Source: an optimization exercise on an open RTL-to-GDS flow (aim: a short achievable clock period and few clock cycles). Production flows keep margins and buffers that such runs may drop. Where RTL was checked, it was by simulation tests only, not by an equivalence proof against the original. The series may have gaps, and a smaller design here may also do less where the tests do not look. Only the layout flow was run in runs 1, 4 and 5; the RTL was not checked for function there. Power is estimated from default activity; no workload was simulated.

==> run_1/critical_path.png <==
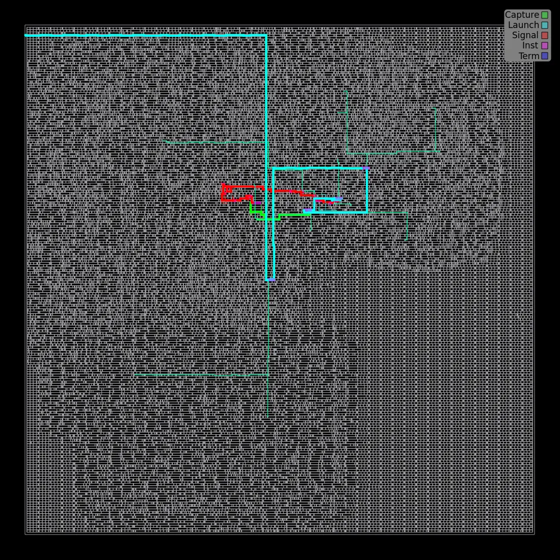
==> run_1/m3.png <==
Scale bar: 200 um.
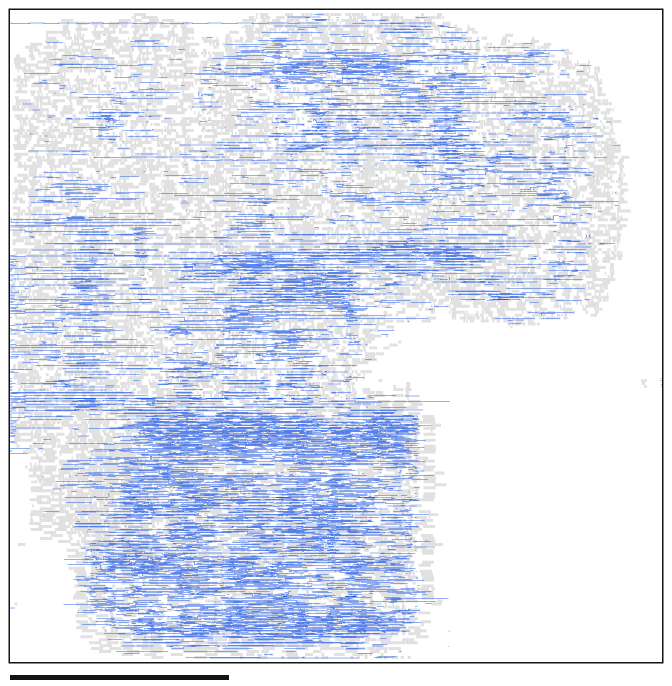
==> run_1/m2.png <==
Scale bar: 200 um.
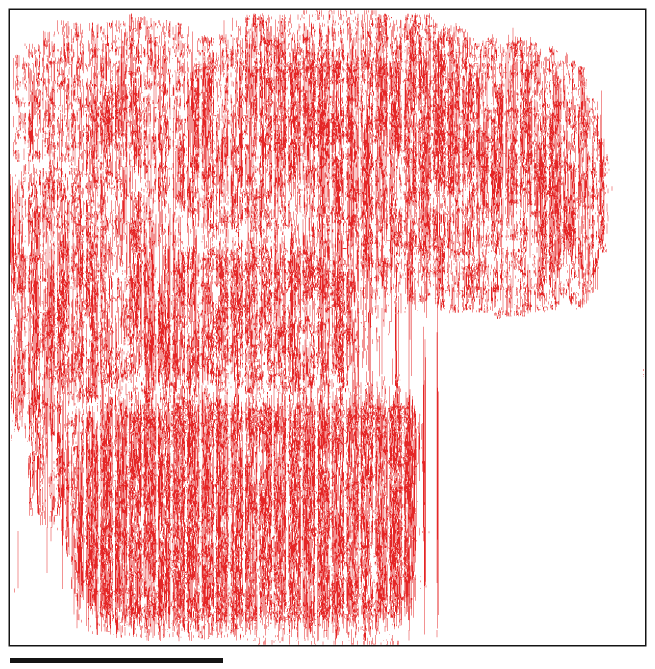
==> flow/design.v, too long to show whole: its modules and the start of the top module <==
// module alu: 16 lines
// module regfile: 32 lines
// module multpipe: 3221 lines
// module decoder: 71 lines
// module mips: 227 lines
module mips(input         clk, rst,
            input  [31:0] instrF, readdataM,
            output [31:0] pcF,
            output        memwriteM,
            output [31:0] alumultoutM, writedataM);
  // ...
==> flow/flow/run.sh <==
#!/bin/bash
# Layout flow: the standard ORFS flow (standard.sh), with the standard synthesis
# unchanged and two changes to the steps after it:
#  - every input and output port gets a sky130_fd_sc_hd__buf_4 (buffer_ports would
#    otherwise pick a slow delay buffer);
#  - the clkdlybuf4s* delay buffers are left out of the cells the repair steps may add.
# Each step's full output goes to a log file of its own in this folder.
set -euo pipefail
bash standard.sh synth > synth.log 2>&1
export DONT_USE_CELLS="sky130_fd_sc_hd__clkdlybuf4s15_1 sky130_fd_sc_hd__clkdlybuf4s15_2 sky130_fd_sc_hd__clkdlybuf4s18_1 sky130_fd_sc_hd__clkdlybuf4s18_2 sky130_fd_sc_hd__clkdlybuf4s25_1 sky130_fd_sc_hd__clkdlybuf4s25_2 sky130_fd_sc_hd__clkdlybuf4s50_1 sky130_fd_sc_hd__clkdlybuf4s50_2"
export BUFFER_PORTS_ARGS="-buffer_cell sky130_fd_sc_hd__buf_4"
bash standard.sh floorplan > floorplan.log 2>&1
bash standard.sh place > place.log 2>&1
bash standard.sh cts > cts.log 2>&1
bash standard.sh route > route.log 2>&1
bash standard.sh finish > finish.log 2>&1
==> flow/standard.sh <==
#!/bin/bash
# synth_recipe.tcl (not shown) runs the flow's synth.tcl, then flattens the netlist and writes it again
# the make line also repeats each setting of config.mk as NAME=value (left out here)
make -C /OpenROAD-flow-scripts/flow DESIGN_CONFIG=/design/flow/config.mk WORK_HOME=/design/flow/orfs CLKGATE_MAP_FILE= SYNTH_SCRIPT=/design/flow/synth_recipe.tcl "${@:-finish}"
==> flow/config.mk <==
export PLATFORM = sky130hd
export DESIGN_NAME = mips
export DESIGN_NICKNAME = mips
export VERILOG_FILES = /design/flow/design.v
export SDC_FILE = /design/flow/constraint.sdc
export NUM_CORES = 8
export LEC_CHECK = 0
export CAP_MARGIN = 60
export CORE_MARGIN = 2
export CORE_UTILIZATION = 40
export PLACE_DENSITY = 0.6
export SETUP_SLACK_MARGIN = 5
export SLEW_MARGIN = 60
==> flow/constraint.sdc <==
create_clock -name core_clock -period 11.0 [get_ports {clk}]
set_input_delay 2.2000 -clock core_clock [delete_from_list [all_inputs] [get_ports {clk}]]
set_output_delay 2.2000 -clock core_clock [all_outputs]
set_load 0.01 [all_outputs]
==> impl_metrics.tcl, run 1 <==
set metrics [dict create \
    fin_area_um2 158600 \
    grt_use_met2 0.4528 \
    critPathSlowestCell "a221oi_1" \
    synth-xor-area-share 0.02277 \
    grt_pass1_wl_mm 828.2 \
    routedWlPerCell_um 32.06 \
    clockBufferCount 401 \
    final-setup-viol-count 0 \
    path_delay_family "compound AO/OA/AOI/OAI gates" \
    maxSlewViolCount 0 \
    chipHeight_um 595.6 \
    clkSinkCount 2552 \
    seq_power_mw 11.5 \
    pre_cts_slack_ps 6356 \
    synth-compound-area-share 0.2137 \
    rsz0062_at_grt "no" \
    syn_area_um2 140000 \
    fmax_mhz 240.2 \
    fin_crit_sh 0.3785 \
    final_cell_mix "edfxtp_1, nand2_1, a21oi_1" \
    multiInputGateArea_um2 68080 \
    first_pass_iters 12 \
    synth_top_area_share 0.2921 \
    grt_use_met1 0.4319 \
    async_reset_ff_frac 0.06818 \
    grt_pass1_vias 110400 \
    avgViaCountPerCell 6.550 \
    die_area_um2 354800 \
    yosys.area_share.simple 0.1161 \
    grt_busiest_layer "met2" \
    fin_worst_skew_ps 70.41 \
    root_buffer "clkbuf_16" \
    clk_latency_ps 950 \
    clk_share 0.06188 \
    nWellTaps 4599 \
    critPathBufInv 0 \
    holdPathStages 0 \
    yosysWarningCount 5 \
    grt_max_degree 114 \
    synthTopCellsByCount "edfxtp_1, nand2_1, a21oi_1" \
    largest_class "multi-input gates" \
    critPathKind "register to register" \
    switching_power_mw 8.178 \
    cp.arrival_ps 4840 \
    tightest_slew_ps 704.6 \
    worst_setup_path_end_kind "register" \
    ff2ff_path_depth 12 \
    cp_cell_sequence "ha_1 > fa_1 > a211oi_1 > o211ai_1 > a21boi_2 > nor2_1 > a221oi_1 > xnor2_1 > and3_1 > nand4_2 > nor4_1 > xnor2_1" \
    dpl.cell_count 17940 \
    crit_top_cell "xnor2_1" \
    largest_reg_flops 992 \
    rows 217 \
    synth_ff_type "edfxtp_1" \
    via_count 121300 \
    die_x_um 595.6 \
    multi_input_area_share 0.4293 \
    cp-start-kind "register" \
    synth_seq_cells 2552 \
    fin_nets 14470 \
    num_antenna_cells 33 \
    wl_mm 593.9 \
    sh_seq_area 0.4147 \
    syn_nets 14900 \
    design.seq.count 2552 \
    track_usage 0.3229 \
    core_um2 348900 \
    pwr-share-seq 0.430 \
    muxShareOfSynthArea 0.01938 \
    switching_share 0.3070 \
    status "timing/DRC/antenna clean" \
    top_level_ports 163 \
    required_ps 11670 \
    yosysMostFrequentCell "edfxtp_1" \
    drtIter0Drc 20810 \
    cts_tree "built" \
    syn2layout_area_growth_pct 13.25 \
    dpl_cell_area_um2 147700 \
    powerComb_mw 5.02 \
    tns_ps 0 \
    nNonClkBuffers 563 \
    worst_hold_slack_ps 299.1 \
    layout_commonest_cell "edfxtp_1" \
    synth.area.top_cells "edfxtp_1, dfxtp_1, fa_1" \
    wl_met3_mm 88.70 \
    yosysSeqAreaShare 0.4685 \
    yosysTopAreaCell "edfxtp_1" \
    start_util 0.4013 \
    area.sequential_um2 65760 \
    cts_max_level 5 \
    drc 0 \
    maxSlewHeadroom 0.5303 \
    synth_edf_count 1362 \
    wl_met1_mm 222.4 \
    cts_setup_buffers 0 \
    synthDistinctLibCells 99 \
    cp_max_fo 6 \
    pwr-share-clk 0.382 \
    p_int_mw 18.46 \
    hp-class "register to register" \
    synth_top_family_by_area "compound AO/OA/AOI/OAI gates" \
    cp.depth 12 \
    combinationalPowerShare 0.188 \
    top_layer "met5" \
    cts_made_buffers 288 \
    grt-ovfl-total 0 \
    syn_inst 14080 \
    ant_nets 0 \
    layoutNonFillerInstCount 18520 \
    use_met3 0.1076 \
    drive_above_1_share 0.1113 \
    grt_antenna_before_repair 34 \
    hold_buffers 0 \
    non_clock_inverter_count 753 \
    buffer_area_frac 0.03925 \
    gp_congestion 0.9708 \
    wl_met2_mm 239.8 \
    powerDensity_nw_per_um2 168.0 \
    worst_ir_drop_vdd_mv 0.1531 \
    nFillCells 32300 \
    slowest_delay_ps 440 \
    maxCapViolCount 0 \
    p_leak_nw 59.63 \
    synth_fa_ha_area_frac 0.1048 \
    p_total_mw 26.64 \
    reg2reg_slack_ps 6840 \
    io_buffers 162 \
    cts_resized 0 \
    clk-power_mw 10.2 \
    clock_path_buffers 4 \
    maxPowerGroup "registers" \
    multi_input_comb_cells 9497 \
    syn_avg_cell_area_um2 9.941 \
    hold_viol_final 0 \
    clkTransAtPathRegs_ps 60 \
    dp_hpwl_mm 370.9 \
]
Back to the opening pictures, critical_path.png:
utilization after layout: 0.4545
min cycle time layout: 4164 ps
Final Worst Setup Slack: 6836 ps

Back to the opening pictures, m3.png:
main direction: horizontal
nets with wire on the layer: 1,880
longest straight run: 215 um

Back to the opening pictures, m2.png:
nets with wire on the layer: 11,362
longest straight run: 245 um
share of all routed wire: 40%
main direction: vertical

==> run 2, diff against run 1 <==
--- a/flow/design.v
+++ b/flow/design.v
@@ -3351,7 +3351,8 @@
             output [31:0] pcF,
             output        memwriteM,
             output [31:0] alumultoutM, writedataM);
-    reg  [31:0] pc, pcp4;
+    reg  [31:0] pc, pcp4x;
+    wire [31:0] pcp4  = pcp4x ^ 32'd4;
     wire [31:0] pcp4F = pcp4;
     wire [31:0] pcp8F = pcp4 + 32'd4;
     assign pcF = pc;
@@ -3400,7 +3401,12 @@
     reg  [5:0]  bidxD;
     reg         bvD, btD;
     wire        statD  = instrD[15] | isbneDq;
-    wire        predtD = isbrD & (bvD ? btD : statD);
+    reg         zaddq, zsubq;
+    wire [31:0] zc    = {opAE[30:0] | opBE[30:0], 1'b0};
+    wire        zsum  = &(~(opAE ^ opBE ^ zc));
+    wire        zeroD = zaddq ? zsum : (opAE == opBE);    
+    wire        resD  = zaddq | zsubq;
+    wire        predtD = isbrD & (resD ? (isbeqDq ? zeroD : ~zeroD) : (bvD ? btD : statD));
     reg         regwrE, isloadE, ismultE;
     reg  [4:0]  destE;
     reg         regwrM, isloadM;
@@ -3434,6 +3440,8 @@
         fAM <= fAMn; fBM <= fBMn;
         a_add <= fAEn & s_addD; a_sub <= fAEn & s_subD; a_slt <= fAEn & s_sltD;
         a_oth <= fAEn;          a_rv  <= ~fAEn;
+        zaddq <= fAEn & (rtF == 5'd0) & (isbeqF | isbneF) & s_addD & ~isloadDq;
+        zsubq <= fAEn & (rtF == 5'd0) & (isbeqF | isbneF) & s_subD;
         b_add <= fBEn & bregN & s_addD; b_sub <= fBEn & bregN & s_subD;
         b_slt <= fBEn & bregN & s_sltD; b_oth <= fBEn & bregN; b_nf <= ~(fBEn & bregN);
         s_add <= fBEn & s_addD; s_sub <= fBEn & s_subD; s_slt <= fBEn & s_sltD;
@@ -3462,11 +3470,13 @@
             sumE, difE, othE);
     wire [31:0] aluoutE = ({32{s_addE}} & sumE) | ({32{s_subE}} & difE)
                         | ({32{s_sltE}} & {31'b0, difE[31]}) | othE;
-    reg  [31:0] cmpAE, cmpBE, mulAE, mulBE;
+    reg  [31:0] mulAE, mulBE;
     reg  [5:0]  bidxE;
-    wire eqE    = (cmpAE == cmpBE);
+    wire eqE    = (opAE == opBE);
     wire takenE = (isbeqE & eqE) | (isbneE & ~eqE);
     wire mispE  = (isbeqE | isbneE) & (takenE ^ predtE);
+    reg         mispq;
+    reg  [31:0] altq, altp4q;
     multpipe mul(clk, rst, ismultE, msignedE, mulAE, mulBE, hi, lo, mbusy1);
     reg         memwrM;
     reg  [31:0] resM, wdM;     
@@ -3474,25 +3484,27 @@
     assign writedataM  = wdM;
     assign memwriteM   = memwrM;
     wire redirD = (isjumpD | predtD) & ~stallD;
-    wire [31:0] pcnext   = mispE  ? altE :
+    wire [31:0] pcnext   = mispq  ? altq :
                            stallD ? pc :
                            redirD ? (isjumpDq ? jtargetD : btargetD) :
                            pcp4F;
-    wire [31:0] pcp4next = mispE  ? altp4E :
+    wire [31:0] pcp4next = mispq  ? altp4q :
                            stallD ? pcp4 :
                            redirD ? (isjumpDq ? jtargetp4D : btargetp4D) :
                            pcp8F;
     always @(posedge clk or posedge rst) begin
         if (rst) begin
             pc <= 32'b0;
-            pcp4 <= 32'd4;
+            pcp4x <= 32'b0;
             validD <= 1'b0;
             stallq <= 1'b0;
+            mispq <= 1'b0;
         end else begin
             pc <= pcnext;
-            pcp4 <= pcp4next;
+            pcp4x <= pcp4next ^ 32'd4;
             stallq <= stallnext;
-            if (!stallD) validD <= ~mispE;
+            mispq <= mispE;
+            if (!stallD) validD <= ~(mispE | mispq);
         end
     end
     always @(posedge clk) begin
@@ -3517,11 +3529,11 @@
     end
     always @(posedge clk) begin
         opAE <= opAD; opBE <= opBD; sdE <= sdD;
-        cmpAE <= opAD & {32{isbeqDq | isbneDq}};
-        cmpBE <= opBD & {32{isbeqDq | isbneDq}};
         mulAE <= rvA & {32{ismultDq}};
         mulBE <= rvB & {32{ismultDq}};
         altE <= predtD ? pcp4F : btargetD;
+        altq <= altE;
+        altp4q <= altp4E;
         altp4E <= predtD ? pcp8F : btargetp4D;
         bidxE <= bidxD;
         destE <= destD;
@@ -3541,7 +3553,7 @@
         btaken <= takenE;
         bidxU  <= bidxE;
     end
-    integer k;
+    integer k, kv;
     always @(posedge clk) begin
         for (k = 0; k < 64; k = k + 1)
             if (bupd && bidxU == k) begin
@@ -3552,8 +3564,8 @@
     end
     always @(posedge clk or posedge rst) begin
         if (rst) bhv <= 64'b0;
-        else for (k = 0; k < 64; k = k + 1)
-            if (bupd && bidxU == k) bhv[k] <= 1'b1;
+        else for (kv = 0; kv < 64; kv = kv + 1)
+            if (bupd && bidxU == kv) bhv[kv] <= 1'b1;
     end
     always @(posedge clk or posedge rst) begin
         if (rst) begin
==> run_2/m1.png <==
Supply wires on this layer in gray.
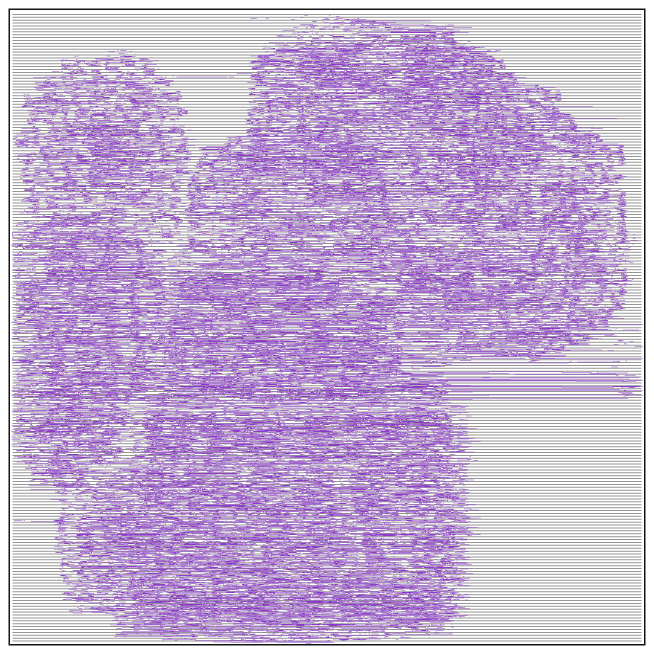
share of all routed wire: 38%
nets with wire on the layer: 13,459
longest straight run: 239 um
main direction: horizontal

==> run_2/m3.png <==
Scale bar: 200 um.
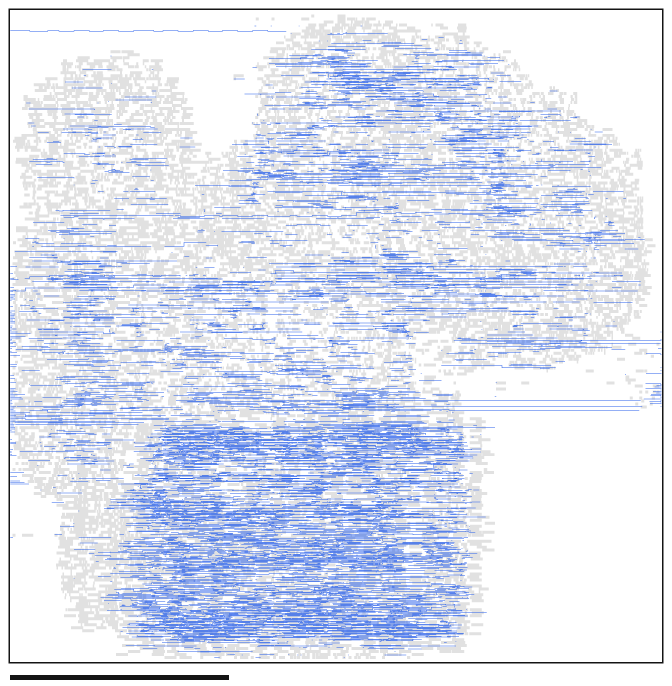
main direction: horizontal
nets with wire on the layer: 1,790
longest straight run: 253 um

==> run_2/critical_path.png <==
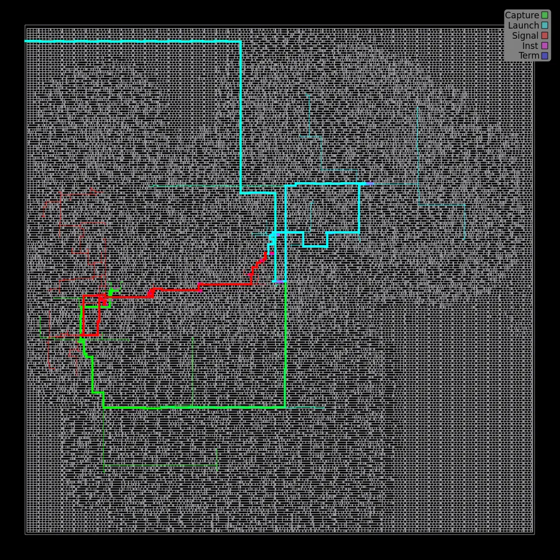
Non-Filler Instances: 18,370
Final Worst Setup Slack: 6299 ps
utilization after layout: 0.4549
Final TNS setup: 0 ps

==> impl_metrics.tcl, run 2 <==
set metrics [dict create \
    status "timing/DRC/antenna clean" \
    fin_crit_sh 0.4274 \
    path_delay_family "simple AND/OR/NAND/NOR gates" \
    powerComb_mw 5.17 \
    wl_met1_mm 223.2 \
    num_antenna_cells 45 \
    design.seq.count 2553 \
    cp_cell_sequence "inv_1 > ha_1 > or4_4 > or4b_1 > or4_4 > nor2_2 > o21ai_1 > a31o_4 > nand2_2 > buf_6 > nand2_1 > a221oi_1 > a221oi_2" \
    combinationalPowerShare 0.192 \
    slowest_delay_ps 650 \
    cts_resized 0 \
    crit_top_cell "or4_4" \
    dp_hpwl_mm 369.4 \
    yosys.area_share.simple 0.1115 \
    largest_reg_flops 992 \
    holdPathStages 0 \
    die_x_um 594.4 \
    critPathKind "register to register" \
    synth_edf_count 1362 \
    clkSinkCount 2553 \
    first_pass_iters 10 \
    syn_area_um2 139400 \
    powerDensity_nw_per_um2 170.6 \
    largest_class "multi-input gates" \
    cts_max_level 5 \
    core_um2 346500 \
    critPathSlowestCell "or4_4" \
    syn_nets 14740 \
    avgViaCountPerCell 6.515 \
    multi_input_area_share 0.4278 \
    synthDistinctLibCells 95 \
    top_level_ports 163 \
    track_usage 0.3177 \
    pre_cts_slack_ps 6288 \
    drc 0 \
    yosysSeqAreaShare 0.4707 \
    rsz0062_at_grt "no" \
    muxShareOfSynthArea 0.02259 \
    worst_hold_slack_ps 307.3 \
    cp.depth 13 \
    clk_share 0.06155 \
    required_ps 11810 \
    gp_congestion 0.9530 \
    cp_max_fo 50 \
    hp-class "register to register" \
    wl_met3_mm 84.62 \
    synth_top_family_by_area "compound AO/OA/AOI/OAI gates" \
    wl_mm 583.2 \
    syn_inst 13930 \
    buffer_area_frac 0.03738 \
    yosysMostFrequentCell "edfxtp_1" \
    dpl.cell_count 17760 \
    switching_power_mw 8.289 \
    top_layer "met5" \
    switching_share 0.3083 \
    hold_viol_final 0 \
    maxCapViolCount 0 \
    fin_area_um2 157600 \
    synth-compound-area-share 0.2120 \
    nWellTaps 4578 \
    non_clock_inverter_count 783 \
    start_util 0.4024 \
    grt_pass1_vias 109800 \
    fin_worst_skew_ps 80.42 \
    final-setup-viol-count 0 \
    p_total_mw 26.89 \
    area.sequential_um2 65790 \
    nNonClkBuffers 568 \
    synth_top_area_share 0.2934 \
    p_int_mw 18.60 \
    maxSlewHeadroom 0.5096 \
    reg2reg_slack_ps 6300 \
    syn2layout_area_growth_pct 13.06 \
    clock_path_buffers 4 \
    grt_busiest_layer "met2" \
    cts_tree "built" \
    synth_ff_type "edfxtp_1" \
    layout_commonest_cell "edfxtp_1" \
    grt_use_met2 0.4417 \
    grt_pass1_wl_mm 817.8 \
    final_cell_mix "edfxtp_1, nand2_1, a21oi_1" \
    routedWlPerCell_um 31.75 \
    ant_nets 0 \
    cts_made_buffers 297 \
    maxPowerGroup "registers" \
    synth.area.top_cells "edfxtp_1, dfxtp_1, fa_1" \
    fin_nets 14330 \
    synth_fa_ha_area_frac 0.1053 \
    dpl_cell_area_um2 147000 \
    multi_input_comb_cells 9310 \
    cts_setup_buffers 0 \
    pwr-share-seq 0.433 \
    seq_power_mw 11.6 \
    pwr-share-clk 0.375 \
    use_met3 0.1085 \
    clk-power_mw 10.1 \
    worst_setup_path_end_kind "register" \
    nFillCells 32150 \
    fmax_mhz 212.7 \
    via_count 119700 \
    drive_above_1_share 0.1133 \
    rows 216 \
    cp.arrival_ps 5510 \
    io_buffers 162 \
    worst_ir_drop_vdd_mv 0.1491 \
    sh_seq_area 0.4174 \
    chipHeight_um 594.4 \
    grt_use_met1 0.4281 \
    yosysTopAreaCell "edfxtp_1" \
    ff2ff_path_depth 13 \
    synth_seq_cells 2553 \
    syn_avg_cell_area_um2 10.01 \
    p_leak_nw 59.28 \
    hold_buffers 0 \
    maxSlewViolCount 0 \
    drtIter0Drc 19950 \
    async_reset_ff_frac 0.06855 \
    tightest_slew_ps 735.6 \
    synth-xor-area-share 0.02224 \
    cp-start-kind "register" \
    multiInputGateArea_um2 67420 \
    grt_antenna_before_repair 55 \
    grt_max_degree 139 \
    synthTopCellsByCount "edfxtp_1, nand2_1, a21oi_1" \
    fin_crit_ps 4701 \
    critPathBufInv 2 \
    die_area_um2 353300 \
    clk_latency_ps 970 \
    grt-ovfl-total 0 \
    yosysWarningCount 5 \
    root_buffer "clkbuf_16" \
    clockBufferCount 391 \
    wl_met2_mm 234.1 \
    clkTransAtPathRegs_ps 60 \
]
Testbench counts for the RTL of run 2, summed over its fixed seeds: cycles 103,880.
==> run 3, diff against run 2 <==
--- a/flow/design.v
+++ b/flow/design.v
@@ -3406,7 +3406,8 @@
     wire        zsum  = &(~(opAE ^ opBE ^ zc));
     wire        zeroD = zaddq ? zsum : (opAE == opBE);    
     wire        resD  = zaddq | zsubq;
-    wire        predtD = isbrD & (resD ? (isbeqDq ? zeroD : ~zeroD) : (bvD ? btD : statD));
+    wire        predtD = isbrD & (bvD ? btD : statD);
+    wire        mearlyD = isbrD & resD & ((isbeqDq ? zeroD : ~zeroD) ^ predtD) & ~stallD;
     reg         regwrE, isloadE, ismultE;
     reg  [4:0]  destE;
     reg         regwrM, isloadM;
@@ -3474,7 +3475,8 @@
     reg  [5:0]  bidxE;
     wire eqE    = (opAE == opBE);
     wire takenE = (isbeqE & eqE) | (isbneE & ~eqE);
-    wire mispE  = (isbeqE | isbneE) & (takenE ^ predtE);
+    reg         mearlyE, resE;
+    wire mispE  = (isbeqE | isbneE) & (takenE ^ predtE) & ~resE;
     reg         mispq;
     reg  [31:0] altq, altp4q;
     multpipe mul(clk, rst, ismultE, msignedE, mulAE, mulBE, hi, lo, mbusy1);
@@ -3485,10 +3487,12 @@
     assign memwriteM   = memwrM;
     wire redirD = (isjumpD | predtD) & ~stallD;
     wire [31:0] pcnext   = mispq  ? altq :
+                           mearlyE ? altE :
                            stallD ? pc :
                            redirD ? (isjumpDq ? jtargetD : btargetD) :
                            pcp4F;
     wire [31:0] pcp4next = mispq  ? altp4q :
+                           mearlyE ? altp4E :
                            stallD ? pcp4 :
                            redirD ? (isjumpDq ? jtargetp4D : btargetp4D) :
                            pcp8F;
@@ -3499,12 +3503,14 @@
             validD <= 1'b0;
             stallq <= 1'b0;
             mispq <= 1'b0;
+            mearlyE <= 1'b0;
         end else begin
             pc <= pcnext;
             pcp4x <= pcp4next ^ 32'd4;
             stallq <= stallnext;
             mispq <= mispE;
-            if (!stallD) validD <= ~(mispE | mispq);
+            mearlyE <= mearlyD;
+            if (!stallD) validD <= ~(mispE | mispq | mearlyE);
         end
     end
     always @(posedge clk) begin
@@ -3539,6 +3545,7 @@
         destE <= destD;
         msignedE <= msignedD;
         predtE <= predtD;
+        resE <= resD;
         s_addE <= s_addD; s_subE <= s_subD; s_andE <= s_andD; s_orE <= s_orD;
         s_xorE <= s_xorD; s_xnorE <= s_xnorD; s_sltE <= s_sltD; s_loE <= s_loD; s_hiE <= s_hiD;
         s_linkE <= s_linkD;
==> impl_metrics.tcl, run 3 <==
set metrics [dict create \
    status "timing/DRC/antenna clean" \
    synthTopCellsByCount "edfxtp_1, nand2_1, a21oi_1" \
    fin_worst_skew_ps 68.20 \
    p_leak_nw 59.00 \
    cts_max_level 5 \
    via_count 121100 \
    fin_crit_ps 4257 \
    drtIter0Drc 20330 \
    sh_seq_area 0.4164 \
    multiInputGateArea_um2 67880 \
    largest_class "multi-input gates" \
    cp_cell_sequence "inv_1 > ha_1 > nor3_1 > a211o_1 > o2111a_1 > a211oi_2 > o221a_1 > nand2_1 > a221oi_2 > clkdlybuf4s15_2 > nor3_1 > a311o_1 > a221o_1" \
    synth_edf_count 1362 \
    fin_nets 14490 \
    syn_inst 14090 \
    top_layer "met5" \
    clk_latency_ps 970 \
    syn_nets 14910 \
    routedWlPerCell_um 31.77 \
    worst_ir_drop_vdd_mv 0.1313 \
    slowest_delay_ps 530 \
    synth-xor-area-share 0.02263 \
    seq_power_mw 11.6 \
    gp_congestion 0.9852 \
    final_cell_mix "edfxtp_1, nand2_1, a21oi_1" \
    first_pass_iters 10 \
    chipHeight_um 595.5 \
    cts_tree "built" \
    synth.area.top_cells "edfxtp_1, dfxtp_1, fa_1" \
    clk_share 0.06236 \
    wl_met3_mm 86.66 \
    layout_commonest_cell "edfxtp_1" \
    track_usage 0.3193 \
    wl_met1_mm 222.3 \
    synth_fa_ha_area_frac 0.1049 \
    clk-power_mw 10.2 \
    hold_buffers 0 \
    fmax_mhz 234.9 \
    worst_setup_path_end_kind "register" \
    core_um2 348900 \
    critPathSlowestCell "ha_1" \
    buffer_area_frac 0.03684 \
    yosysSeqAreaShare 0.4692 \
    reg2reg_slack_ps 6740 \
    crit_top_cell "nor3_1" \
    maxCapViolCount 0 \
    cp-start-kind "register" \
    grt_use_met2 0.4476 \
    nWellTaps 4599 \
    tightest_slew_ps 729.2 \
    wl_met2_mm 236.0 \
    avgViaCountPerCell 6.538 \
    drc 0 \
    synth_top_area_share 0.2923 \
    cp_max_fo 12 \
    grt_pass1_vias 110800 \
    dp_hpwl_mm 372.8 \
    grt-ovfl-total 0 \
    switching_share 0.3129 \
    yosys.area_share.simple 0.1157 \
    fin_area_um2 158200 \
    grt_busiest_layer "met2" \
    critPathBufInv 2 \
    yosysWarningCount 5 \
    powerDensity_nw_per_um2 169.9 \
    clockBufferCount 383 \
    maxSlewHeadroom 0.5139 \
    die_x_um 595.5 \
    clkTransAtPathRegs_ps 60 \
    synth_seq_cells 2555 \
    cp.arrival_ps 5090 \
    syn2layout_area_growth_pct 13.01 \
    design.seq.count 2555 \
    cts_setup_buffers 0 \
    root_buffer "clkbuf_16" \
    cts_resized 0 \
    hp-class "register to register" \
    maxSlewViolCount 0 \
    worst_hold_slack_ps 322.5 \
    required_ps 11830 \
    rows 217 \
    syn_avg_cell_area_um2 9.931 \
    synth_ff_type "edfxtp_1" \
    ant_nets 0 \
    hold_viol_final 0 \
    final_core_util 0.4533 \
    combinationalPowerShare 0.188 \
    ff2ff_path_depth 13 \
    nNonClkBuffers 557 \
    fin_crit_sh 0.3870 \
    use_met3 0.1021 \
    die_area_um2 354600 \
    grt_use_met1 0.4292 \
    area.sequential_um2 65850 \
    yosysMostFrequentCell "edfxtp_1" \
    start_util 0.4011 \
    drive_above_1_share 0.1104 \
    holdPathStages 0 \
    p_int_mw 18.46 \
    dpl.cell_count 17960 \
    path_delay_family "compound AO/OA/AOI/OAI gates" \
    syn_area_um2 139900 \
    top_level_ports 163 \
    grt_antenna_before_repair 30 \
    maxPowerGroup "registers" \
    multi_input_area_share 0.4292 \
    cp.depth 13 \
    num_antenna_cells 16 \
    pre_cts_slack_ps 6504 \
    switching_power_mw 8.406 \
    dpl_cell_area_um2 147600 \
    grt_max_degree 115 \
    io_buffers 162 \
    synth_top_family_by_area "compound AO/OA/AOI/OAI gates" \
    yosysTopAreaCell "edfxtp_1" \
    final-setup-viol-count 0 \
    synth-compound-area-share 0.2141 \
    largest_reg_flops 992 \
    non_clock_inverter_count 778 \
    cts_made_buffers 291 \
    clkSinkCount 2555 \
]
Testbench counts for the RTL of run 3, summed over its fixed seeds: cycles 104,533.
==> run_3/m1.png <==
Supply wires on this layer in gray.
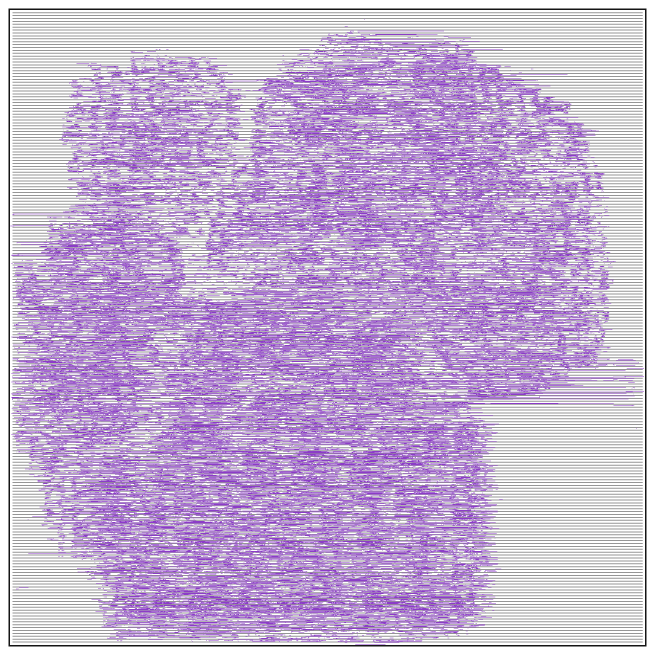
wire length on this layer: 222 mm
main direction: horizontal

==> run_3/critical_path.png <==
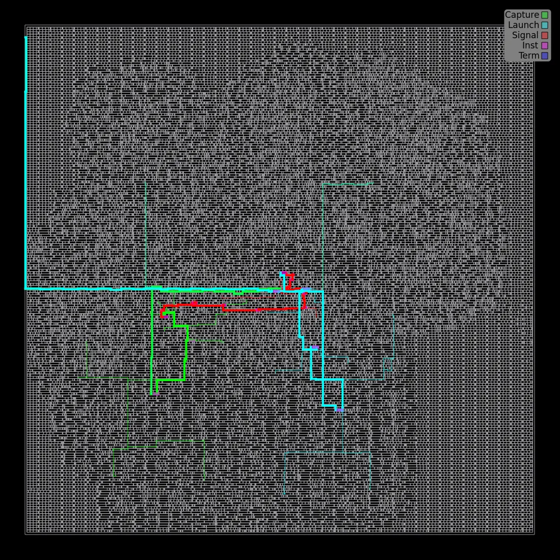
Non-Filler Instances: 18,530
Final Worst Setup Slack: 6743 ps

==> run_3/m4.png <==
Scale bar: 200 um. Supply wires on this layer in gray.
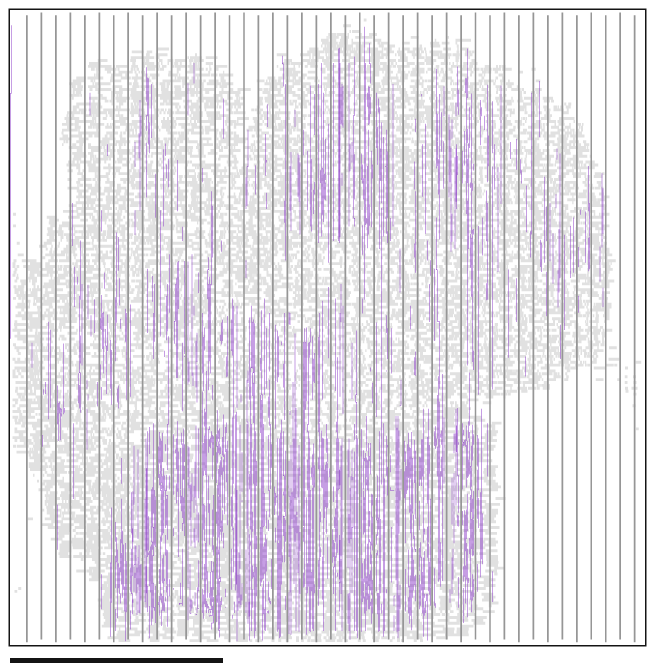
wire length on this layer: 43.6 mm
longest straight run: 295 um
main direction: vertical
nets with wire on the layer: 535
share of all routed wire: 7.4%

==> run 4, diff against run 3 <==
--- a/flow/design.v
+++ b/flow/design.v
@@ -6,7 +6,7 @@
            output [31:0] sum, dif,
            output [31:0] oth);
     assign sum = a + b;
-    assign dif = a - b;
+    assign dif = ~(~a + b);    
     wire [31:0] x = a ^ b;
     assign oth = ({32{s_and}}  & (a & b))
                | ({32{s_or}}   & (a | b))
@@ -3351,8 +3351,7 @@
             output [31:0] pcF,
             output        memwriteM,
             output [31:0] alumultoutM, writedataM);
-    reg  [31:0] pc, pcp4x;
-    wire [31:0] pcp4  = pcp4x ^ 32'd4;
+    reg  [31:0] pc, pcp4;
     wire [31:0] pcp4F = pcp4;
     wire [31:0] pcp8F = pcp4 + 32'd4;
     assign pcF = pc;
@@ -3401,13 +3400,7 @@
     reg  [5:0]  bidxD;
     reg         bvD, btD;
     wire        statD  = instrD[15] | isbneDq;
-    reg         zaddq, zsubq;
-    wire [31:0] zc    = {opAE[30:0] | opBE[30:0], 1'b0};
-    wire        zsum  = &(~(opAE ^ opBE ^ zc));
-    wire        zeroD = zaddq ? zsum : (opAE == opBE);    
-    wire        resD  = zaddq | zsubq;
     wire        predtD = isbrD & (bvD ? btD : statD);
-    wire        mearlyD = isbrD & resD & ((isbeqDq ? zeroD : ~zeroD) ^ predtD) & ~stallD;
     reg         regwrE, isloadE, ismultE;
     reg  [4:0]  destE;
     reg         regwrM, isloadM;
@@ -3441,8 +3434,6 @@
         fAM <= fAMn; fBM <= fBMn;
         a_add <= fAEn & s_addD; a_sub <= fAEn & s_subD; a_slt <= fAEn & s_sltD;
         a_oth <= fAEn;          a_rv  <= ~fAEn;
-        zaddq <= fAEn & (rtF == 5'd0) & (isbeqF | isbneF) & s_addD & ~isloadDq;
-        zsubq <= fAEn & (rtF == 5'd0) & (isbeqF | isbneF) & s_subD;
         b_add <= fBEn & bregN & s_addD; b_sub <= fBEn & bregN & s_subD;
         b_slt <= fBEn & bregN & s_sltD; b_oth <= fBEn & bregN; b_nf <= ~(fBEn & bregN);
         s_add <= fBEn & s_addD; s_sub <= fBEn & s_subD; s_slt <= fBEn & s_sltD;
@@ -3452,7 +3443,7 @@
     wire [31:0] rvB  = fBM ? mvalM : rfb;
     wire [31:0] immB = bimmD ? signimmD :
                        bluiD ? {instrD[15:0], 16'b0} : pcp4D;
-    wire [31:0] sumE, difE, othE;
+    wire [31:0] sumE, difE, othE, sum2E, dif2E, oth2E;
     wire [31:0] opAD = ({32{a_add}} & sumE) | ({32{a_sub}} & difE)
                      | ({32{a_slt}} & {31'b0, difE[31]}) | ({32{a_oth}} & othE)
                      | ({32{a_rv}} & rvA);
@@ -3460,23 +3451,31 @@
     wire [31:0] opBD = ({32{b_add}} & sumE) | ({32{b_sub}} & difE)
                      | ({32{b_slt}} & {31'b0, difE[31]}) | ({32{b_oth}} & othE)
                      | ({32{b_nf}} & bnfD);
-    wire [31:0] sdD  = ({32{s_add}} & sumE) | ({32{s_sub}} & difE)
-                     | ({32{s_slt}} & {31'b0, difE[31]}) | ({32{s_oth}} & othE)
+    wire [31:0] sdD  = ({32{s_add}} & sum2E) | ({32{s_sub}} & dif2E)
+                     | ({32{s_slt}} & {31'b0, dif2E[31]}) | ({32{s_oth}} & oth2E)
                      | ({32{s_rv}} & rvB);
+    wire [31:0] cmpAD = ({32{a_add}} & sum2E) | ({32{a_sub}} & dif2E)
+                      | ({32{a_slt}} & {31'b0, dif2E[31]}) | ({32{a_oth}} & oth2E)
+                      | ({32{a_rv}} & rvA);
+    wire [31:0] cmpBD = ({32{b_add}} & sum2E) | ({32{b_sub}} & dif2E)
+                      | ({32{b_slt}} & {31'b0, dif2E[31]}) | ({32{b_oth}} & oth2E)
+                      | ({32{b_nf}} & bnfD);
     reg  [31:0] opAE, opBE, sdE, altE, altp4E;
     reg         s_addE, s_subE, s_andE, s_orE, s_xorE, s_xnorE, s_sltE, s_loE, s_hiE, s_linkE;
     reg         isstoreE, isbeqE, isbneE, predtE, msignedE;
     wire [31:0] hi, lo;
     alu alu(opAE, opBE, s_andE, s_orE, s_xorE, s_xnorE, s_loE, s_hiE, s_linkE, lo, hi,
             sumE, difE, othE);
-    wire [31:0] aluoutE = ({32{s_addE}} & sumE) | ({32{s_subE}} & difE)
-                        | ({32{s_sltE}} & {31'b0, difE[31]}) | othE;
-    reg  [31:0] mulAE, mulBE;
+    reg  [31:0] opA2E, opB2E;
+    alu alu2(opA2E, opB2E, s_andE, s_orE, s_xorE, s_xnorE, s_loE, s_hiE, s_linkE, lo, hi,
+             sum2E, dif2E, oth2E);
+    wire [31:0] aluoutE = ({32{s_addE}} & sum2E) | ({32{s_subE}} & dif2E)
+                        | ({32{s_sltE}} & {31'b0, dif2E[31]}) | oth2E;
+    reg  [31:0] cmpAE, cmpBE, mulAE, mulBE;
     reg  [5:0]  bidxE;
-    wire eqE    = (opAE == opBE);
+    wire eqE    = (cmpAE == cmpBE);
     wire takenE = (isbeqE & eqE) | (isbneE & ~eqE);
-    reg         mearlyE, resE;
-    wire mispE  = (isbeqE | isbneE) & (takenE ^ predtE) & ~resE;
+    wire mispE  = (isbeqE | isbneE) & (takenE ^ predtE);
     reg         mispq;
     reg  [31:0] altq, altp4q;
     multpipe mul(clk, rst, ismultE, msignedE, mulAE, mulBE, hi, lo, mbusy1);
@@ -3487,30 +3486,26 @@
     assign memwriteM   = memwrM;
     wire redirD = (isjumpD | predtD) & ~stallD;
     wire [31:0] pcnext   = mispq  ? altq :
-                           mearlyE ? altE :
                            stallD ? pc :
                            redirD ? (isjumpDq ? jtargetD : btargetD) :
                            pcp4F;
     wire [31:0] pcp4next = mispq  ? altp4q :
-                           mearlyE ? altp4E :
                            stallD ? pcp4 :
                            redirD ? (isjumpDq ? jtargetp4D : btargetp4D) :
                            pcp8F;
     always @(posedge clk or posedge rst) begin
         if (rst) begin
             pc <= 32'b0;
-            pcp4x <= 32'b0;
+            pcp4 <= 32'd4;
             validD <= 1'b0;
             stallq <= 1'b0;
             mispq <= 1'b0;
-            mearlyE <= 1'b0;
         end else begin
             pc <= pcnext;
-            pcp4x <= pcp4next ^ 32'd4;
+            pcp4 <= pcp4next;
             stallq <= stallnext;
             mispq <= mispE;
-            mearlyE <= mearlyD;
-            if (!stallD) validD <= ~(mispE | mispq | mearlyE);
+            if (!stallD) validD <= ~(mispE | mispq);
         end
     end
     always @(posedge clk) begin
@@ -3535,6 +3530,10 @@
     end
     always @(posedge clk) begin
         opAE <= opAD; opBE <= opBD; sdE <= sdD;
+        cmpAE <= cmpAD & {32{isbeqDq | isbneDq}};
+        cmpBE <= cmpBD & {32{isbeqDq | isbneDq}};
+        opA2E <= opAD & {32{regwrDq | isloadDq | isstoreDq}};
+        opB2E <= opBD & {32{regwrDq | isloadDq | isstoreDq}};
         mulAE <= rvA & {32{ismultDq}};
         mulBE <= rvB & {32{ismultDq}};
         altE <= predtD ? pcp4F : btargetD;
@@ -3545,11 +3544,10 @@
         destE <= destD;
         msignedE <= msignedD;
         predtE <= predtD;
-        resE <= resD;
         s_addE <= s_addD; s_subE <= s_subD; s_andE <= s_andD; s_orE <= s_orD;
         s_xorE <= s_xorD; s_xnorE <= s_xnorD; s_sltE <= s_sltD; s_loE <= s_loD; s_hiE <= s_hiD;
         s_linkE <= s_linkD;
-        resM <= sumE;            
+        resM <= aluoutE & {32{isloadE | isstoreE}};
         resMi <= aluoutE;
         wdM <= sdE;
         destM <= destE;
@@ -3560,7 +3558,7 @@
         btaken <= takenE;
         bidxU  <= bidxE;
     end
-    integer k, kv;
+    integer k;
     always @(posedge clk) begin
         for (k = 0; k < 64; k = k + 1)
             if (bupd && bidxU == k) begin
@@ -3571,8 +3569,8 @@
     end
     always @(posedge clk or posedge rst) begin
         if (rst) bhv <= 64'b0;
-        else for (kv = 0; kv < 64; kv = kv + 1)
-            if (bupd && bidxU == kv) bhv[kv] <= 1'b1;
+        else for (k = 0; k < 64; k = k + 1)
+            if (bupd && bidxU == k) bhv[k] <= 1'b1;
     end
     always @(posedge clk or posedge rst) begin
         if (rst) begin
==> run_4/m4.png <==
Scale bar: 200 um. Supply wires on this layer in gray.
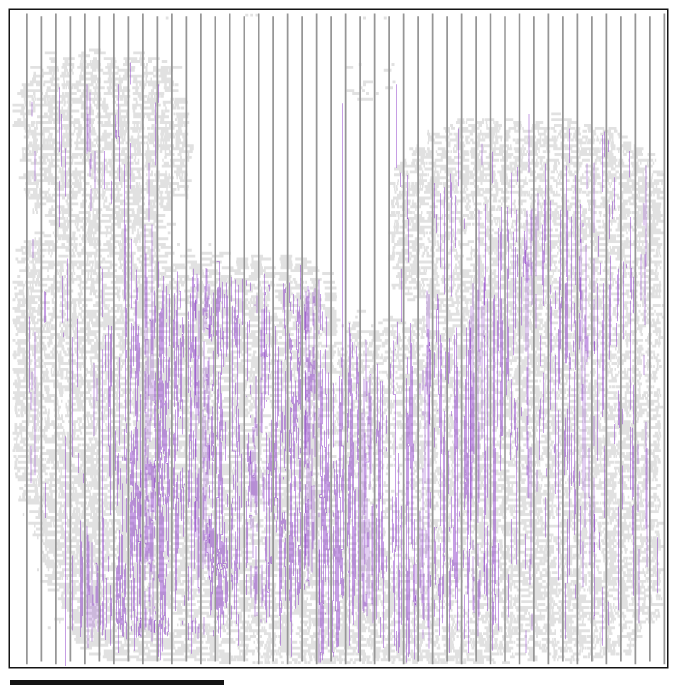
share of all routed wire: 8.1%
wire length on this layer: 52.8 mm
nets with wire on the layer: 569

==> run_4/critical_path.png <==
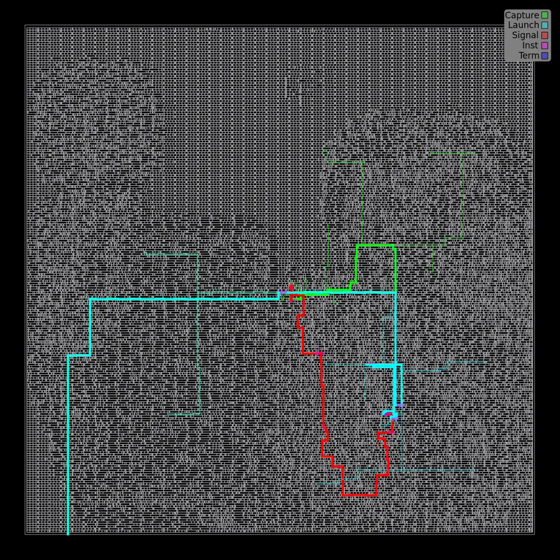
min cycle time layout: 4323 ps
Final Worst Setup Slack: 6677 ps
Non-Filler Instances: 20,180
utilization after layout: 0.4532

==> impl_metrics.tcl, run 4 <==
set metrics [dict create \
    cts_tree "built" \
    fmax_mhz 231.3 \
    buffer_area_frac 0.03575 \
    area.sequential_um2 68350 \
    nNonClkBuffers 600 \
    clock_path_buffers 4 \
    powerDensity_nw_per_um2 166.8 \
    wl_met1_mm 235.3 \
    slowest_delay_ps 570 \
    fin_area_um2 168700 \
    worst_setup_path_end_kind "register" \
    synth.area.top_cells "edfxtp_1, dfxtp_1, fa_1" \
    grt_busiest_layer "met2" \
    clockBufferCount 407 \
    synth_ff_type "edfxtp_1" \
    cts_resized 0 \
    critPathBufInv 1 \
    cp_cell_sequence "ha_1 > fa_1 > a21oi_1 > o21bai_1 > a211oi_1 > o21ai_1 > buf_4 > a32o_1 > o41ai_4 > nor2_1 > mux2i_1 > a2111oi_0 > o22ai_1" \
    track_usage 0.3301 \
    core_um2 372200 \
    drtIter0Drc 21000 \
    dpl_cell_area_um2 157700 \
    pre_cts_slack_ps 6008 \
    num_antenna_cells 46 \
    critPathSlowestCell "o41ai_4" \
    drc 0 \
    switching_share 0.3192 \
    tns_ps 0 \
    cts_setup_buffers 0 \
    grt_use_met2 0.4859 \
    cts_max_level 5 \
    grt_use_met1 0.4076 \
    via_count 131800 \
    design.seq.count 2679 \
    die_area_um2 378700 \
    p_int_mw 19.15 \
    ant_nets 0 \
    fin_nets 15820 \
    tightest_slew_ps 754.9 \
    clk_share 0.06017 \
    grt_pass1_vias 121100 \
    pwr-share-seq 0.417 \
    maxCapViolCount 0 \
    synth_seq_cells 2679 \
    combinationalPowerShare 0.207 \
    largest_reg_flops 992 \
    grt_antenna_before_repair 40 \
    cts_made_buffers 302 \
    fin_crit_sh 0.3930 \
    top_level_ports 163 \
    yosysTopAreaCell "edfxtp_1" \
    syn_inst 15370 \
    synth_top_family_by_area "compound AO/OA/AOI/OAI gates" \
    path_delay_family "compound AO/OA/AOI/OAI gates" \
    clkTransAtPathRegs_ps 60 \
    p_total_mw 28.13 \
    worst_ir_drop_vdd_mv 0.1641 \
    io_buffers 162 \
    yosysWarningCount 5 \
    powerComb_mw 5.84 \
    grt-ovfl-total 0 \
    synthDistinctLibCells 105 \
    die_x_um 615.4 \
    final-setup-viol-count 0 \
    pwr-share-clk 0.376 \
    grt_pass1_wl_mm 908.2 \
    layout_commonest_cell "nand2_1" \
    cp_max_fo 8 \
    cp-start-kind "register" \
    maxSlewViolCount 0 \
    final_cell_mix "nand2_1, edfxtp_1, a21oi_1" \
    synth_fa_ha_area_frac 0.1065 \
    hp-class "register to register" \
    nWellTaps 4972 \
    muxShareOfSynthArea 0.01937 \
    synth_top_area_share 0.2735 \
    fin_worst_skew_ps 103.9 \
    non_clock_inverter_count 953 \
    synth-compound-area-share 0.2157 \
    yosysMostFrequentCell "nand2_1" \
    worst_hold_slack_ps 303.5 \
    synth_edf_count 1362 \
    switching_power_mw 8.981 \
    hold_viol_final 0 \
    drive_above_1_share 0.1080 \
    cp.arrival_ps 5100 \
    dpl.cell_count 19550 \
    top_layer "met5" \
    nFillCells 34930 \
    reg2reg_slack_ps 6680 \
    p_leak_nw 64.12 \
    maxPowerGroup "registers" \
    maxSlewHeadroom 0.4968 \
    start_util 0.4018 \
    required_ps 11780 \
    clk-power_mw 10.6 \
    critPathKind "register to register" \
    synth-xor-area-share 0.02290 \
    first_pass_iters 11 \
    yosysSeqAreaShare 0.4557 \
    use_met3 0.1171 \
    syn_avg_cell_area_um2 9.728 \
    hold_buffers 0 \
    dp_hpwl_mm 418.9 \
    cp.depth 13 \
    multi_input_comb_cells 10370 \
    rsz0062_at_grt "no" \
    root_buffer "clkbuf_16" \
    avgViaCountPerCell 6.530 \
    chipHeight_um 615.4 \
    status "timing/DRC/antenna clean" \
    syn_area_um2 149500 \
    ff2ff_path_depth 13 \
    multiInputGateArea_um2 74190 \
    seq_power_mw 11.7 \
    holdPathStages 0 \
    wl_mm 651.4 \
    largest_class "multi-input gates" \
    wl_met2_mm 272.9 \
    multi_input_area_share 0.4398 \
    async_reset_ff_frac 0.06532 \
    sh_seq_area 0.4052 \
    gp_congestion 1.002 \
    grt_max_degree 112 \
    clk_latency_ps 1010 \
    syn2layout_area_growth_pct 12.81 \
    rows 224 \
    yosys.area_share.simple 0.1215 \
    wl_met3_mm 89.83 \
    syn_nets 16280 \
    synthTopCellsByCount "nand2_1, edfxtp_1, a21oi_1" \
    routedWlPerCell_um 32.29 \
    clkSinkCount 2679 \
]
==> run_4/m1.png <==
Supply wires on this layer in gray.
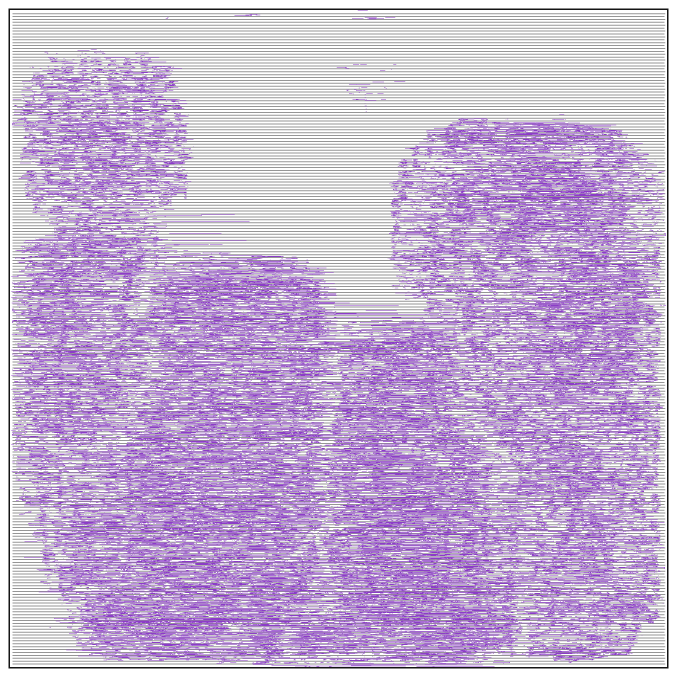
share of all routed wire: 36%
nets with wire on the layer: 14,902
longest straight run: 159 um
wire length on this layer: 235 mm
main direction: horizontal

==> run 5, diff against run 4 <==
--- a/flow/design.v
+++ b/flow/design.v
@@ -3,10 +3,9 @@
 module alu(input  [31:0] a, b,
            input         s_and, s_or, s_xor, s_xnor, s_lo, s_hi, s_link,
            input  [31:0] lo, hi,
-           output [31:0] sum, dif,
+           output [31:0] sum,
            output [31:0] oth);
     assign sum = a + b;
-    assign dif = ~(~a + b);    
     wire [31:0] x = a ^ b;
     assign oth = ({32{s_and}}  & (a & b))
                | ({32{s_or}}   & (a | b))
@@ -54,8 +53,8 @@
                 input         start, sgn,
                 input  [31:0] a, b,
                 output [31:0] hi, lo,
-                output        busy1);
-    reg        v1, v2;
+                output        busy1, busy2);
+    reg        v1, v2, v3;
     reg        hlv;             
     reg [31:0] hir, lor;
     assign hi = hir & {32{hlv}};
@@ -64,6 +63,9 @@
     wire [32:0] b1 = {sgn & b[31], b};
     reg [63:0] ra2, rb2;
     assign busy1 = v1;
+    assign busy2 = v2;
+    reg [31:0] lo3, rah3, rbh3;
+    reg        c3;
     wire bn0, bo0, bt0;
     wire [33:0] pp0;
     wire ppi1;
@@ -2796,9 +2798,8 @@
     assign c1070 = (r1_63_0 & r1_63_1) | (r1_63_0 & c946) | (r1_63_1 & c946);
     wire [63:0] rowa = {s1069, s1067, s1065, s1063, s1061, s1059, s1057, s1055, s1053, s1051, s1049, s1047, s1045, s1043, s1041, s1039, s1037, s1035, s1033, s1031, s1029, s1027, s1025, s1023, s1021, s1019, s1017, s1015, s1013, s1011, s1009, s1007, s1005, s1003, s1001, s999, s997, s995, s993, s991, s989, s987, s985, s983, s981, s979, s977, s975, s973, s971, s969, s967, s965, s963, s961, s959, s957, s955, s953, s951, s949, s947, r1_1_0, r1_0_0};
     wire [63:0] rowb = {c1068, c1066, c1064, c1062, c1060, c1058, c1056, c1054, c1052, c1050, c1048, c1046, c1044, c1042, c1040, c1038, c1036, c1034, c1032, c1030, c1028, c1026, c1024, c1022, c1020, c1018, c1016, c1014, c1012, c1010, c1008, c1006, c1004, c1002, c1000, c998, c996, c994, c992, c990, c988, c986, c984, c982, c980, c978, c976, c974, c972, c970, c968, c966, c964, c962, c960, c958, c956, c954, c952, c950, c948, r1_2_2, 1'b0, r1_0_1};
-    wire [32:0] lsum  = {1'b0, ra2[31:0]} + {1'b0, rb2[31:0]};
-    wire [31:0] hsum0 = ra2[63:32] + rb2[63:32];
-    wire [31:0] hsum1 = ra2[63:32] + rb2[63:32] + 32'd1;
+    wire [32:0] lsum = {1'b0, ra2[31:0]} + {1'b0, rb2[31:0]};
+    wire [31:0] hsum = rah3 + rbh3 + {31'b0, c3};
     always @(posedge clk) begin
             r1_0_0 <= pp0[0];
             r1_0_1 <= bn0;
@@ -3256,18 +3257,23 @@
             r1_63_1 <= pp16[31];
             ra2 <= rowa;
             rb2 <= rowb;
-            if (v2) begin
-                hir <= lsum[32] ? hsum1 : hsum0;
-                lor <= lsum[31:0];
+            lo3  <= lsum[31:0];
+            c3   <= lsum[32];
+            rah3 <= ra2[63:32];
+            rbh3 <= rb2[63:32];
+            if (v3) begin
+                hir <= hsum;
+                lor <= lo3;
             end
     end
     always @(posedge clk or posedge rst) begin
         if (rst) begin
-            v1 <= 1'b0; v2 <= 1'b0; hlv <= 1'b0;
+            v1 <= 1'b0; v2 <= 1'b0; v3 <= 1'b0; hlv <= 1'b0;
         end else begin
             v1 <= start;
             v2 <= v1;
-            if (v2) hlv <= 1'b1;
+            v3 <= v2;
+            if (v3) hlv <= 1'b1;
         end
     end
 endmodule
@@ -3406,15 +3412,15 @@
     reg         regwrM, isloadM;
     reg  [4:0]  destM;
     reg  [31:0] resMi;         
-    wire        mbusy1;
+    wire        mbusy1, mbusy2;
     reg         stallq;
     wire        stallD = stallq & validD;
     wire        rsmF    = (rsF == destD);
     wire        rtmF    = (rtF == destD);
     wire        lduseN  = isloadD & regwrD & ((usesrsF & rsmF) | (usesrtF & rtmF));
-    wire        mfwaitN = ismfF & (ismultD | ismultE);
+    wire        mfwaitN = ismfF & (ismultD | ismultE | mbusy1);
     wire        mdepN   = ismultF & regwrD & (rsmF | rtmF);
-    wire        mfwaitS = ismfD & ismultE;
+    wire        mfwaitS = ismfD & (ismultE | mbusy1);
     wire        stallnext = stallD ? mfwaitS : (lduseN | mfwaitN | mdepN);
     wire [31:0] mvalM = isloadM ? readdataM : resMi;
     wire [31:0] rfa, rfb;
@@ -3427,13 +3433,16 @@
     wire        fAMn  = regwrE & (rsN == destE);
     wire        fBMn  = regwrE & (rtN == destE);
     reg         fAM, fBM;
-    reg         a_add, a_sub, a_slt, a_oth, a_rv;
+    wire        invN  = stallD ? (s_subD | s_sltD) : (s_subF | s_sltF);
+    reg         a_add, a_sub, a_slt, a_oth, a_rv, a_addn, a_subn, a_sltn, a_othn, a_rvn;
     reg         b_add, b_sub, b_slt, b_oth, b_nf;
     reg         s_add, s_sub, s_slt, s_oth, s_rv;
     always @(posedge clk) begin
         fAM <= fAMn; fBM <= fBMn;
-        a_add <= fAEn & s_addD; a_sub <= fAEn & s_subD; a_slt <= fAEn & s_sltD;
-        a_oth <= fAEn;          a_rv  <= ~fAEn;
+        a_add  <= fAEn & s_addD & ~invN; a_sub  <= fAEn & s_subD & ~invN; a_slt  <= fAEn & s_sltD & ~invN;
+        a_oth  <= fAEn & ~invN;          a_rv   <= ~fAEn & ~invN;
+        a_addn <= fAEn & s_addD & invN;  a_subn <= fAEn & s_subD & invN;  a_sltn <= fAEn & s_sltD & invN;
+        a_othn <= fAEn & invN & ~(s_addD | s_subD | s_sltD); a_rvn <= ~fAEn & invN;
         b_add <= fBEn & bregN & s_addD; b_sub <= fBEn & bregN & s_subD;
         b_slt <= fBEn & bregN & s_sltD; b_oth <= fBEn & bregN; b_nf <= ~(fBEn & bregN);
         s_add <= fBEn & s_addD; s_sub <= fBEn & s_subD; s_slt <= fBEn & s_sltD;
@@ -3443,42 +3452,36 @@
     wire [31:0] rvB  = fBM ? mvalM : rfb;
     wire [31:0] immB = bimmD ? signimmD :
                        bluiD ? {instrD[15:0], 16'b0} : pcp4D;
-    wire [31:0] sumE, difE, othE, sum2E, dif2E, oth2E;
-    wire [31:0] opAD = ({32{a_add}} & sumE) | ({32{a_sub}} & difE)
-                     | ({32{a_slt}} & {31'b0, difE[31]}) | ({32{a_oth}} & othE)
-                     | ({32{a_rv}} & rvA);
+    wire [31:0] sumE, othE;
+    wire [31:0] opAD = ({32{a_add}} & sumE) | ({32{a_sub}} & ~sumE)
+                     | ({32{a_slt}} & {31'b0, ~sumE[31]}) | ({32{a_oth}} & othE)
+                     | ({32{a_rv}} & rvA)
+                     | ({32{a_addn}} & ~sumE) | ({32{a_subn}} & sumE)
+                     | ({32{a_sltn}} & {31'b1111111111111111111111111111111, sumE[31]})
+                     | ({32{a_othn}} & ~othE) | ({32{a_rvn}} & ~rvA);
     wire [31:0] bnfD = bregD ? rvB : immB;
-    wire [31:0] opBD = ({32{b_add}} & sumE) | ({32{b_sub}} & difE)
-                     | ({32{b_slt}} & {31'b0, difE[31]}) | ({32{b_oth}} & othE)
+    wire [31:0] opBD = ({32{b_add}} & sumE) | ({32{b_sub}} & ~sumE)
+                     | ({32{b_slt}} & {31'b0, ~sumE[31]}) | ({32{b_oth}} & othE)
                      | ({32{b_nf}} & bnfD);
-    wire [31:0] sdD  = ({32{s_add}} & sum2E) | ({32{s_sub}} & dif2E)
-                     | ({32{s_slt}} & {31'b0, dif2E[31]}) | ({32{s_oth}} & oth2E)
+    wire [31:0] sdD  = ({32{s_add}} & sumE) | ({32{s_sub}} & ~sumE)
+                     | ({32{s_slt}} & {31'b0, ~sumE[31]}) | ({32{s_oth}} & othE)
                      | ({32{s_rv}} & rvB);
-    wire [31:0] cmpAD = ({32{a_add}} & sum2E) | ({32{a_sub}} & dif2E)
-                      | ({32{a_slt}} & {31'b0, dif2E[31]}) | ({32{a_oth}} & oth2E)
-                      | ({32{a_rv}} & rvA);
-    wire [31:0] cmpBD = ({32{b_add}} & sum2E) | ({32{b_sub}} & dif2E)
-                      | ({32{b_slt}} & {31'b0, dif2E[31]}) | ({32{b_oth}} & oth2E)
-                      | ({32{b_nf}} & bnfD);
     reg  [31:0] opAE, opBE, sdE, altE, altp4E;
     reg         s_addE, s_subE, s_andE, s_orE, s_xorE, s_xnorE, s_sltE, s_loE, s_hiE, s_linkE;
     reg         isstoreE, isbeqE, isbneE, predtE, msignedE;
     wire [31:0] hi, lo;
     alu alu(opAE, opBE, s_andE, s_orE, s_xorE, s_xnorE, s_loE, s_hiE, s_linkE, lo, hi,
-            sumE, difE, othE);
-    reg  [31:0] opA2E, opB2E;
-    alu alu2(opA2E, opB2E, s_andE, s_orE, s_xorE, s_xnorE, s_loE, s_hiE, s_linkE, lo, hi,
-             sum2E, dif2E, oth2E);
-    wire [31:0] aluoutE = ({32{s_addE}} & sum2E) | ({32{s_subE}} & dif2E)
-                        | ({32{s_sltE}} & {31'b0, dif2E[31]}) | oth2E;
-    reg  [31:0] cmpAE, cmpBE, mulAE, mulBE;
+            sumE, othE);
+    wire [31:0] aluoutE = ({32{s_addE}} & sumE) | ({32{s_subE}} & ~sumE)
+                        | ({32{s_sltE}} & {31'b0, ~sumE[31]}) | othE;
+    reg  [31:0] mulAE, mulBE;
     reg  [5:0]  bidxE;
-    wire eqE    = (cmpAE == cmpBE);
+    wire eqE    = (opAE == opBE);
     wire takenE = (isbeqE & eqE) | (isbneE & ~eqE);
     wire mispE  = (isbeqE | isbneE) & (takenE ^ predtE);
     reg         mispq;
     reg  [31:0] altq, altp4q;
-    multpipe mul(clk, rst, ismultE, msignedE, mulAE, mulBE, hi, lo, mbusy1);
+    multpipe mul(clk, rst, ismultE, msignedE, mulAE, mulBE, hi, lo, mbusy1, mbusy2);
     reg         memwrM;
     reg  [31:0] resM, wdM;     
     assign alumultoutM = resM;
@@ -3530,10 +3533,6 @@
     end
     always @(posedge clk) begin
         opAE <= opAD; opBE <= opBD; sdE <= sdD;
-        cmpAE <= cmpAD & {32{isbeqDq | isbneDq}};
-        cmpBE <= cmpBD & {32{isbeqDq | isbneDq}};
-        opA2E <= opAD & {32{regwrDq | isloadDq | isstoreDq}};
-        opB2E <= opBD & {32{regwrDq | isloadDq | isstoreDq}};
         mulAE <= rvA & {32{ismultDq}};
         mulBE <= rvB & {32{ismultDq}};
         altE <= predtD ? pcp4F : btargetD;
@@ -3547,7 +3546,7 @@
         s_addE <= s_addD; s_subE <= s_subD; s_andE <= s_andD; s_orE <= s_orD;
         s_xorE <= s_xorD; s_xnorE <= s_xnorD; s_sltE <= s_sltD; s_loE <= s_loD; s_hiE <= s_hiD;
         s_linkE <= s_linkD;
-        resM <= aluoutE & {32{isloadE | isstoreE}};
+        resM <= sumE;            
         resMi <= aluoutE;
         wdM <= sdE;
         destM <= destE;
==> impl_metrics.tcl, run 5 <==
set metrics [dict create \
    yosysMostFrequentCell "edfxtp_1" \
    cp.arrival_ps 4840 \
    fin_area_um2 158100 \
    switching_share 0.2951 \
    grt_use_met1 0.4097 \
    wl_met2_mm 226.1 \
    synth_top_family_by_area "compound AO/OA/AOI/OAI gates" \
    die_area_um2 353400 \
    cts_tree "built" \
    dpl_cell_area_um2 147400 \
    final_cell_mix "edfxtp_1, nand2_1, a21oi_1" \
    wl_met3_mm 77.16 \
    non_clock_inverter_count 750 \
    synth_seq_cells 2654 \
    routedWlPerCell_um 30.63 \
    fin_crit_sh 0.3804 \
    combinationalPowerShare 0.170 \
    track_usage 0.3039 \
    drc 0 \
    top_layer "met5" \
    synth_top_area_share 0.2933 \
    hold_buffers 0 \
    layoutNonFillerInstCount 18200 \
    cts_made_buffers 296 \
    p_int_mw 18.90 \
    largest_reg_flops 992 \
    clock_path_buffers 4 \
    hp-class "register to register" \
    holdPathStages 0 \
    avgViaCountPerCell 6.398 \
    synthTopCellsByCount "edfxtp_1, nand2_1, dfxtp_1" \
    grt_pass1_wl_mm 783.6 \
    switching_power_mw 7.910 \
    p_leak_nw 59.67 \
    maxSlewViolCount 0 \
    cp_cell_sequence "buf_4 > nor4_1 > nor3b_1 > nand3b_1 > a221oi_1 > or2_2 > nor2_1 > a211oi_1 > a22oi_1 > nor2_1 > a31oi_1" \
    seq_power_mw 12.0 \
    die_x_um 594.4 \
    multi_input_area_share 0.4139 \
    tightest_slew_ps 677.7 \
    clockBufferCount 410 \
    layout_setup_ws_ps 6816 \
    tns_ps 0 \
    multi_input_comb_cells 9066 \
    dp_hpwl_mm 355.4 \
    final_core_util 0.4564 \
    syn2layout_area_growth_pct 13.40 \
    clk_share 0.06285 \
    fin_nets 14120 \
    slowest_delay_ps 420 \
    syn_area_um2 139400 \
    syn_inst 13760 \
    fmax_mhz 239.0 \
    grt_antenna_before_repair 43 \
    cp.depth 11 \
    pre_cts_slack_ps 5933 \
    use_met3 0.09171 \
    top_level_ports 163 \
    yosys.area_share.simple 0.1110 \
    largest_class "flip-flops and latches" \
    status "timing/DRC/antenna clean" \
    multiInputGateArea_um2 65450 \
    ant_nets 0 \
    clkTransAtPathRegs_ps 60 \
    grt_use_met2 0.4291 \
    synth_ff_type "edfxtp_1" \
    wl_mm 557.3 \
    nWellTaps 4578 \
    io_buffers 162 \
    synth_edf_count 1362 \
    fin_worst_skew_ps 115.1 \
]
==> run_5/m4.png <==
Scale bar: 200 um. Supply wires on this layer in gray.
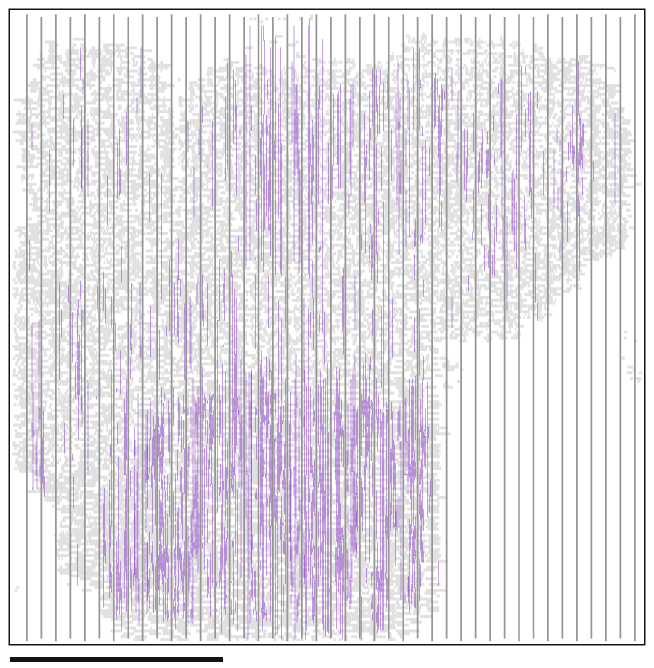
longest straight run: 275 um
nets with wire on the layer: 488

==> run_5/m3.png <==
Scale bar: 200 um.
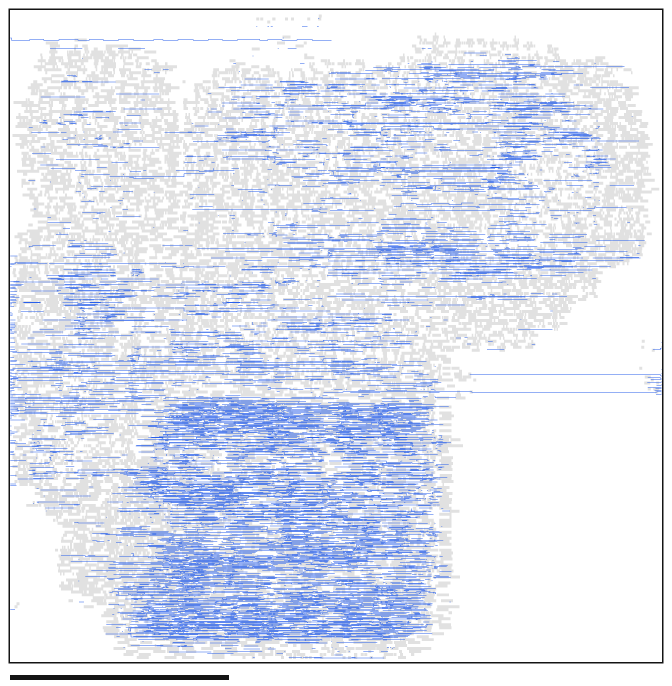
longest straight run: 236 um
nets with wire on the layer: 1,737

==> run_5/m1.png <==
Supply wires on this layer in gray.
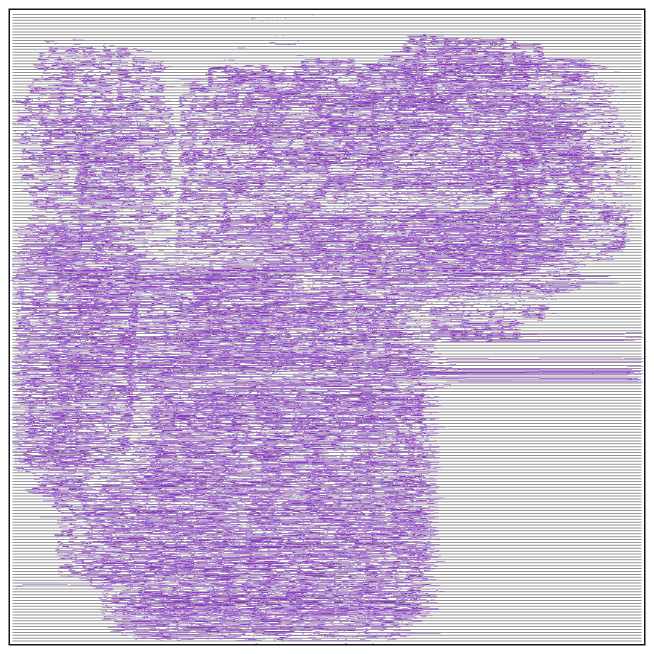
share of all routed wire: 38%
nets with wire on the layer: 13,293
wire length on this layer: 213 mm
longest straight run: 183 um


==> layout pictures side by side <==
M2 wires.
Scale bar: 200 um.
(a)
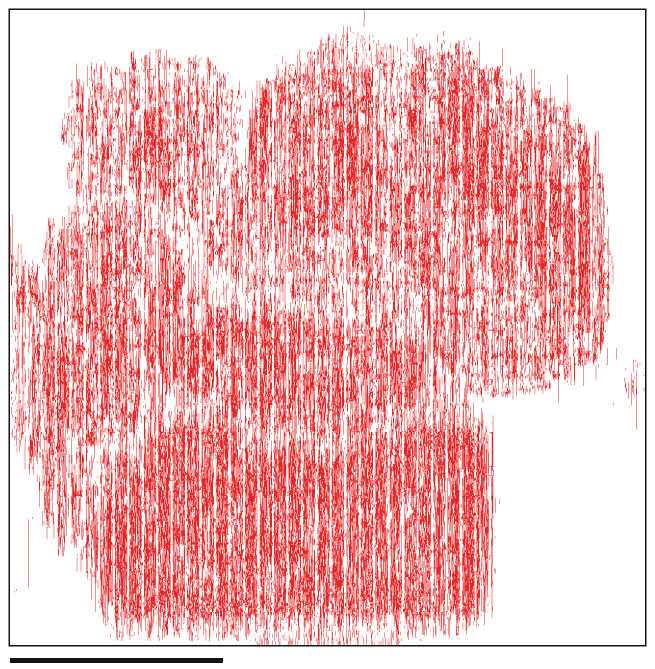
(b)
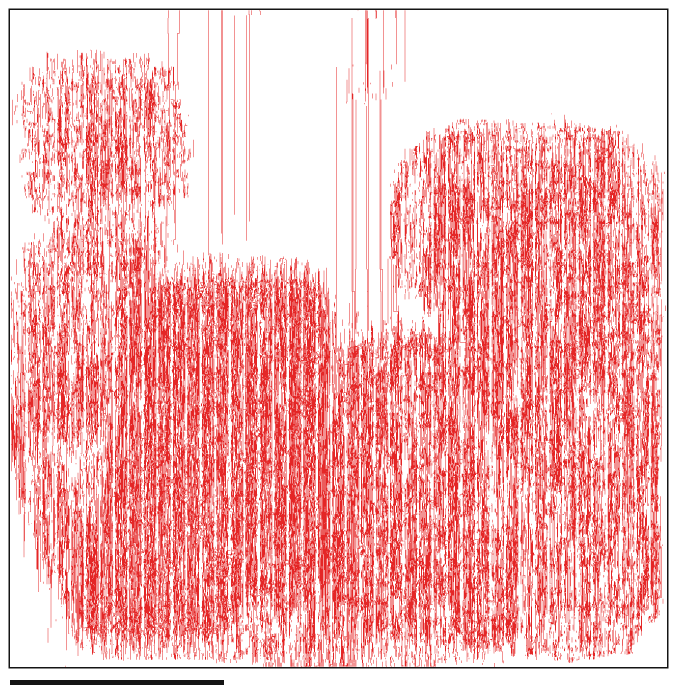
- (a) = run 3
- (b) = run 4

Key to (a):
main direction: vertical
wire length on this layer: 236 mm
share of all routed wire: 40%
nets with wire on the layer: 11,435
longest straight run: 172 um

-- afterwards: timing with drivers on the ports --
How much do the figures lean on ideal ports? The routed layouts below were timed once more, with nothing changed but the port constraints.
Step 1 sets driving cells, clkbuf_16 on the clock port and buf_2 on the other inputs (assumed; they add their load-dependent delay and slew).
Step 2 times the ports against the registers' clock, not the clock port: input delays grow and output delays shrink by t, the midpoint of the rising clock arrivals with the driver on.
Slacks: no drivers / after step 1 / after step 2; pairs: no drivers / after step 1.
| run | shift t [ns] | slack for setup (ns) | worst setup path at the end |
|---|---|---|---|
| run 1 | 1.028 | 6.836 / 6.836 / 6.334 | input to register |
| run 2 | 1.038 | 6.299 / 6.299 / 6.269 | input to register |
| run 3 | 1.048 | 6.743 / 6.743 / 6.381 | input to register |
| run 4 | 1.075 | 6.677 / 6.677 / 5.971 | input to register |
| run 5 | 1.026 | 6.816 / 6.867 / 5.878 | input to register |
After both steps setup and hold are still met in every run listed. For run 5, which loses most, drivers alone change the setup slack by +0.051 ns; drivers and shift together by -0.938 ns.
